Source: an optimization exercise on an open RTL-to-GDS flow (aim: small area). Production flows keep margins and buffers that such runs may drop. In this exercise RTL edits were held to simulation tests only and were not proved equivalent to the original. Not every run is shown, and edits may drop behaviour that the tests do not exercise. No activity file was given, so power comes from the tool's default toggle rates.

--- design/flow/config.mk ---
export PLATFORM = sky130hd
export DESIGN_NAME = IOTDF
export DESIGN_NICKNAME = IOTDF
export VERILOG_FILES = /design/flow/design.v
export SDC_FILE = /design/flow/constraint.sdc
export NUM_CORES = 8
export LEC_CHECK = 0
export CAP_MARGIN = 20
export CORE_MARGIN = 2
export CORE_UTILIZATION = 50
export SLEW_MARGIN = 20
--- design/flow/run.sh ---
#!/bin/bash
# synth_recipe.tcl (not shown) runs the flow's synth.tcl, then flattens the netlist and writes it again
# the make line also repeats each setting of config.mk as NAME=value (left out here)
make -C /OpenROAD-flow-scripts/flow DESIGN_CONFIG=/design/flow/config.mk WORK_HOME=/design/flow/orfs CLKGATE_MAP_FILE= SYNTH_SCRIPT=/design/flow/synth_recipe.tcl finish
--- design/flow/design.v ---
`timescale 1ns/10ps
module IOTDF( clk, rst, in_en, iot_in, fn_sel, busy, valid, iot_out);
input          clk;
input          rst;
input          in_en;
input  [7:0]   iot_in;
input  [2:0]   fn_sel;
output         busy;
output         valid;
output [127:0] iot_out;
reg	[127:0]	iot_out_w, iot_out_r;
reg			valid_w, valid_r,
			busy_w, busy_r;
reg	[127:0]	data[7:0], data_next[7:0];  
reg	[142:0]	sum, sum_next;  
reg	[2:0]	cur_state, next_state;  
reg	[7:0]	start_bit;  
reg	[3:0]	count_cycle, count_cycle_next;  
reg [2:0]	count_data, count_data_next;  
reg [2:0]	data_idx, data_idx_next;  
reg	[3:0]	count_round, count_round_next;  
reg [127:0] compare, compare_next;  
reg [127:0] last_extre, last_extre_next;  
reg	[3:0]	i;
parameter S_IDLE	= 3'b000;  
parameter S_LOAD	= 3'b001;  
parameter S_EX		= 3'b010;  
parameter S_OUT		= 3'b011;  
parameter S_END		= 3'b111;  
parameter F_MAX		= 3'b001;  
parameter F_MIN		= 3'b010;  
parameter F_AVG		= 3'b011;  
parameter F_EXTRACT	= 3'b100;  
parameter F_EXCLUDE	= 3'b101;  
parameter F_PEAKMAX	= 3'b110;  
parameter F_PEAKMIN	= 3'b111;  
assign iot_out	= iot_out_r;  
assign valid	= valid_r;  
assign busy		= busy_r;  
always@(*) begin
	count_data_next		= count_data;
	data_idx_next		= data_idx;
	case(cur_state) 
		S_IDLE: begin
			next_state	= S_LOAD;
		end
		S_LOAD: begin
			if(count_cycle == 4'd15) begin
				count_data_next	= count_data + 1;
				data_idx_next	= count_data;
				next_state	= S_EX;
			end else begin
				next_state		= S_LOAD;
			end
		end
		S_EX: begin
			if(count_round == 12) begin
				next_state	= S_END;
			end else begin
				next_state	= S_LOAD;
			end
		end
		S_END: begin
			next_state	= S_END;
		end
		default: begin
			next_state	= S_LOAD;
		end
	endcase
end
always@(*) begin
	for(i=0;i<=7;i=i+1)
		data_next[i] = data[i];
	start_bit			= 127 - (count_cycle << 3);  
	if(in_en) begin
		data_next[count_data][start_bit -: 8]	= iot_in;  
		count_cycle_next	= count_cycle + 1;
	end else begin
		count_cycle_next	= count_cycle;
	end
end
always@(*) begin
	valid_w				= 0;
	busy_w				= 0;
	iot_out_w			= 0;
	sum_next			= sum;
	last_extre_next		= last_extre;
	count_round_next	= count_round;
	compare_next		= compare;
	if(cur_state == S_EX) begin
		if(data_idx == 7) begin
			count_round_next	= count_round + 1;
		end
		case(fn_sel)
			F_MAX: begin
				if(data_idx == 0) begin
					compare_next	= data[0];
				end else begin
					compare_next	= (compare > data[data_idx])? compare : data[data_idx];
				end
				if(data_idx == 7) begin
					valid_w			= 1;
					iot_out_w		= (compare > data[data_idx])? compare : data[data_idx];
				end else begin 
					valid_w		= 0;
					iot_out_w	= 0;
				end
			end
			F_MIN: begin
				if(data_idx == 0) begin
					compare_next	= data[0];
				end else begin
					compare_next	= (compare < data[data_idx])? compare : data[data_idx];
				end
				if(data_idx == 7) begin
					valid_w			= 1;
					iot_out_w		= (compare < data[data_idx])? compare : data[data_idx];
				end else begin 
					valid_w		= 0;
					iot_out_w	= 0;
				end
			end
			F_AVG: begin
				if(data_idx == 0) begin
					sum_next = 143'd0 + data[data_idx];
				end else begin
					sum_next = sum + data[data_idx];
				end
				if(data_idx == 7) begin
					valid_w			= 1;
					iot_out_w		= (sum + data[data_idx]) / 8;
				end else begin 
					valid_w		= 0;
					iot_out_w	= 0;
				end
			end
			F_EXTRACT: begin
				if(data[data_idx] > 128'h6FFFFFFFFFFFFFFFFFFFFFFFFFFFFFFF && data[data_idx] < 128'hAFFFFFFFFFFFFFFFFFFFFFFFFFFFFFFF) begin
					valid_w		= 1;
					iot_out_w	= data[data_idx];
				end else begin 
					valid_w		= 0;
					iot_out_w	= 0;
				end
			end
			F_EXCLUDE: begin
				if(data[data_idx] < 128'h7FFFFFFFFFFFFFFFFFFFFFFFFFFFFFFF || data[data_idx] > 128'hBFFFFFFFFFFFFFFFFFFFFFFFFFFFFFFF) begin
					valid_w		= 1;
					iot_out_w	= data[data_idx];
				end else begin 
					valid_w		= 0;
					iot_out_w	= 0;
				end
			end
			F_PEAKMAX: begin
				last_extre_next	= last_extre;
				compare_next	= compare;
				if(count_round == 0) begin
					if(data_idx == 0) begin
						compare_next	= data[0];
					end else begin
						compare_next	= (compare > data[data_idx])? compare : data[data_idx];
					end
					if(data_idx == 7) begin
						valid_w			= 1;
						iot_out_w		= (compare > data[data_idx])? compare : data[data_idx];
						last_extre_next	= (compare > data[data_idx])? compare : data[data_idx];
					end else begin
						valid_w			= 0;
						iot_out_w		= 0;
					end
				end else begin
					if(data[data_idx] > last_extre) begin
						valid_w			= 1;
						iot_out_w		= data[data_idx];
						compare_next	= (compare > data[data_idx])? compare : data[data_idx];
					end else begin 
						valid_w			= 0;
						iot_out_w		= 0;
					end
					if(data_idx == 7) begin
						last_extre_next	= (compare > data[data_idx])? compare : data[data_idx];
					end
				end
			end
			F_PEAKMIN: begin
				last_extre_next	= last_extre;
				compare_next	= compare;
				if(count_round == 0) begin
					if(data_idx == 0) begin
						compare_next	= data[0];
					end else begin
						compare_next	= (compare < data[data_idx])? compare : data[data_idx];
					end
					if(data_idx == 7) begin
						valid_w			= 1;
						iot_out_w		= (compare < data[data_idx])? compare : data[data_idx];
						last_extre_next	= (compare < data[data_idx])? compare : data[data_idx];
					end else begin
						valid_w			= 0;
						iot_out_w		= 0;
					end
				end else begin
					if(data[data_idx] < last_extre) begin
						valid_w			= 1;
						iot_out_w		= data[data_idx];
						compare_next	= (compare < data[data_idx])? compare : data[data_idx];
					end else begin 
						valid_w			= 0;
						iot_out_w		= 0;
					end
					if(data_idx == 7) begin
						last_extre_next	= (compare < data[data_idx])? compare : data[data_idx];
					end
				end
			end
			default: begin
				valid_w			= 0;
				iot_out_w		= 0;
			end
		endcase
	end else begin
		valid_w			= 0;
		iot_out_w		= 0;
	end
end
always@(posedge clk or posedge rst) begin
	if(rst) begin
		iot_out_r	<= 0;
		valid_r		<= 0;
		busy_r		<= 0;
		for(i=0;i<=7;i=i+1)
			data[i]		<= 0;
		compare		<= 0;
		sum			<= 0;
		data_idx	<= 0;
		count_round	<= 0;
		last_extre	<= 0;
		count_data	<= 0;
		count_cycle	<= 0;
		cur_state	<= S_IDLE;
	end else begin
		for(i=0;i<=7;i=i+1)
			data[i]		<= data_next[i];
		sum			<= sum_next;
		compare		<= compare_next;
		data_idx	<= data_idx_next;
		last_extre	<= last_extre_next;
		count_round	<= count_round_next;
		count_data	<= count_data_next;
		count_cycle	<= count_cycle_next;
		cur_state	<= next_state;
		busy_r		<= busy_w;
		valid_r		<= valid_w;
		iot_out_r	<= iot_out_w;
	end
end
endmodule
--- design/flow/constraint.sdc ---
create_clock -name core_clock -period 12.0 [get_ports {clk}]
set_input_delay 2.4000 -clock core_clock [delete_from_list [all_inputs] [get_ports {clk}]]
set_output_delay 2.4000 -clock core_clock [all_outputs]
set_load 0.01 [all_outputs]
==> impl_metrics.env, run 1 <==
export IMPL_outcome="finished clean"
export IMPL_ctsResizeCount=0
export IMPL_internal_power_mw=15.5
export IMPL_firstDrtPassIters=9
export IMPL_slowest_delay_ps=800
export IMPL_cts_made_buffers=181
export IMPL_grt_total_usage=0.426
export IMPL_dieHeight_um=458
export IMPL_comb_multi_input_count=8142
export IMPL_vias=96000
export IMPL_num_rows=166
export IMPL_yosys_area_share_simple=0.117
export IMPL_slew_viol_final=0
export IMPL_synthMuxAreaShare=0.0753
export IMPL_met1Wirelength_um=183000
export IMPL_startpoint_type="flop"
export IMPL_post_route_drc_count=0
export IMPL_async_flop_share=1.00
export IMPL_r2r_cells=19
export IMPL_antenna_found_initial=44
export IMPL_final_area_um2=114000
export IMPL_switching_power_mw=15.6
export IMPL_wl_met2_um=190000
export IMPL_numPortBuffers=142
export IMPL_bufAreaShareNonClock=0.0291
export IMPL_gp_congestion=1.08
export IMPL_drive_gt1_frac=0.0754
export IMPL_grt_setup_unrepaired="false"
export IMPL_clkTransAtPathRegs_ps=60
export IMPL_cts_tree="built"
export IMPL_regMostFlops="data"
export IMPL_area_growth_pct=10.3
export IMPL_maxPowerGroup="combinational logic"
export IMPL_crit_arrival_ps=10010
export IMPL_post_route_min_period_ps=9330
export IMPL_path_cells="inv_6, buf_4, buf_4, o21ai_0, a222oi_1, o21ai_0, ha_1, a21oi_1, nand3b_1, a221oi_1, o21ai_0, nor3_1, o211ai_1, nor2_1, buf_4, a21o_2, buf_4, a221oi_1, o22ai_1"
export IMPL_r2r_end="iot_out_r[126]"
export IMPL_busiest_layer="met2"
export IMPL_ctsHoldBuffers=0
export IMPL_largest_reg_flops=1024
export IMPL_pre_cts_ws_ps=3240
export IMPL_start_util=0.504
export IMPL_layout_nets=11600
export IMPL_seq_area_um2=39000
export IMPL_path_max_fanout=68
export IMPL_post_cts_buffers=0
export IMPL_final_core_util=0.555
export IMPL_worst_hold_slack_ps=483
export IMPL_p_comb_frac=0.547
export IMPL_clock_area_frac=0.0574
export IMPL_rrSetupSlack_ps=2670
-- run 1: cell usage after synthesis (52+ instances only) --
| cell | count |
|---|---|
| xnor2_1 | 157 |
| mux2_1 | 57 |
| inv_1 | 588 |
| o21a_1 | 110 |
| nand2b_1 | 74 |
| xor2_1 | 78 |
| buf_2 | 101 |
| nor3_1 | 142 |
| o22ai_1 | 134 |
| and3_1 | 65 |
| buf_1 | 60 |
| o2bb2ai_1 | 73 |
| a22o_1 | 979 |
| nand4_1 | 236 |
| a21oi_1 | 820 |
| a211oi_1 | 53 |
| clkbuf_1 | 468 |
| nand3b_1 | 117 |
| buf_4 | 59 |
| nand3_1 | 113 |
| dfrtp_1 | 1557 |
| nor2b_1 | 72 |
| a21o_1 | 338 |
| and2_1 | 52 |
| nand2_1 | 996 |
| mux2i_1 | 491 |
| a222oi_1 | 121 |
| o21ai_1 | 54 |
| o21ai_0 | 625 |
| a22oi_1 | 72 |
| o21bai_1 | 75 |
| a31oi_1 | 94 |
| ha_1 | 777 |
| nor2_1 | 516 |
| mux2_2 | 156 |
Figure 1. Wiring by layer (run 1).
Scale bar: 100 um. Only two layers are drawn.
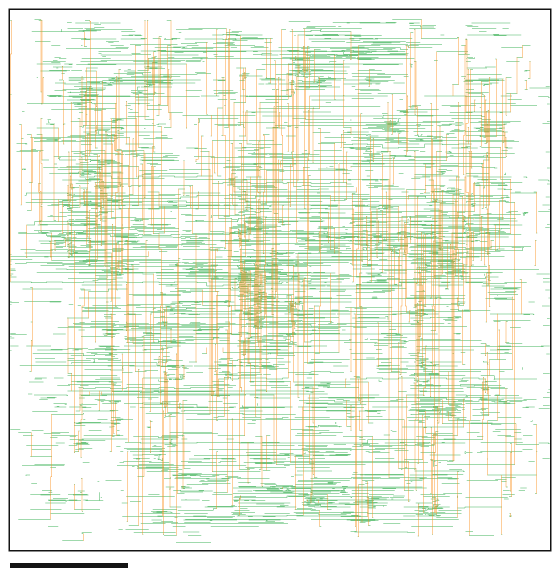
- orange: met4 (wire length 30.2 mm)
- green: met3 (wire length 55.1 mm)

Figure 2. Placement by cell class (run 1).
Scale bar: 100 um.
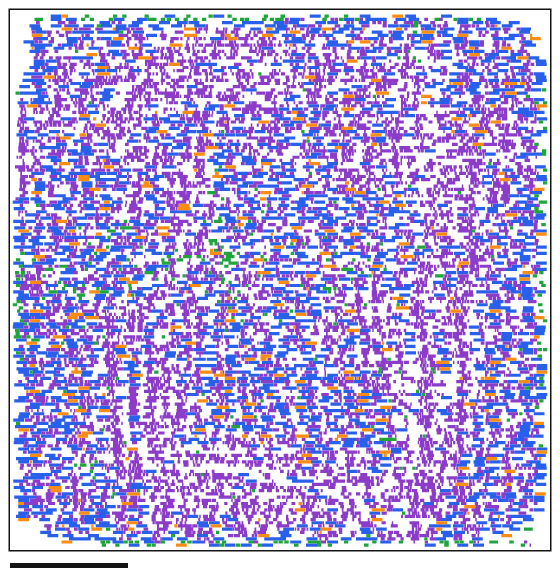
- blue: flops (cells 1557; share of their area 35%)
- green: other buffers and delay cells (cells 346; share of their area 3.0%)
- orange: clock drivers and dummy loads (cells 330; share of their area 5.9%)
- purple: all other logic (cells 8753; share of their area 56%)

Figure 3. Pin map (run 1).
Scale bar: 100 um. Pins as bars across the die edge, other pins in grey.
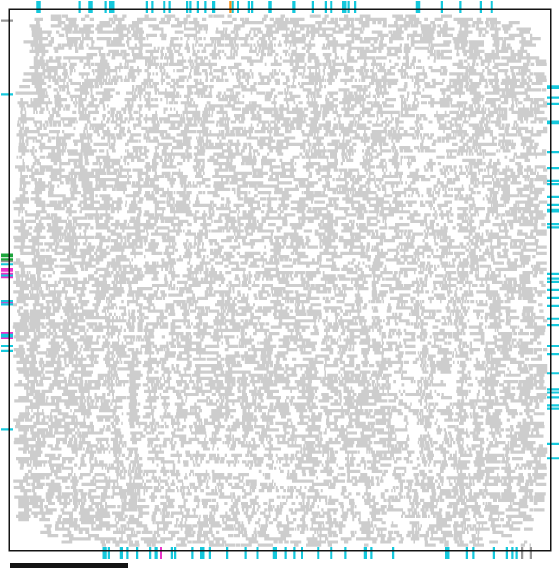
- orange: in_en (pins 1; direction input; edge top)
- green: fn_sel (pins 3; direction input; edge left)
- magenta: iot_in (pins 8; direction input; edge 7 left, 1 bottom)
- cyan: iot_out (pins 128; direction output; edge 43 top, 41 bottom, 34 right, 10 left)

Figure 4. Clock wiring as the flow saved it (run 1).
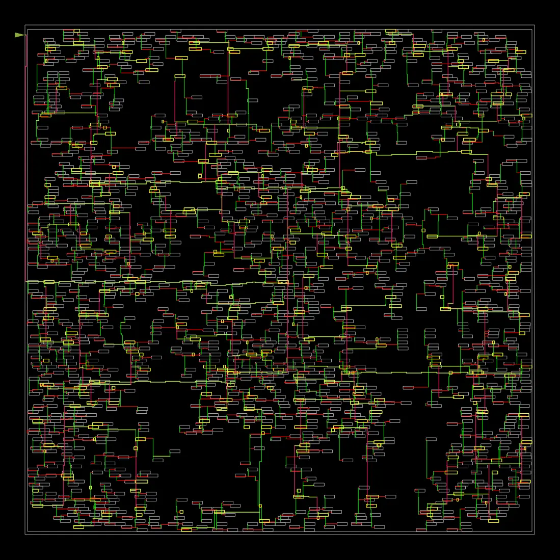

## Run 2: files that changed since run 1, shown whole
==> design/flow/design.v <==
`timescale 1ns/10ps
module IOTDF( clk, rst, in_en, iot_in, fn_sel, busy, valid, iot_out);
input          clk;
input          rst;
input          in_en;
input  [7:0]   iot_in;
input  [2:0]   fn_sel;
output         busy;
output         valid;
output [127:0] iot_out;
wire f_max  = (fn_sel == 3'd1);
wire f_min  = (fn_sel == 3'd2);
wire f_avg  = (fn_sel == 3'd3);
wire f_ext  = (fn_sel == 3'd4);
wire f_exc  = (fn_sel == 3'd5);
wire f_pmax = (fn_sel == 3'd6);
wire f_pmin = (fn_sel == 3'd7);
wire f_peak = f_pmax | f_pmin;
wire lo_mode = f_min | f_pmin;           
reg  [3:0] bcnt;         
reg  [2:0] wcnt;         
reg        rnd0;         
reg        pass;         
reg  [3:0] pcnt;         
wire last_b  = in_en & (bcnt == 4'd15);
wire first_b = (bcnt == 4'd0);
always @(posedge clk or posedge rst) begin
	if (rst) begin
		bcnt <= 4'd0;
		wcnt <= 3'd0;
		rnd0 <= 1'b1;
		pass <= 1'b0;
		pcnt <= 4'd0;
	end else begin
		if (in_en) bcnt <= bcnt + 4'd1;
		if (last_b) wcnt <= wcnt + 3'd1;
		if (last_b & (wcnt == 3'd7)) rnd0 <= 1'b0;
		if (pass) pcnt <= pcnt + 4'd1;
		if (f_avg & last_b & (wcnt == 3'd7)) pass <= 1'b1;
		else if (pcnt == 4'd15) pass <= 1'b0;
	end
end
reg  [127:0] ra;         
reg  [127:0] rb;         
reg  [119:0] ro;         
reg  [14:0]  pc;         
reg  [2:0]   x3;         
reg          eb, gb;     
reg          ea, ga;     
reg          fd, fq, ff;  
wire [7:0] ha = ra[127:120];
wire [7:0] hb = rb[127:120];
function [1:0] cmp8;
	input [7:0] a, b;
	reg gt, eq;
	integer j;
	begin
		gt = 1'b0;
		eq = 1'b1;
		for (j = 7; j >= 0; j = j - 1) begin
			gt = gt | (eq & a[j] & ~b[j]);
			eq = eq & ~(a[j] ^ b[j]);
		end
		cmp8 = {gt, eq};
	end
endfunction
wire eb_e = first_b | eb;
wire gb_e = ~first_b & gb;
wire [1:0] cb = cmp8(iot_in, hb);
wire b_eq = cb[0];
wire b_bt = lo_mode ? ~(cb[1] | cb[0]) : cb[1];
wire b_first = (f_peak ? rnd0 : 1'b1) & (wcnt == 3'd0);
wire b_sel = b_first | f_avg | gb_e | (eb_e & b_bt);
wire [7:0] tb = b_sel ? iot_in : hb;
wire ea_e = first_b | ea;
wire ga_e = ~first_b & ga;
wire [1:0] ca = cmp8(iot_in, ha);
wire a_eq = ca[0];
wire a_bt = lo_mode ? ~(ca[1] | ca[0]) : ca[1];
wire a_win = ga_e | (ea_e & a_bt);      
reg cin;
reg [7:0] la_s;
reg       la_p;
integer k;
always @(*) begin
	cin = 1'b0;
	for (k = 15; k >= 1; k = k - 1) begin
		la_s = ra[127-8*k -: 8];
		la_p = (k <= 14) ? pc[k] : 1'b0;
		cin = (&la_s[7:1]) & ((la_s[0] & la_p) | ((la_s[0] ^ la_p) & cin));
	end
end
wire       w1    = (wcnt == 3'd1);
wire [7:0] add_a = (w1 & ~pass) ? hb : ha;
wire [7:0] add_b = pass ? {7'd0, cin} : iot_in;
wire       add_c = (w1 & ~pass) ? 1'b0 : pc[0];
wire [8:0] add_s = add_a + add_b + add_c;
wire [2:0] top3  = (pcnt == 4'd0) ? (x3 + add_s[8]) : x3;
wire [7:0] avg_o = {top3, add_s[7:3]};
wire in_ff = (iot_in == 8'hFF);
wire d0 = f_ext ? ((iot_in >= 8'h70) & (iot_in < 8'hAF)) :
                  ((iot_in < 8'h7F) | (iot_in >= 8'hC0));
wire q0 = f_ext ? (iot_in == 8'hAF) : (iot_in == 8'h7F);
wire x_cond = fd | (fq & ~(ff & in_ff));
wire copy_b = f_max | f_min | (f_peak & rnd0);
wire [7:0] to = copy_b ? tb : (f_avg ? avg_o : iot_in);
assign iot_out = {ro, to};
assign busy = 1'b0;
assign valid = f_avg ? (pass & (pcnt == 4'd15)) :
               (last_b & ((f_max | f_min) ? (wcnt == 3'd7) :
                          (f_ext | f_exc) ? x_cond :
                          f_peak ? (rnd0 ? (wcnt == 3'd7) : a_win) : 1'b0));
wire en_a = f_avg ? (pass | (in_en & (wcnt != 3'd0))) : in_en;
wire [7:0] ta = f_avg ? (pass ? 8'd0 : add_s[7:0]) :
                ((wcnt == 3'd7) ? tb : ha);
always @(posedge clk) begin
	ro <= {ro[111:0], to};
	if (in_en) begin
		rb <= {rb[119:0], tb};
		eb <= eb_e & b_eq;
		gb <= gb_e | (eb_e & b_bt);
		ea <= ea_e & a_eq;
		ga <= a_win;
		if (first_b) begin
			fd <= d0;
			fq <= q0;
			ff <= 1'b1;
		end else begin
			ff <= ff & in_ff;
		end
	end
	if (en_a) begin
		ra <= {ra[119:0], ta};
		pc <= {~pass & ~first_b & add_s[8], pc[14:1]};
	end
	if (pass)
		x3 <= add_s[2:0];
	else if (f_avg & in_en & (wcnt != 3'd0) & first_b)
		x3 <= (w1 ? 3'd0 : x3) + add_s[8];
end
endmodule
Figure 5. Clock wiring as the flow saved it (run 2).
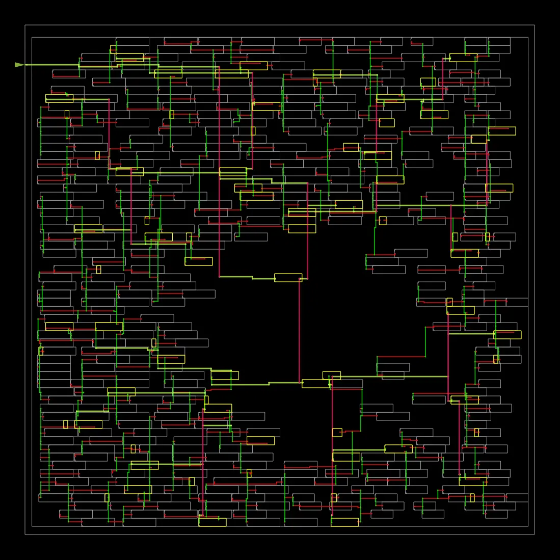
Clock Latency Late Sink: 520 ps
number of sequential cells: 414
Clock Skews: 17.8 ps

Figure 6. Pin map (run 2).
Scale bar: 50 um. Pins as bars across the die edge, other pins in grey.
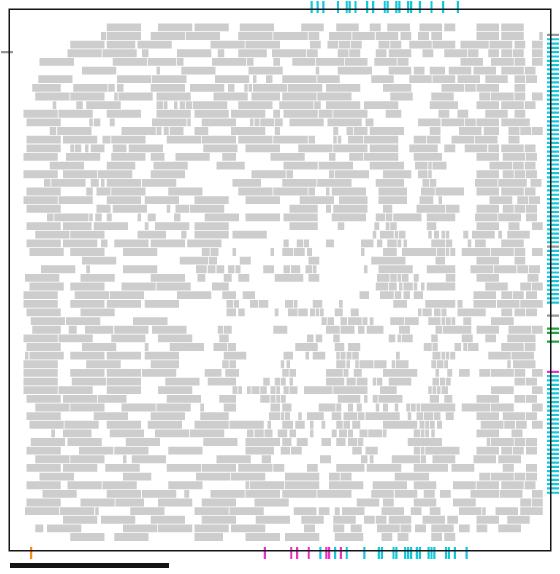
- orange: in_en (pins 1; direction input; edge bottom)
- green: fn_sel (pins 3; direction input; edge right)
- cyan: iot_out (pins 128; direction output; edge 89 right, 20 bottom, 19 top)
- magenta: iot_in (pins 8; direction input; edge 7 bottom, 1 right)
- all pins by edge: 96 right, 28 bottom, 19 top, 1 left

Figure 7. Wiring by layer (run 2).
Scale bar: 50 um. Only two layers are drawn.
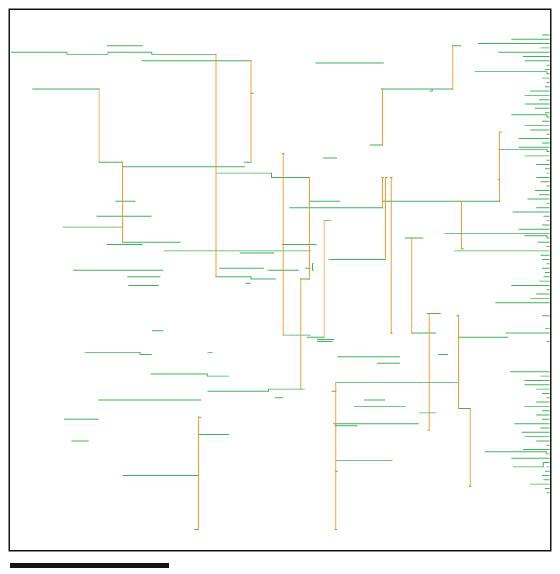
- green: met3 (wire length 1540 um)
- orange: met4 (wire length 665 um)

==> run 2 against run 1 <==
Setup slack improved by 310 ps. Non-clock buffer count decreased by 199. Global-route usage is 25 points lower. Hold slack got worse by 140 ps. Count of clock-buffer cells in the layout shrank 182. Critical path depth fell by 1. Register-to-register slack better by 4300 ps. Via count is 93% lower. Synthesized area fell by 87%. Sequential share of layout area rose by 32 points. Sequential cell count decreased by 1143. Largest power group is now registers.
==> impl_metrics.env, run 2 <==
export IMPL_gp_congestion=0.861
export IMPL_synthMuxAreaShare=0.0171
export IMPL_yosys_top_cells_area="edfxtp_1, dfxtp_1, ha_1"
export IMPL_post_route_drc_count=0
export IMPL_clkTransAtPathRegs_ps=60
export IMPL_num_rows=60
export IMPL_yosys_area_share_simple=0.0578
export IMPL_slew_viol_final=0
export IMPL_ys_top_cells_by_count="edfxtp_1, dfxtp_1, ha_1, nand4_1, nor2_1"
export IMPL_numPortBuffers=142
export IMPL_ctsHoldBuffers=0
export IMPL_area_growth_pct=22.8
export IMPL_pre_cts_ws_ps=3010
export IMPL_antenna_found_initial=0
export IMPL_synthMostInstantiatedCell="edfxtp_1"
export IMPL_layout_nets=1016
export IMPL_start_util=0.510
export IMPL_cts_tree="built"
export IMPL_slowest_delay_ps=580
export IMPL_post_route_min_period_ps=9030
export IMPL_ctsResizeCount=0
export IMPL_drive_gt1_frac=0.0842
export IMPL_r2r_cells=22
export IMPL_outcome="finished clean"
export IMPL_async_flop_share=0.0314
export IMPL_final_area_um2=16900
export IMPL_rrSetupSlack_ps=7010
export IMPL_dieHeight_um=170
export IMPL_grt_total_usage=0.173
export IMPL_post_cts_buffers=0
export IMPL_cts_made_buffers=42
export IMPL_grt_overflow=0
export IMPL_path_cells="clkdlybuf4s50_1, inv_1, o22ai_1, fa_1, fa_1, a21o_1, a21oi_1, o21bai_1, a21oi_1, o21bai_1, a21o_1, ha_1, ha_1, nand2_1, xnor2_1, o22ai_1, a21oi_1, clkdlybuf4s50_1"
export IMPL_grt_setup_unrepaired="false"
export IMPL_r2r_end="ro[6]"
export IMPL_path_max_fanout=5
export IMPL_firstDrtPassIters=5
[run 2: cell count changes in the layout (fill, tap and decap cells not counted), moves of 281 or more]
cell	change
a21o_1	-323
a21oi_1	-792
a22o_1	-978
dfrtp_1	-1542
edfxtp_1	+281
ha_1	-743
inv_1	-566
mux2i_1	-487
nand2_1	-956
nor2_1	-477
o21ai_0	-614
[run 2: through the flow]
step / util / hold slack [ps]
floorplan: - / 382
global placement: 0.577 / 331
detailed placement: 0.577 / 335
CTS: 0.626 / 348
global route: 0.626 / 352
finish: 0.626 / 346
[run 2: final cells by class]
class | instances | share of cell area
Sequential cell | 414 | 0.660
Inverter | 23 | 0.00510
Clock inverter | 21 | 0.00939
Tap cell | 341 | 0.0252
Multi-Input combinational cell | 338 | 0.146
Timing Repair Buffer | 147 | 0.0861
Clock buffer | 55 | 0.0686
[run 2: power by group]
part | internal, mW | leakage [nW] | switching, mW
Clock | 0.724 | 0.651 | 0.501
Combinational | 0.297 | 1.68 | 0.303
Sequential | 1.75 | 3.92 | 0.0984
[run 2: per-layer routing]
layer / GRT usage / wire length, um
met5: 0 / 0
met4: 0.0617 / 665
met3: 0.0379 / 1540
met2: 0.273 / 11400
met1: 0.239 / 11300
Figure 8. Placement by cell class (run 2).
Scale bar: 50 um.
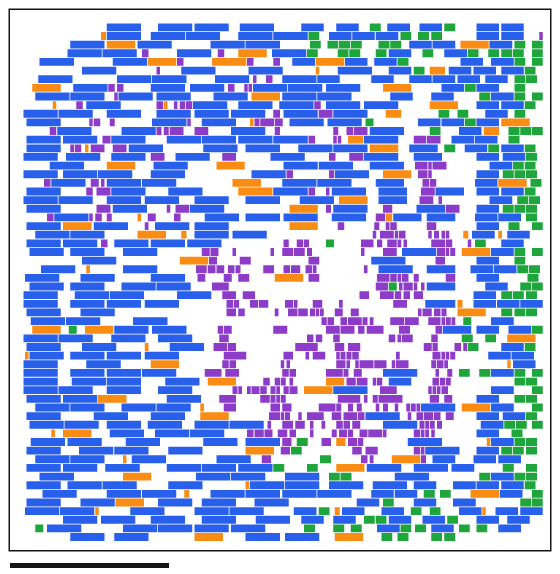

--- run 3 (diff from run 2) ---
--- a/design/flow/design.v
+++ b/design/flow/design.v
@@ -31,10 +31,8 @@
 		rnd0 <= 1'b1;
 		pass <= 1'b0;
-		pcnt <= 4'd0;
 	end else begin
 		if (in_en) bcnt <= bcnt + 4'd1;
 		if (last_b) wcnt <= wcnt + 3'd1;
 		if (last_b & (wcnt == 3'd7)) rnd0 <= 1'b0;
-		if (pass) pcnt <= pcnt + 4'd1;
 		if (f_avg & last_b & (wcnt == 3'd7)) pass <= 1'b1;
 		else if (pcnt == 4'd15) pass <= 1'b0;
@@ -53,14 +51,14 @@
 function [1:0] cmp8;
 	input [7:0] a, b;
-	reg gt, eq;
+	reg gt, lt;
 	integer j;
 	begin
 		gt = 1'b0;
-		eq = 1'b1;
-		for (j = 7; j >= 0; j = j - 1) begin
-			gt = gt | (eq & a[j] & ~b[j]);
-			eq = eq & ~(a[j] ^ b[j]);
+		lt = 1'b0;
+		for (j = 0; j <= 7; j = j + 1) begin
+			gt = (a[j] & ~b[j]) | (a[j] & gt) | (~b[j] & gt);
+			lt = (~a[j] & b[j]) | (~a[j] & lt) | (b[j] & lt);
 		end
-		cmp8 = {gt, eq};
+		cmp8 = {gt, ~(gt | lt)};
 	end
 endfunction
@@ -88,5 +86,5 @@
 		la_s = ra[127-8*k -: 8];
 		la_p = (k <= 14) ? pc[k] : 1'b0;
-		cin = (&la_s[7:1]) & ((la_s[0] & la_p) | ((la_s[0] ^ la_p) & cin));
+		cin = (&la_s[7:1]) & ((la_s[0] & la_p) | (la_s[0] & cin) | (la_p & cin));
 	end
 end
@@ -95,5 +93,15 @@
 wire [7:0] add_b = pass ? {7'd0, cin} : iot_in;
 wire       add_c = (w1 & ~pass) ? 1'b0 : pc[0];
-wire [8:0] add_s = add_a + add_b + add_c;
+reg  [8:0] add_s;
+reg        add_k;
+integer    m;
+always @(*) begin
+	add_k = add_c;
+	for (m = 0; m < 8; m = m + 1) begin
+		add_s[m] = add_a[m] ^ add_b[m] ^ add_k;
+		add_k = (add_a[m] & add_b[m]) | (add_a[m] & add_k) | (add_b[m] & add_k);
+	end
+	add_s[8] = add_k;
+end
 wire [2:0] top3  = (pcnt == 4'd0) ? (x3 + add_s[8]) : x3;
 wire [7:0] avg_o = {top3, add_s[7:3]};
@@ -112,22 +120,21 @@
                           f_peak ? (rnd0 ? (wcnt == 3'd7) : a_win) : 1'b0));
 wire en_a = f_avg ? (pass | (in_en & (wcnt != 3'd0))) : in_en;
-wire [7:0] ta = f_avg ? (pass ? 8'd0 : add_s[7:0]) :
+wire [7:0] ta = f_avg ? add_s[7:0] :
                 ((wcnt == 3'd7) ? tb : ha);
+always @(posedge clk)
+	pcnt <= pass ? pcnt + 4'd1 : 4'd0;
 always @(posedge clk) begin
 	ro <= {ro[111:0], to};
-	if (in_en) begin
+	eb <= eb_e & b_eq;
+	gb <= gb_e | (eb_e & b_bt);
+	ea <= ea_e & a_eq;
+	ga <= a_win;
+	ff <= first_b | (ff & in_ff);
+	if (first_b) begin
+		fd <= d0;
+		fq <= q0;
+	end
+	if (in_en)
 		rb <= {rb[119:0], tb};
-		eb <= eb_e & b_eq;
-		gb <= gb_e | (eb_e & b_bt);
-		ea <= ea_e & a_eq;
-		ga <= a_win;
-		if (first_b) begin
-			fd <= d0;
-			fq <= q0;
-			ff <= 1'b1;
-		end else begin
-			ff <= ff & in_ff;
-		end
-	end
 	if (en_a) begin
 		ra <= {ra[119:0], ta};
--- a/design/flow/config.mk
+++ b/design/flow/config.mk
@@ -6,6 +6,9 @@
 export NUM_CORES = 8
 export LEC_CHECK = 0
+export ABC_AREA = 1
 export CAP_MARGIN = 20
 export CORE_MARGIN = 2
 export CORE_UTILIZATION = 50
+export CTS_CLUSTER_DIAMETER = 100
+export CTS_CLUSTER_SIZE = 30
 export SLEW_MARGIN = 20
Figure 9. Placement by cell class (run 3).
Scale bar: 50 um.
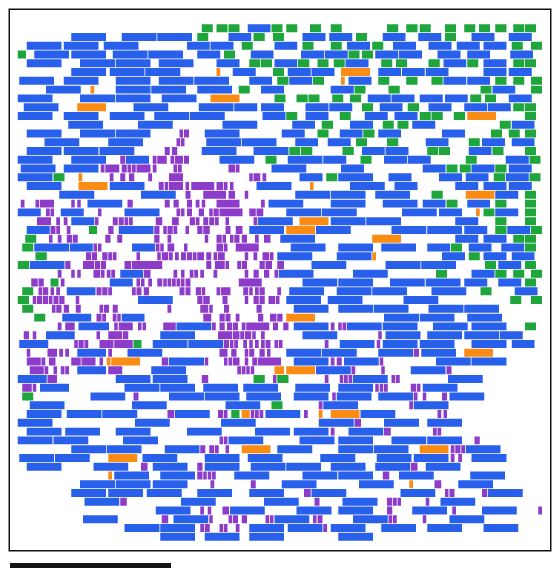
- green: other buffers and delay cells (cells 146; share of their area 9.5%)
- orange: clock drivers and dummy loads (cells 30; share of their area 3.2%)
- blue: flops (cells 414; share of their area 73%)
- purple: all other logic (cells 432; share of their area 15%)

Figure 10. Wires at chosen ports, followed through buffers (run 3).
Scale bar: 50 um.
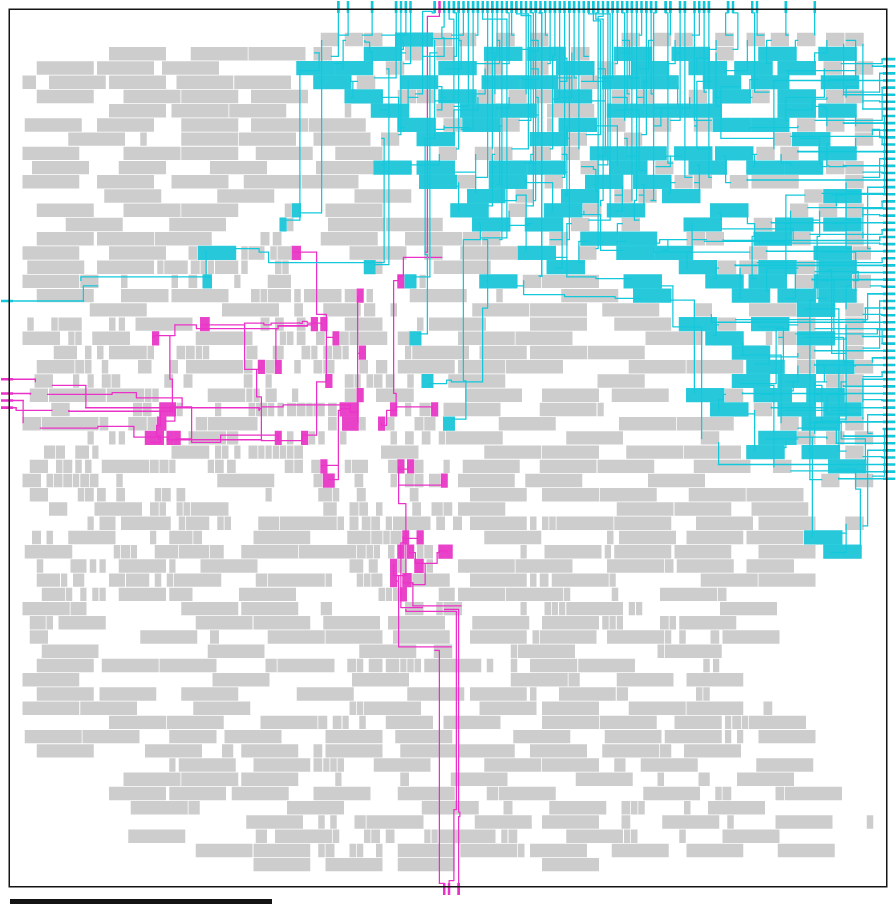
- cyan: iot_out (direction output; end cells 128; buffers 128; wire 4100 um)
- magenta: iot_in (direction input; end cells 44; buffers 8; wire 828 um)

==> run 3 against run 2 <==
Still clean. Clock skew is 6.2 ps lower. Setup slack got worse by 1200 ps. Combinational power grew 18%. Global-route usage shrank 0.70 points. Die area down 3.0%. Fmax shrank 11%. Core utilization decreased by 2.6 points. Via count fell by 0.85%. Clock power fell by 46%. Critical path type unchanged. Largest power group unchanged. Highest routed layer unchanged.
==> impl_metrics.env, run 3 <==
export IMPL_ys_flop_type="edfxtp_1"
export IMPL_yosys_area_share_simple=0.0906
export IMPL_cts_tree="built"
export IMPL_firstDrtPassIters=18
export IMPL_ys_seq_area_frac=0.830
export IMPL_cts_made_buffers=17
export IMPL_path_max_fanout=5
export IMPL_switching_power_uw=875
export IMPL_maxPowerGroup="registers"
export IMPL_dieHeight_um=167
export IMPL_drtIter0Drc=557
export IMPL_layout_nets=1045
export IMPL_yosys_top_cells_area="edfxtp_1, dfxtp_1, nand2_1"
export IMPL_outcome="finished clean"
export IMPL_clkPwrFrac=0.202
export IMPL_num_rows=59
export IMPL_p_seq_mw=1.93
export IMPL_drive_gt1_frac=0.0470
export IMPL_slowest_delay_ps=560
export IMPL_clock_latency_ps=510
export IMPL_grt_setup_unrepaired="false"
export IMPL_slew_viol_final=0
export IMPL_post_route_min_period_ps=10180
export IMPL_r2r_cells=43
export IMPL_worst_hold_slack_ps=350
export IMPL_comb_power_uw=706
export IMPL_synthMuxAreaShare=0
export IMPL_clkTransAtPathRegs_ps=110
export IMPL_ctsResizeCount=0
export IMPL_fin_worst_skew_ps=11.6
export IMPL_antenna_found_initial=0
export IMPL_p_sw_frac=0.265
export IMPL_vias=6985
export IMPL_startpoint_type="primary input"
export IMPL_synthMostInstantiatedCell="edfxtp_1"
export IMPL_ctsHoldBuffers=0
export IMPL_numPortBuffers=142
export IMPL_final_core_util=0.600
export IMPL_area_growth_pct=17.3
export IMPL_p_comb_frac=0.214
export IMPL_start_util=0.511
export IMPL_power_mw=3.30
export IMPL_seq_area_um2=11100
export IMPL_async_flop_share=0.0217
export IMPL_crit_arrival_ps=7780
export IMPL_gp_congestion=0.826
export IMPL_ys_top_cells_by_count="edfxtp_1, nand2_1, dfxtp_1"
export IMPL_internal_power_mw=2.43
export IMPL_power_frac_seq=0.584
export IMPL_syn_avg_cell_area_um2=15.6
export IMPL_grt_total_usage=0.166
export IMPL_r2r_end="x3[2]"
export IMPL_post_route_drc_count=0
export IMPL_netlist_area_um2=13400
Figure 11. Pin map (run 3).
Scale bar: 50 um. Pins as bars across the die edge, other pins in grey.
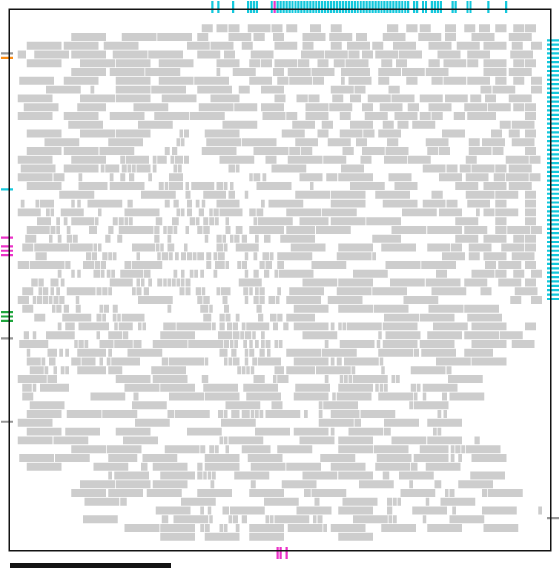
- orange: in_en (pins 1; direction input; edge left)
- green: fn_sel (pins 3; direction input; edge left)
- cyan: iot_out (pins 128; direction output; edge 67 top, 60 right, 1 left)
- magenta: iot_in (pins 8; direction input; edge 4 left, 3 bottom, 1 top)
- all pins by edge: 68 top, 61 right, 12 left, 3 bottom

[run 3: cell types whose count changed after synthesis, moves of 11 or more]
| cell | previous run | this run |
|---|---|---|
| nand2_1 | 33 | 139 |
| nand3_1 | 7 | 37 |
| inv_1 | 21 | 47 |
| ha_1 | 34 | 12 |
| xnor2_1 | 23 | 2 |
| o21ai_0 | 8 | 28 |
| nand4_1 | 34 | 15 |
| a21o_1 | 14 | 0 |
| nor2b_1 | 11 | 0 |
[run 3: through the flow]
step	setup WS [ps]	cell area, um^2
floorplan	1860	13400
global placement	1900	15200
detailed placement	1820	15200
CTS	1820	15700
global route	1490	15700
finish	1820	15700
[run 3: layer usage]
metal | GRT usage | share of wire | vias to the layer above
met1 | 0.235 | 0.45 | 3419
met4 | 0.0431 | 0.019 | 0
met3 | 0.0284 | 0.062 | 35
met2 | 0.271 | 0.47 | 205
li1 | - | - | 3326
met5 | 0 | 0 | -
[run 3: layout make-up]
type	count	share of cell area
Timing Repair Buffer	146	0.0924
Clock inverter	2	0.00104
Inverter	48	0.0115
Tap cell	335	0.0267
Multi-Input combinational cell	384	0.131
Sequential cell	414	0.708
Clock buffer	28	0.0298
Figure 12. Wiring by layer (run 3).
Scale bar: 50 um. Only two layers are drawn.
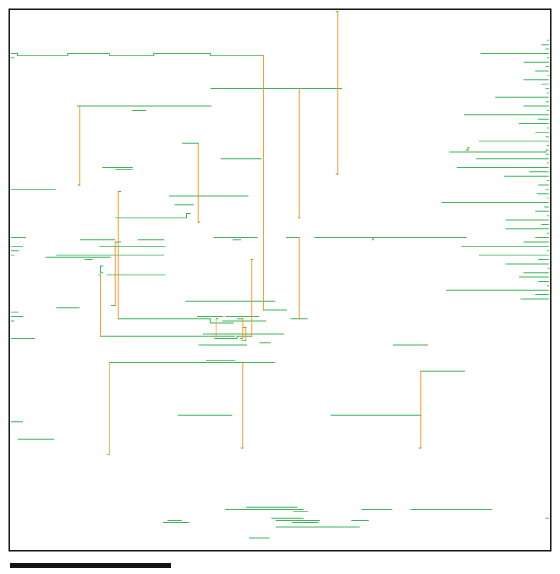

--- run 4 (diff from run 3) ---
==> design/flow/flow/run.sh (new file) <==
#!/bin/bash
# Layout flow: the standard ORFS flow (standard.sh) with three changes:
#  - synthesis is the standard flow's synth_recipe.tcl unchanged, except that its final
#    technology-mapping abc call runs flow/abc_area_deep.script (a longer
#    area-oriented ABC script). Flip-flops are mapped before that call by
#    dfflibmap and are left as they are, so registers keep their names and cells.
#  - port buffers use sky130_fd_sc_hd__buf_1 (every port is still buffered).
#  - CTS clusters sinks with clkbuf_8 buffers and inserts no dummy loads.
# Each tool's full output stays in the ORFS logs under orfs/logs; make's output
# goes to flow.log in this folder.
set -uo pipefail
W=$(pwd)
{
  echo 'proc abc {args} { set i [lsearch -exact $args -script]; if {$i >= 0} { lset args [expr {$i + 1}] $::env(OWN_ABC_SCRIPT) }; yosys abc {*}$args }'
  cat "$W/synth_recipe.tcl"
} > "$W/synth_own.tcl"
export OWN_ABC_SCRIPT="$W/flow/abc_area_deep.script"
bash "$W/standard.sh" \
  SYNTH_SCRIPT="$W/synth_own.tcl" \
  ABC_AREA=1 \
  BUFFER_PORTS_ARGS="-buffer_cell sky130_fd_sc_hd__buf_1" \
  CTS_ARGS="-sink_clustering_enable -repair_clock_nets -dont_use_dummy_load -sink_clustering_size 20 -sink_clustering_max_diameter 60 -buf_list sky130_fd_sc_hd__clkbuf_8" \
  finish > "$W/flow.log" 2>&1
rc=$?
mkdir -p "$W/logs_copy"
cp -r "$W/orfs/logs/." "$W/logs_copy/" 2>/dev/null || true
exit $rc
==> design/flow/flow/abc_area_deep.script (new file) <==
strash
&get -n
&deepsyn -T 60
&put
dch -f
map -a
topo
stime -c
buffer -c
upsize -c
dnsize -c
==> design/flow/standard.sh (new file) <==
#!/bin/bash
# synth_recipe.tcl (not shown) runs the flow's synth.tcl, then flattens the netlist and writes it again
# the make line also repeats each setting of config.mk as NAME=value (left out here)
make -C /OpenROAD-flow-scripts/flow DESIGN_CONFIG=/design/flow/config.mk WORK_HOME=/design/flow/orfs CLKGATE_MAP_FILE= SYNTH_SCRIPT=/design/flow/synth_recipe.tcl "${@:-finish}"
--- a/design/flow/config.mk
+++ b/design/flow/config.mk
@@ -10,5 +10,3 @@
 export CORE_MARGIN = 2
 export CORE_UTILIZATION = 50
-export CTS_CLUSTER_DIAMETER = 100
-export CTS_CLUSTER_SIZE = 30
 export SLEW_MARGIN = 20
removed: design/flow/run.sh
Figure 13. Wiring by layer (run 4).
Scale bar: 50 um. Only two layers are drawn.
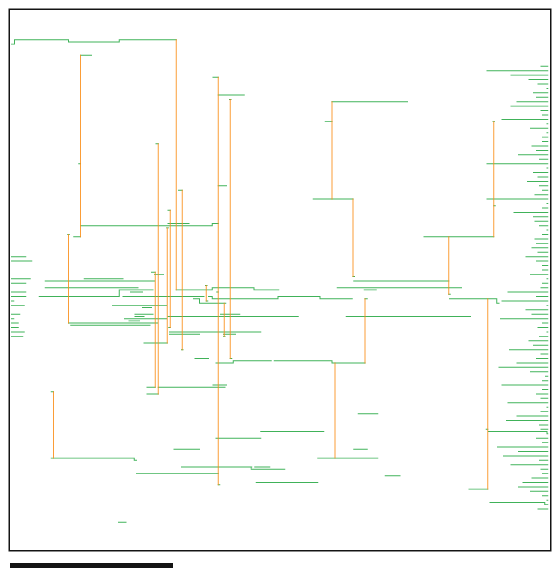
- green: met3 (wire length 1610 um)
- orange: met4 (wire length 847 um)

Figure 14. Wires at chosen ports, followed through buffers (run 4).
Scale bar: 50 um.
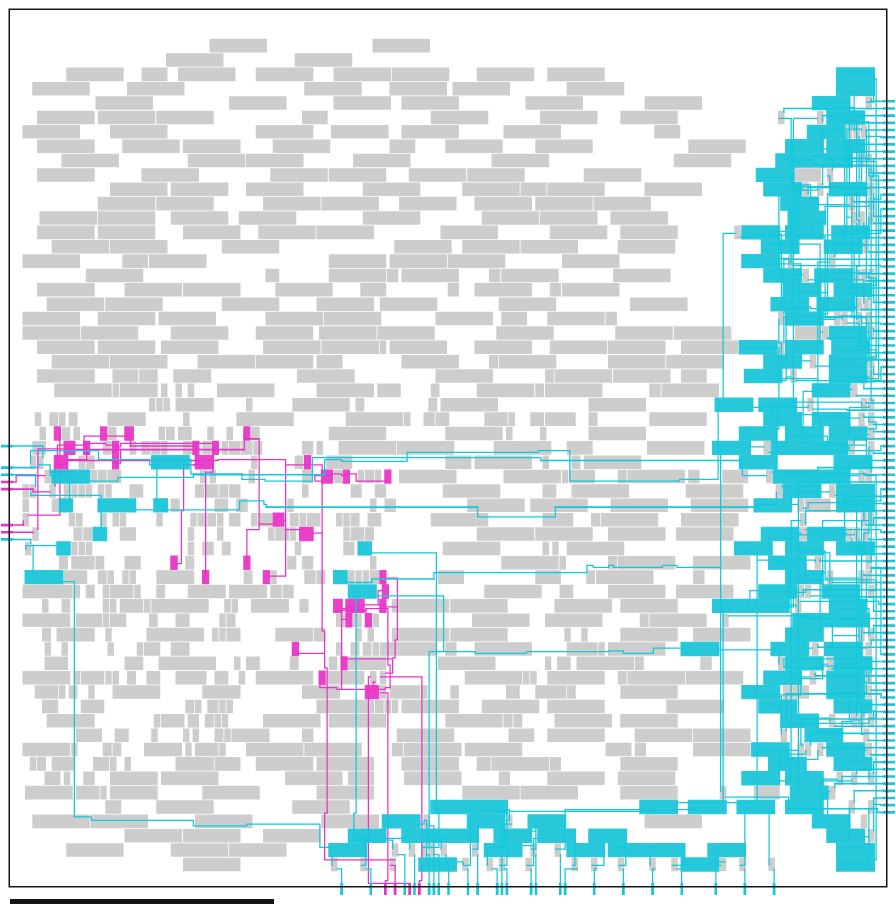
- magenta: iot_in (direction input; end cells 35; buffers 8; wire 722 um)
- cyan: iot_out (direction output; end cells 128; buffers 128; wire 4340 um)

Figure 15. Placement by cell class (run 4).
Scale bar: 50 um.
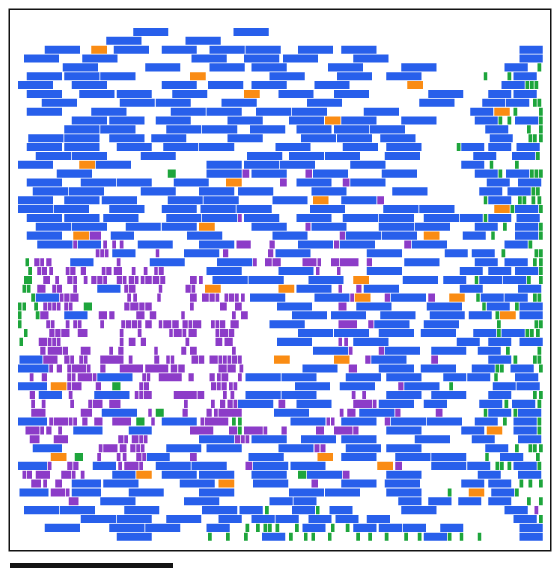
- orange: cells driving clock nets (cells 29; share of their area 2.8%)
- purple: all other logic (cells 345; share of their area 14%)
- blue: flops (cells 414; share of their area 79%)
- green: other buffers and delay cells (cells 149; share of their area 4.2%)

==> run 4 against run 3 <==
Fmax is 2.7% higher. Critical endpoint unchanged. Sequential share of layout area is 5.8 points higher. Critical path type is now flop to output port. Setup slack better by 260 ps.
==> impl_metrics.env, run 4 <==
export IMPL_outcome="finished clean"
export IMPL_drtIter0Drc=617
export IMPL_layout_nets=973
export IMPL_firstDrtPassIters=5
export IMPL_clock_area_frac=0.0275
export IMPL_power_mw=3.05
export IMPL_internal_power_mw=2.18
export IMPL_fin_worst_skew_ps=76.3
export IMPL_clkTransAtPathRegs_ps=100
export IMPL_p_sw_frac=0.283
export IMPL_inverters_excl_clock=58
export IMPL_area_growth_pct=10.6
export IMPL_vias=6689
export IMPL_slowest_delay_ps=440
export IMPL_highest_layer="met4"
export IMPL_use_met3=0.0331
export IMPL_power_frac_seq=0.642
export IMPL_grt_setup_unrepaired="false"
export IMPL_ys_flop_type="edfxtp_1"
export IMPL_drive_gt1_frac=0.0587
export IMPL_switching_power_uw=862
export IMPL_numPortBuffers=142
export IMPL_taps=335
export IMPL_post_cts_buffers=0
export IMPL_busiest_layer="met2"
export IMPL_yosys_area_share_simple=0.0522
export IMPL_start_util=0.506
export IMPL_antenna_found_initial=0
export IMPL_slew_viol_final=0
export IMPL_p_comb_frac=0.160
export IMPL_ys_top_cells_by_count="edfxtp_1, dfxtp_1, nand2_1"
export IMPL_grt_use_met2=0.264
export IMPL_met1Wirelength_um=10600
export IMPL_crit_arrival_ps=7520
## run 4: cell types whose count changed in the layout (fill, tap and decap cells not counted), moves of 8 or more
cell             before  now
a21oi_1              28   14
a22oi_1               0   12
buf_1                 0  141
clkbuf_1             11    0
clkbuf_16            17    0
clkbuf_8              0   29
clkdlybuf4s50_1     141    0
nand2_1             139   60
nand2_2               9    0
nand3_1              37   17
o211ai_1              2   10
o22ai_1               3   15
## run 4: power groups by stage
stage	clock [mW]	combinational, mW	sequential, mW
floorplan	0	0.190	2.03
global placement	0	0.492	1.98
detailed placement	0	0.491	1.99
CTS	0.636	0.493	1.96
global route	0.683	0.538	1.99
finish	0.605	0.488	1.95
## run 4: path summary, 6_finish.rpt
path / start / depth (start not counted) / slack [ps] / to
worst min register to register: ro[94] / 0 / 330 / ro[102]
max in group asynchronous: rst / 2 / 9880 / rnd0
worst min-delay path: ro[94] / 0 / 330 / ro[102]
worst max-delay path: pc[14] / 32 / 2080 / iot_out[7]
worst max register to register: pc[14] / 31 / 5040 / ro[7]
min in group asynchronous: rst / 2 / 1790 / bcnt[2]
Figure 16. Pin map (run 4).
Scale bar: 50 um. Pins as bars across the die edge, other pins in grey.
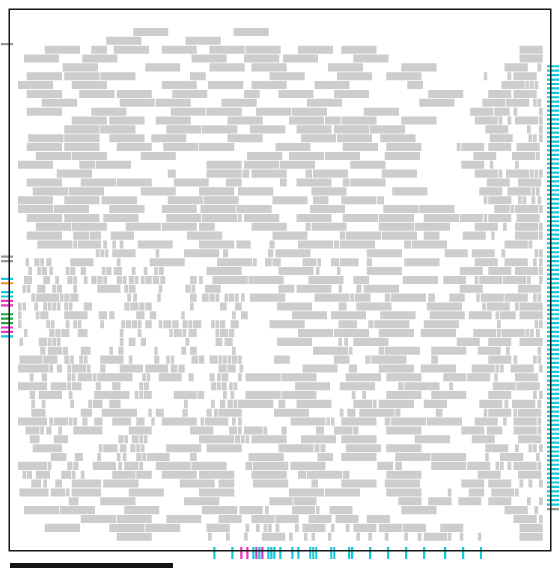

--- run 5 (diff from run 4) ---
--- a/design/flow/design.v
+++ b/design/flow/design.v
@@ -90,7 +90,8 @@
 end
 wire       w1    = (wcnt == 3'd1);
-wire [7:0] add_a = (w1 & ~pass) ? hb : ha;
-wire [7:0] add_b = pass ? {7'd0, cin} : iot_in;
-wire       add_c = (w1 & ~pass) ? 1'b0 : pc[0];
+wire       a_w0  = f_avg & w1 & ~pass;
+wire [7:0] add_a = a_w0 ? hb : ha;
+wire [7:0] add_b = pass ? {7'd0, cin} : (iot_in & {8{f_avg}});
+wire       add_c = f_avg & ~a_w0 & pc[0];
 reg  [8:0] add_s;
 reg        add_k;
@@ -104,5 +105,6 @@
 	add_s[8] = add_k;
 end
-wire [2:0] top3  = (pcnt == 4'd0) ? (x3 + add_s[8]) : x3;
+wire [2:0] x3_i  = ((w1 & ~pass) ? 3'd0 : x3) + add_s[8];
+wire [2:0] top3  = (pcnt == 4'd0) ? x3_i : x3;
 wire [7:0] avg_o = {top3, add_s[7:3]};
 wire in_ff = (iot_in == 8'hFF);
@@ -110,5 +112,5 @@
                   ((iot_in < 8'h7F) | (iot_in >= 8'hC0));
 wire q0 = f_ext ? (iot_in == 8'hAF) : (iot_in == 8'h7F);
-wire x_cond = fd | (fq & ~(ff & in_ff));
+wire x_cond = ga | (ea & ~(ff & in_ff));
 wire copy_b = f_max | f_min | (f_peak & rnd0);
 wire [7:0] to = copy_b ? tb : (f_avg ? avg_o : iot_in);
@@ -120,6 +122,5 @@
                           f_peak ? (rnd0 ? (wcnt == 3'd7) : a_win) : 1'b0));
 wire en_a = f_avg ? (pass | (in_en & (wcnt != 3'd0))) : in_en;
-wire [7:0] ta = f_avg ? add_s[7:0] :
-                ((wcnt == 3'd7) ? tb : ha);
+wire [7:0] ta = (f_peak & (wcnt == 3'd7)) ? tb : add_s[7:0];
 always @(posedge clk)
 	pcnt <= pass ? pcnt + 4'd1 : 4'd0;
@@ -128,11 +129,7 @@
 	eb <= eb_e & b_eq;
 	gb <= gb_e | (eb_e & b_bt);
-	ea <= ea_e & a_eq;
-	ga <= a_win;
+	ea <= (f_ext | f_exc) ? (first_b ? q0 : ea) : (ea_e & a_eq);
+	ga <= (f_ext | f_exc) ? (first_b ? d0 : ga) : a_win;
 	ff <= first_b | (ff & in_ff);
-	if (first_b) begin
-		fd <= d0;
-		fq <= q0;
-	end
 	if (in_en)
 		rb <= {rb[119:0], tb};
@@ -144,5 +141,5 @@
 		x3 <= add_s[2:0];
 	else if (f_avg & in_en & (wcnt != 3'd0) & first_b)
-		x3 <= (w1 ? 3'd0 : x3) + add_s[8];
+		x3 <= x3_i;
 end
 endmodule
Figure 17. Pin map (run 5).
Scale bar: 50 um. Pins as bars across the die edge, other pins in grey.
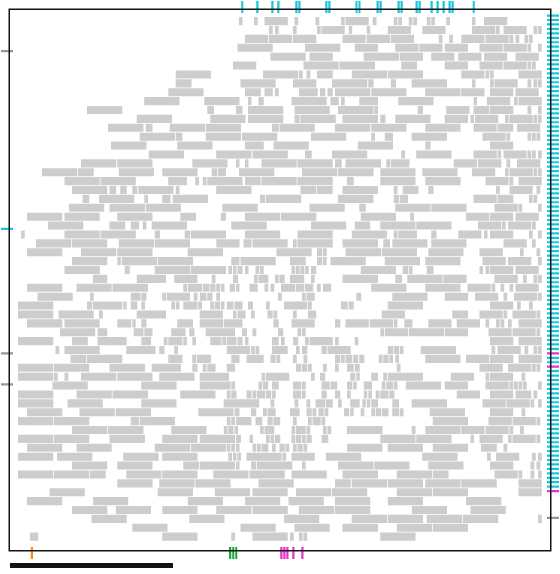
- cyan: iot_out (pins 128; direction output; edge 105 right, 22 top, 1 left)
- green: fn_sel (pins 3; direction input; edge bottom)
- orange: in_en (pins 1; direction input; edge bottom)
- magenta: iot_in (pins 8; direction input; edge 5 bottom, 3 right)
- all pins by edge: 109 right, 22 top, 9 bottom, 4 left

Figure 18. Placement by cell class (run 5).
Scale bar: 50 um.
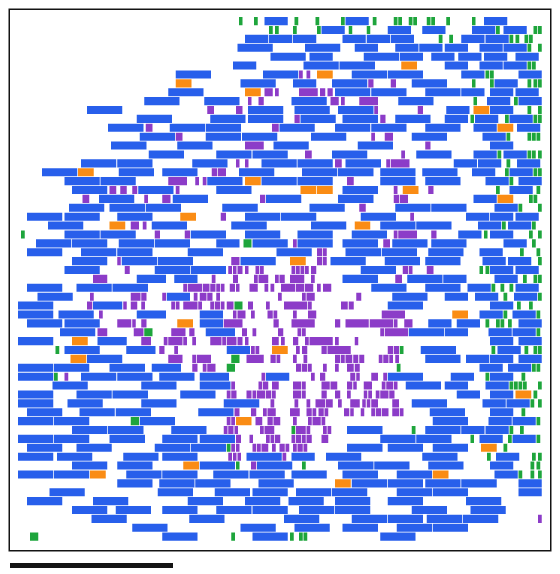
- green: other buffers and delay cells (cells 148; share of their area 4.2%)
- blue: flops (cells 412; share of their area 79%)
- orange: cells driving clock nets (cells 28; share of their area 2.8%)
- purple: all other logic (cells 338; share of their area 14%)

==> run 5 against run 4 <==
Critical path depth shrank 7. Still clean. Setup slack lost 620 ps. Sequential power shrank 4%. First-iteration DRC count shrank 4.1%. Critical endpoint unchanged. Synthesized area shrank 0.76%. Clock power shrank 3%. Sequential share of layout area grew 0.33 points. Largest cell class unchanged. Synthesized cell count shrank 1.2%.
==> impl_metrics.env, run 5 <==
export IMPL_holdCritStartpoint="ro[31]"
export IMPL_netlist_area_um2=13000
export IMPL_clock_latency_ps=580
export IMPL_switching_power_uw=749
export IMPL_buffers=148
export IMPL_r2r_start="ra[8]"
export IMPL_grt_total_usage=0.161
export IMPL_internal_power_mw=2.08
export IMPL_inverters_excl_clock=55
export IMPL_ys_seq_area_frac=0.851
export IMPL_yosys_area_share_simple=0.0521
export IMPL_bufAreaShareNonClock=0.0405
export IMPL_firstDrtPassIters=5
export IMPL_ys_flop_type="edfxtp_1"
export IMPL_cts_tree="built"
export IMPL_synthMostInstantiatedCell="edfxtp_1"
export IMPL_pre_cts_ws_ps=1470
export IMPL_post_cts_buffers=0
export IMPL_antenna_found_initial=0
export IMPL_worst_hold_slack_ps=324
export IMPL_drtIter0Drc=592
export IMPL_multi_input_area_share=0.120
export IMPL_drive_gt1_frac=0.0518
export IMPL_sh_seq_area=0.769
export IMPL_clock_area_frac=0.0268
export IMPL_comb_multi_input_count=283
export IMPL_vias=6543
export IMPL_slew_viol_final=0
export IMPL_syn_avg_cell_area_um2=17.2
export IMPL_place_area_um2=14000
export IMPL_area_growth_pct=10.6
export IMPL_yosys_top_cells_area="edfxtp_1, dfxtp_1, nand2_1"
export IMPL_setup_slack_ps=1460
export IMPL_clock_buffers=28
export IMPL_r2r_cells=30
export IMPL_crit_start="fn_sel[0]"
export IMPL_fin_worst_skew_ps=65.6
export IMPL_seq_area_um2=11100
export IMPL_clkPwrFrac=0.207
export IMPL_power_frac_seq=0.662
export IMPL_grt_setup_unrepaired="false"
export IMPL_taps=335
export IMPL_p_sw_frac=0.265
export IMPL_grt_overflow=0
export IMPL_num_rows=59
export IMPL_post_route_min_period_ps=10540
export IMPL_ctsResizeCount=0
export IMPL_p_seq_mw=1.87
export IMPL_startpoint_type="primary input"
export IMPL_pg_clk_uw=586
export IMPL_layout_nets=960
export IMPL_rrSetupSlack_ps=4830
export IMPL_outcome="finished clean"
export IMPL_comb_power_uw=371
export IMPL_synthMuxAreaShare=0
Figure 19. Wires at chosen ports, followed through buffers (run 5).
Scale bar: 50 um.
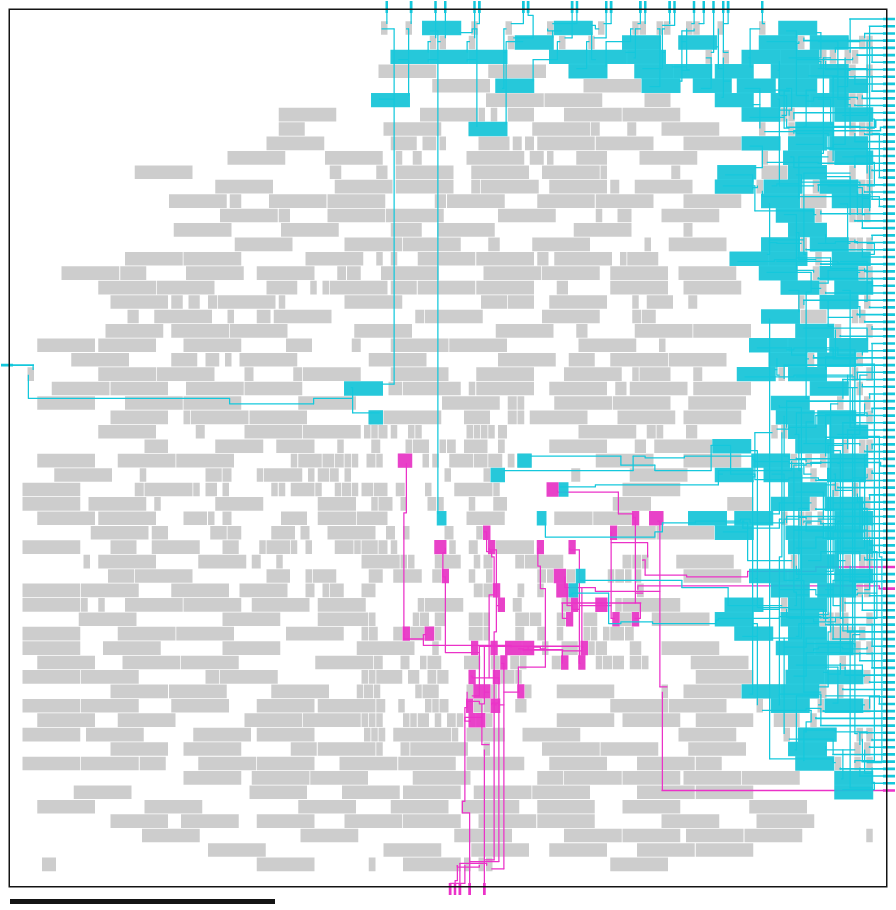
- magenta: iot_in (direction input; end cells 38; buffers 8; wire 820 um)
- cyan: iot_out (direction output; end cells 128; buffers 128; wire 4170 um)

-- run 5: cell types whose count changed in the layout (fill, tap and decap cells not counted), sizes merged, moves of 2 or more --
cell    before  now
a22oi       12   16
ha          12   10
inv         58   54
o221ai       0    4
nor4         4    2
dfxtp      129  127
nand3       17   20
o22ai       15   13
a211oi       3    0
o211ai      10    5
or2          4    2
-- run 5: worst max-delay path, cell delays in order --
cell and delay (ps):
buf_1 180, inv_1 60, nor2_1 170, inv_1 60, nor2_1 110, buf_4 190
inv_2 120, nor2_1 600, o21ai_0 240, fa_1 480, fa_1 390, fa_1 380
fa_1 390, fa_1 390, fa_1 390, fa_1 360, inv_1 70, fa_1 190
ha_1 150, ha_1 160, xor2_1 140, inv_1 70, nand2_1 50, o211ai_1 190
buf_1 180
-- run 5: per-layer routing --
layer / part of all wire / vias up / global-route usage
met5: 0 / - / 0
met4: 0.013 / 0 / 0.0348
met3: 0.078 / 22 / 0.0310
met2: 0.45 / 231 / 0.260
met1: 0.46 / 3189 / 0.229
li1: - / 3101 / -
-- run 5: worst paths after layout --
check	endpoint
max reg2reg	ro[7]
min reg2reg	ro[39]
max in group asynchronous	pass
min in group asynchronous	bcnt[1]
max	iot_out[7]
min	ro[39]
Figure 20. Wiring by layer (run 5).
Scale bar: 50 um. Only two layers are drawn.
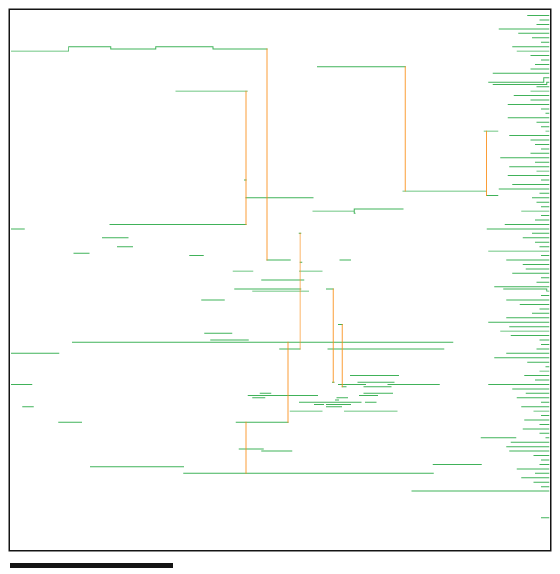

--- run 6 (diff from run 5) ---
--- a/design/flow/design.v
+++ b/design/flow/design.v
@@ -22,5 +22,4 @@
 reg        rnd0;         
 reg        pass;         
-reg  [3:0] pcnt;         
 wire last_b  = in_en & (bcnt == 4'd15);
 wire first_b = (bcnt == 4'd0);
@@ -46,5 +45,6 @@
 reg          eb, gb;     
 reg          ea, ga;     
-reg          fd, fq, ff;  
+wire [3:0]   pcnt = {ga, ea, gb, eb};
+wire [3:0]   pcnt_n = pass ? pcnt + 4'd1 : 4'd0;
 wire [7:0] ha = ra[127:120];
 wire [7:0] hb = rb[127:120];
@@ -112,5 +112,5 @@
                   ((iot_in < 8'h7F) | (iot_in >= 8'hC0));
 wire q0 = f_ext ? (iot_in == 8'hAF) : (iot_in == 8'h7F);
-wire x_cond = ga | (ea & ~(ff & in_ff));
+wire x_cond = ga | (ea & ~(gb & in_ff));
 wire copy_b = f_max | f_min | (f_peak & rnd0);
 wire [7:0] to = copy_b ? tb : (f_avg ? avg_o : iot_in);
@@ -123,13 +123,10 @@
 wire en_a = f_avg ? (pass | (in_en & (wcnt != 3'd0))) : in_en;
 wire [7:0] ta = (f_peak & (wcnt == 3'd7)) ? tb : add_s[7:0];
-always @(posedge clk)
-	pcnt <= pass ? pcnt + 4'd1 : 4'd0;
 always @(posedge clk) begin
 	ro <= {ro[111:0], to};
-	eb <= eb_e & b_eq;
-	gb <= gb_e | (eb_e & b_bt);
-	ea <= (f_ext | f_exc) ? (first_b ? q0 : ea) : (ea_e & a_eq);
-	ga <= (f_ext | f_exc) ? (first_b ? d0 : ga) : a_win;
-	ff <= first_b | (ff & in_ff);
+	eb <= f_avg ? pcnt_n[0] : (eb_e & b_eq);
+	gb <= f_avg ? pcnt_n[1] : (f_ext | f_exc) ? (first_b | (gb & in_ff)) : (gb_e | (eb_e & b_bt));
+	ea <= f_avg ? pcnt_n[2] : (f_ext | f_exc) ? (first_b ? q0 : ea) : (ea_e & a_eq);
+	ga <= f_avg ? pcnt_n[3] : (f_ext | f_exc) ? (first_b ? d0 : ga) : a_win;
 	if (in_en)
 		rb <= {rb[119:0], tb};
Figure 21. Wiring by layer (run 6).
Scale bar: 50 um. Only two layers are drawn.
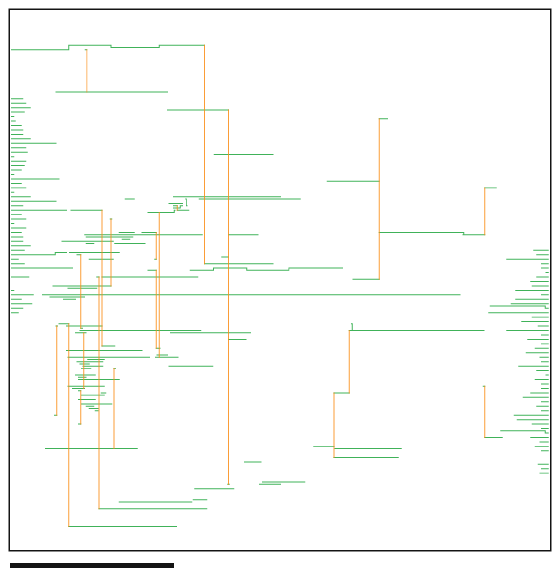
- green: met3 (wire length 1700 um)
- orange: met4 (wire length 685 um)

Figure 22. Wires at chosen ports, followed through buffers (run 6).
Scale bar: 50 um.
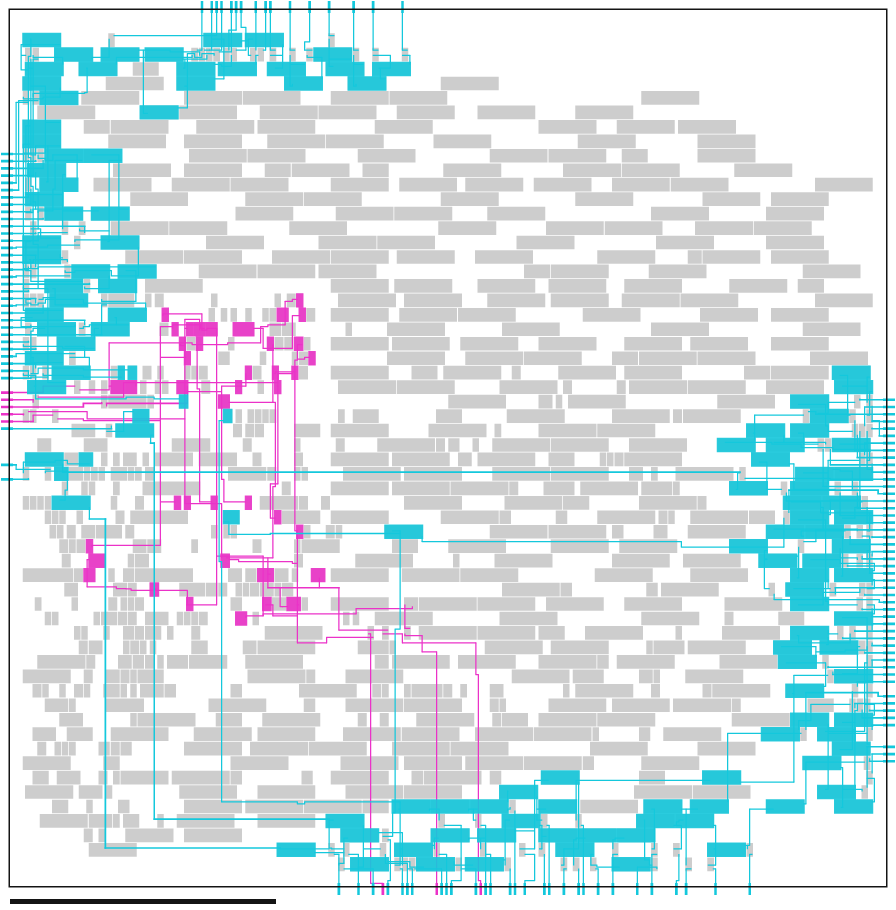
- magenta: iot_in (direction input; end cells 41; buffers 9; wire 1010 um)
- cyan: iot_out (direction output; end cells 128; buffers 128; wire 3460 um)

==> run 6 against run 5 <==
Clock skew grew 4.7 ps. Die area shrank 0.56%. Core utilization grew 0.73 points. Clock power is essentially flat. First-iteration DRC count shrank 3.5%. Fmax shrank 2.0%. Final cell count shrank 0.71%. Critical endpoint unchanged. Synthesized cell count shrank 0.26%. Critical path depth is the same. Combinational power grew 8.4%. Final area shrank 0.69%. Sequential power grew 3%.
==> impl_metrics.env, run 6 <==
export IMPL_outcome="finished clean"
export IMPL_comb_power_uw=402
export IMPL_inverters_excl_clock=49
export IMPL_gp_congestion=0.926
export IMPL_drive_gt1_frac=0.0510
export IMPL_clock_area_frac=0.0270
export IMPL_start_util=0.512
export IMPL_multi_input_area_share=0.123
export IMPL_critPathCapture="iot_out[7]"
export IMPL_busiest_layer="met2"
export IMPL_cp_slowest_cell="nor2_1"
export IMPL_met1Wirelength_um=10400
export IMPL_buffers=148
export IMPL_layout_nets=956
export IMPL_fin_worst_skew_ps=70.3
export IMPL_wl_met2_um=10100
export IMPL_ys_top_cells_by_count="edfxtp_1, dfxtp_1, nand2_1"
export IMPL_slowest_delay_ps=660
export IMPL_taps=330
export IMPL_p_comb_frac=0.138
export IMPL_nFlopsAndLatches=407
export IMPL_highest_layer="met4"
export IMPL_cp_depth=25
export IMPL_cts_tree="built"
export IMPL_netlist_area_um2=12900
export IMPL_power_frac_seq=0.662
export IMPL_pg_clk_uw=585
export IMPL_hold_depth=0
export IMPL_grt_total_usage=0.166
export IMPL_internal_power_mw=2.13
export IMPL_path_buf_inv=8
export IMPL_clkPwrFrac=0.201
export IMPL_async_flop_share=0.0221
export IMPL_dieHeight_um=165
export IMPL_ys_flop_type="edfxtp_1"
export IMPL_clock_buffers=28
Figure 23. Pin map (run 6).
Scale bar: 50 um. Pins as bars across the die edge, other pins in grey.
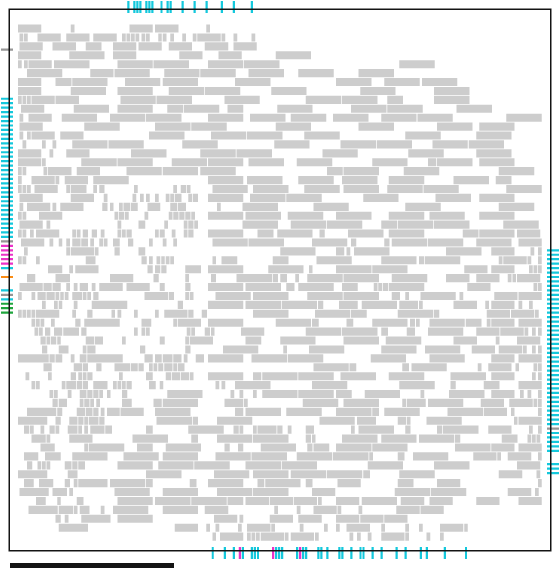
- cyan: iot_out (pins 128; direction output; edge 48 right, 35 left, 29 bottom, 16 top)
- green: fn_sel (pins 3; direction input; edge left)
- magenta: iot_in (pins 8; direction input; edge 5 left, 3 bottom)
- orange: in_en (pins 1; direction input; edge left)

run 6: changes by cell type in the layout (fill, tap and decap cells not counted), moves of 2 or more:
cell | before | now
a31oi_1 | 2 | 4
o21ai_0 | 16 | 25
inv_1 | 52 | 46
dfxtp_1 | 127 | 122
nor2_1 | 39 | 43
nand2_1 | 61 | 58
o21ai_1 | 19 | 13
run 6: how the worst min path moves through the flow:
| stage | to |
|---|---|
| 2_1_floorplan | ro[100] |
| 3_3_place_gp | ro[32] |
| 3_5_place_dp | ro[39] |
| 4_1_cts | ro[64] |
| 5_1_grt | ro[64] |
| 6_report | ro[64] |
run 6: metrics by stage:
| step | power, mW | utilization | instance area, um^2 | worst slack [ps] | hold slack [ps] |
|---|---|---|---|---|---|
| 5_1_grt | 3.08 | 0.565 | 14300 | 808 | 344 |
| 2_1_floorplan | 2.15 | - | 12900 | 2130 | 382 |
| 3_3_place_gp | 2.36 | 0.550 | 13900 | 1360 | 331 |
| 3_5_place_dp | 2.37 | 0.550 | 13900 | 1290 | 334 |
| 6_report | 2.92 | 0.565 | 14300 | 1250 | 337 |
| 4_1_cts | 2.96 | 0.565 | 14300 | 1270 | 337 |
Figure 24. Clock wiring as the flow saved it (run 6).
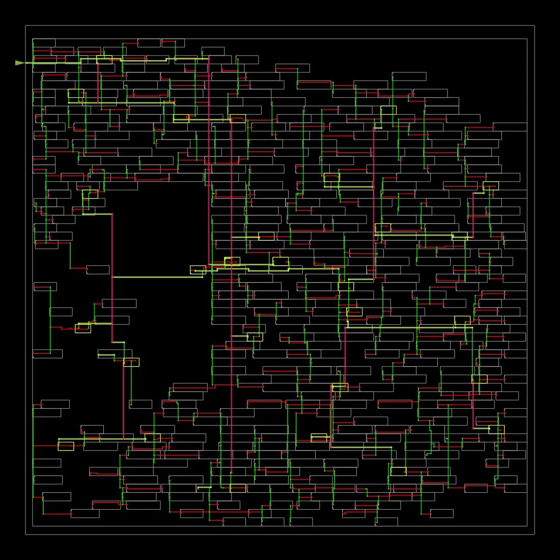

--- run 7 (diff from run 6) ---
==> design/flow/flow/abc_area_deep.script (replaced) <==
strash
&get -n
&deepsyn -T 60
&put
dch -f
map -a
topo
stime -c
dnsize -c
Figure 25. Clock wiring as the flow saved it (run 7).
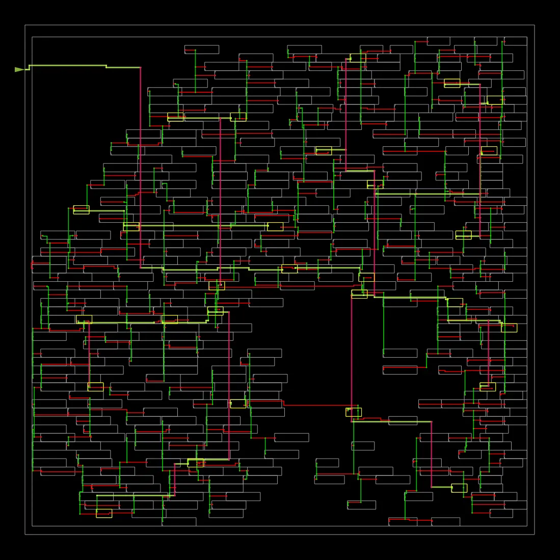
Clock Skews: 76.4 ps
number of sequential cells: 407
CTS buffer count: 28

Figure 26. Wires at chosen ports, followed through buffers (run 7).
Scale bar: 50 um.
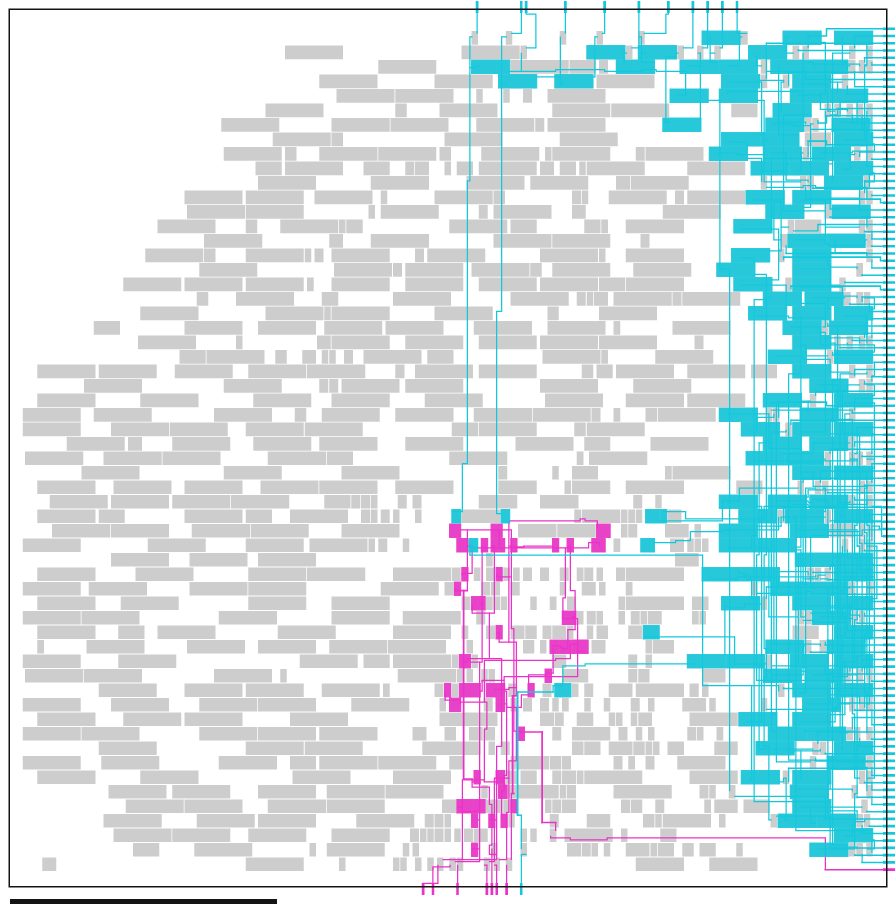
- magenta: iot_in (direction input; end cells 41; buffers 8; wire 802 um)
- cyan: iot_out (direction output; end cells 128; buffers 128; wire 4790 um)

==> run 7 against run 6 <==
Still clean on timing, DRC and antenna. Final cell count hardly changed. Global-route usage is 0.77 points higher. Synthesized cell count is 0.93% lower. Core utilization hardly changed. Largest cell class unchanged. Largest power group unchanged.
==> impl_metrics.env, run 7 <==
export IMPL_ys_seq_area_frac=0.852
export IMPL_crit_start="pc[14]"
export IMPL_post_route_drc_count=0
export IMPL_startpoint_type="flop"
export IMPL_layout_nets=957
export IMPL_crit_arrival_ps=8330
export IMPL_path_buf_inv=3
export IMPL_bufAreaShareNonClock=0.0414
export IMPL_final_area_um2=14200
export IMPL_num_rows=58
export IMPL_pre_cts_ws_ps=1330
export IMPL_grt_setup_unrepaired="false"
export IMPL_dieHeight_um=164
export IMPL_area_growth_pct=10.8
export IMPL_clock_buffers=28
export IMPL_taps=330
export IMPL_syn_avg_cell_area_um2=17.2
export IMPL_post_route_min_period_ps=10730
export IMPL_outcome="finished clean"
export IMPL_path_max_fanout=2
export IMPL_ctsHoldBuffers=0
export IMPL_numPortBuffers=142
export IMPL_seq_area_um2=11000
export IMPL_clkTransAtPathRegs_ps=120
export IMPL_gp_congestion=0.920
export IMPL_async_flop_share=0.0221
export IMPL_worst_hold_slack_ps=336
export IMPL_comb_multi_input_count=290
export IMPL_dominant_cells="flip-flops and latches"
export IMPL_slew_viol_final=0
export IMPL_start_util=0.510
export IMPL_grt_overflow=0
export IMPL_r2r_end="ro[7]"
export IMPL_post_cts_buffers=0
export IMPL_place_area_um2=13900
export IMPL_highest_layer="met4"
export IMPL_ctsResizeCount=0
export IMPL_critPathCapture="iot_out[7]"
export IMPL_final_core_util=0.566
export IMPL_hold_depth=0
export IMPL_drtIter0Drc=607
export IMPL_r2r_cells=30
export IMPL_drive_gt1_frac=0.0423
export IMPL_buffers=149
export IMPL_sh_seq_area=0.769
export IMPL_inverters_excl_clock=49
Figure 27. Wiring by layer (run 7).
Scale bar: 50 um. Only two layers are drawn.
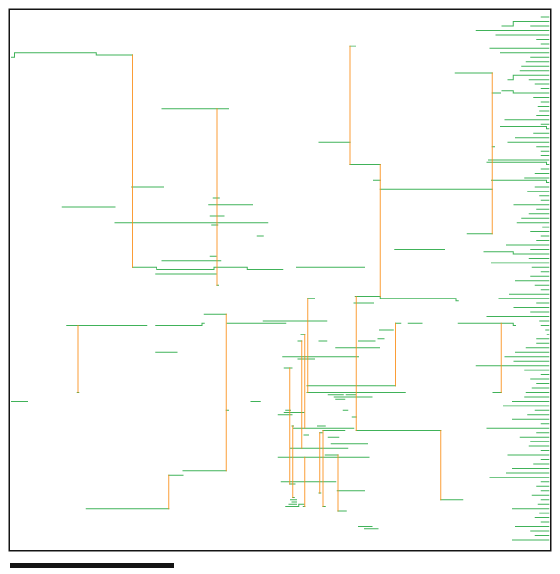
- green: met3 (wire length 1770 um)
- orange: met4 (wire length 644 um)

==> run 7: cell types whose count changed after synthesis, sizes merged <==
| cell | previous run | this run |
|---|---|---|
| inv | 49 | 0 |
| clkinv | 0 | 49 |
| clkbuf | 7 | 0 |
==> run 7: routing by layer <==
| metal | vias to the layer above | global-route usage |
|---|---|---|
| met5 | - | 0 |
| li1 | 3104 | - |
| met4 | 0 | 0.0534 |
| met2 | 268 | 0.279 |
| met3 | 51 | 0.0374 |
| met1 | 3189 | 0.241 |
==> run 7: kinds of logic (layout without fill, tap and decap cells) <==
| group | Yosys count | in the layout | share of synthesized area |
|---|---|---|---|
| XOR/XNOR | 6 | 6 | 0.00409 |
| adder cells (fa/ha/maj) | 18 | 18 | 0.0222 |
| buffers and inverters | 50 | 226 | 0.0149 |
| flip-flops | 407 | 407 | 0.852 |
| AND/OR/NAND/NOR | 156 | 156 | 0.0529 |
| other | 1 | 1 | 0.000292 |
| AO/OA/AOI/OAI | 109 | 109 | 0.0532 |
==> run 7: report_power, final <==
group	switching, mW	leakage, nW	internal (mW)	total (mW)
Clock	0.384	0.201	0.209	0.593
Sequential	0.146	3.85	1.79	1.94
Combinational	0.293	0.805	0.121	0.415
Total	0.824	4.86	2.12	2.95
Figure 28. Placement by cell class (run 7).
Scale bar: 50 um.
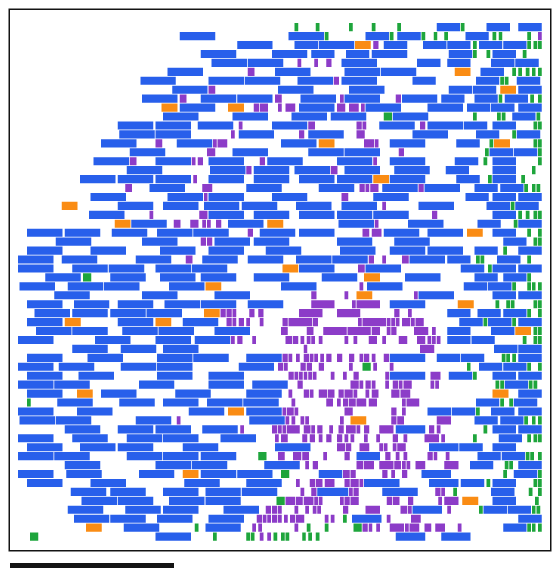

--- run 8 (diff from run 7) ---
--- a/design/flow/flow/run.sh
+++ b/design/flow/flow/run.sh
@@ -20,5 +20,5 @@
   ABC_AREA=1 \
   BUFFER_PORTS_ARGS="-buffer_cell sky130_fd_sc_hd__buf_1" \
-  CTS_ARGS="-sink_clustering_enable -repair_clock_nets -dont_use_dummy_load -sink_clustering_size 20 -sink_clustering_max_diameter 60 -buf_list sky130_fd_sc_hd__clkbuf_8" \
+  CTS_ARGS="-sink_clustering_enable -repair_clock_nets -dont_use_dummy_load -sink_clustering_size 20 -sink_clustering_max_diameter 80 -buf_list sky130_fd_sc_hd__clkbuf_8" \
   finish > "$W/flow.log" 2>&1
 rc=$?
Figure 29. Placement by cell class (run 8).
Scale bar: 50 um.
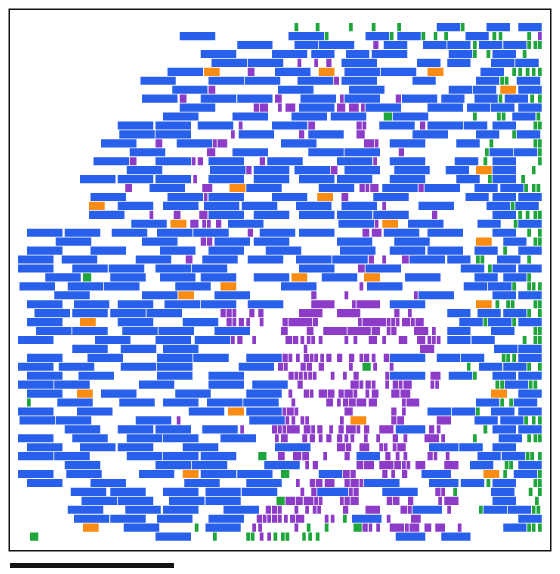
- green: other buffers and delay cells (cells 149; share of their area 4.3%)
- orange: cells driving clock nets (cells 24; share of their area 2.4%)
- purple: all other logic (cells 339; share of their area 14%)
- blue: flops (cells 407; share of their area 80%)

Figure 30. Wires at chosen ports, followed through buffers (run 8).
Scale bar: 50 um.
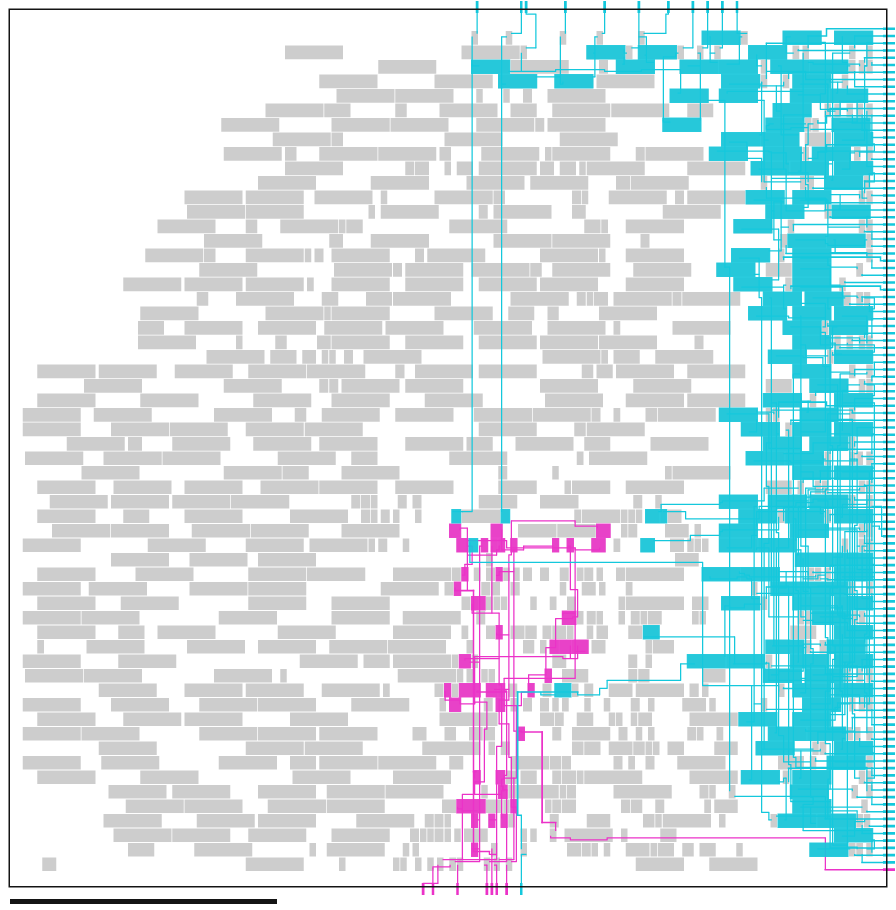
- magenta: iot_in (direction input; end cells 41; buffers 8; wire 808 um)
- cyan: iot_out (direction output; end cells 128; buffers 128; wire 4780 um)

Figure 31. Pin map (run 8).
Scale bar: 50 um. Pins as bars across the die edge, other pins in grey.
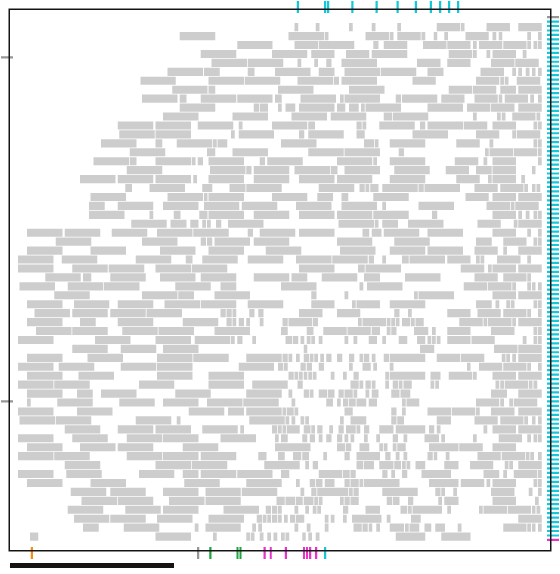
- magenta: iot_in (pins 8; direction input; edge 7 bottom, 1 right)
- cyan: iot_out (pins 128; direction output; edge 116 right, 11 top, 1 bottom)
- green: fn_sel (pins 3; direction input; edge bottom)
- orange: in_en (pins 1; direction input; edge bottom)

==> run 8 against run 7 <==
Still clean. Sequential power barely moved. Wire length fell by 0.38%. Combinational power barely moved. Final cell count fell by 0.32%. Synthesized area did not move. Sequential cell count did not move. Largest power group unchanged.
==> impl_metrics.env, run 8 <==
export IMPL_outcome="finished clean"
export IMPL_start_util=0.510
export IMPL_area_growth_pct=10.4
export IMPL_setup_slack_ps=1280
export IMPL_synth_compound_gate_area_share=0.0532
export IMPL_cts_tree="built"
export IMPL_vias=6607
export IMPL_dieHeight_um=164
export IMPL_synth_fa_ha_area_frac=0.0222
export IMPL_switching_power_uw=810
export IMPL_synth_top_family_by_area="compound AO/OA/AOI/OAI gates"
export IMPL_crit_start="fn_sel[0]"
export IMPL_slew_viol_final=0
export IMPL_async_flop_share=0.0221
export IMPL_post_route_min_period_ps=10720
export IMPL_synthMuxAreaShare=0
export IMPL_cts_made_buffers=24
export IMPL_path_max_fanout=12
export IMPL_holdCritStartpoint="ro[87]"
export IMPL_internal_power_mw=2.10
export IMPL_busiest_layer="met2"
export IMPL_hold_end="ro[95]"
export IMPL_ys_flop_type="edfxtp_1"
export IMPL_ctsHoldBuffers=0
export IMPL_rrSetupSlack_ps=4340
export IMPL_crit_arrival_ps=8320
export IMPL_firstDrtPassIters=5
export IMPL_ys_top_cells_by_count="edfxtp_1, dfxtp_1, nand2_1"
export IMPL_power_mw=2.91
export IMPL_ys_seq_area_frac=0.852
export IMPL_critPathCapture="iot_out[7]"
export IMPL_grt_setup_unrepaired="false"
export IMPL_numPortBuffers=142
export IMPL_fin_worst_skew_ps=36.5
export IMPL_pre_cts_ws_ps=1330
export IMPL_yosys_area_share_simple=0.0529
export IMPL_routed_wl_met3_um=1810
export IMPL_synth_xor_area_frac=0.00409
export IMPL_final_core_util=0.563
export IMPL_grt_use_met1=0.241
export IMPL_startpoint_type="primary input"
export IMPL_drtIter0Drc=574
export IMPL_r2r_end="ro[7]"
export IMPL_clock_latency_ps=560
export IMPL_power_frac_seq=0.667
export IMPL_post_route_drc_count=0
export IMPL_wl_met2_um=10700
export IMPL_clkTransAtPathRegs_ps=110
export IMPL_drive_gt1_frac=0.0381
export IMPL_yosys_top_cells_area="edfxtp_1, dfxtp_1, nand2_1"
export IMPL_final_area_um2=14200
export IMPL_layout_nets=953
export IMPL_grt_overflow=0
export IMPL_clkPwrFrac=0.190
export IMPL_r2r_start="ra[8]"
run 8: changes by cell type in the layout (fill, tap and decap cells not counted), sizes merged:
| cell | change |
|---|---|
| clkbuf | -4 |
run 8: layout make-up:
class / instances / area [um^2] / share of cell area
flip-flops and latches: 407 / 11000 / 0.772
multi-input cells: 290 / 1710 / 0.121
repair buffers: 149 / 589 / 0.0415
well taps: 330 / 413 / 0.0291
clock buffers: 24 / 330 / 0.0233
inverters: 49 / 184 / 0.0130
run 8: power by group through the flow:
stage	Combinational [mW]	Clock, mW	Sequential, mW
global placement	0.416	0	1.97
detailed placement	0.416	0	1.98
CTS	0.418	0.577	1.95
floorplan	0.156	0	1.99
global route	0.468	0.625	1.97
finish	0.414	0.552	1.94
run 8: critical path, stage by stage:
cell,delay [ps]
buf_1,200
clkinv_1,120
nor2_1,140
clkinv_1,90
nor2_1,90
buf_4,200
clkinv_1,290
nor2_1,420
a22oi_1,190
fa_1,430
fa_1,390
fa_1,390
fa_1,400
fa_1,390
fa_1,390
fa_1,400
clkinv_1,70
fa_1,220
ha_1,170
ha_1,150
xor2_1,150
clkinv_1,100
a22oi_1,170
o221ai_1,180
buf_1,180

==> afterwards: timing with drivers on the ports <==
Ports are ideal in the flow. The routed layouts listed here were re-timed in OpenROAD.
Step 1 sets driving cells, clkbuf_16 on the clock port and buf_2 on the other inputs (assumed; they add their load-dependent delay and slew).
Step 2 also shifts input and output timing later by t, the mid clock arrival at the registers, as if the neighbouring blocks saw the same clock.
a / b / c = ideal / step 1 / step 2; a / b = the first two.
| run | shift t [ns] | setup slack, ns | latest minus earliest clock arrival (ns) |
|---|---|---|---|
| run 1 | 0.939 | 2.667 / 2.667 / 2.667 | 0.045 / 0.046 |
| run 2 | 0.562 | 2.974 / 2.939 / 2.939 | 0.020 / 0.020 |
| run 3 | 0.556 | 1.817 / 1.758 / 1.758 | 0.014 / 0.014 |
| run 4 | 0.609 | 2.082 / 2.037 / 2.647 | 0.077 / 0.077 |
| run 5 | 0.592 | 1.461 / 1.424 / 1.424 | 0.065 / 0.066 |
| run 6 | 0.601 | 1.247 / 1.227 / 1.227 | 0.070 / 0.071 |
| run 7 | 0.605 | 1.270 / 1.228 / 1.269 | 0.076 / 0.076 |
| run 8 | 0.585 | 1.284 / 1.262 / 1.262 | 0.037 / 0.037 |
After both steps every run listed still meets setup and hold. The setup slack of run 3, which loses most, moves by -0.059 ns with the drivers and by -0.059 ns with both steps.
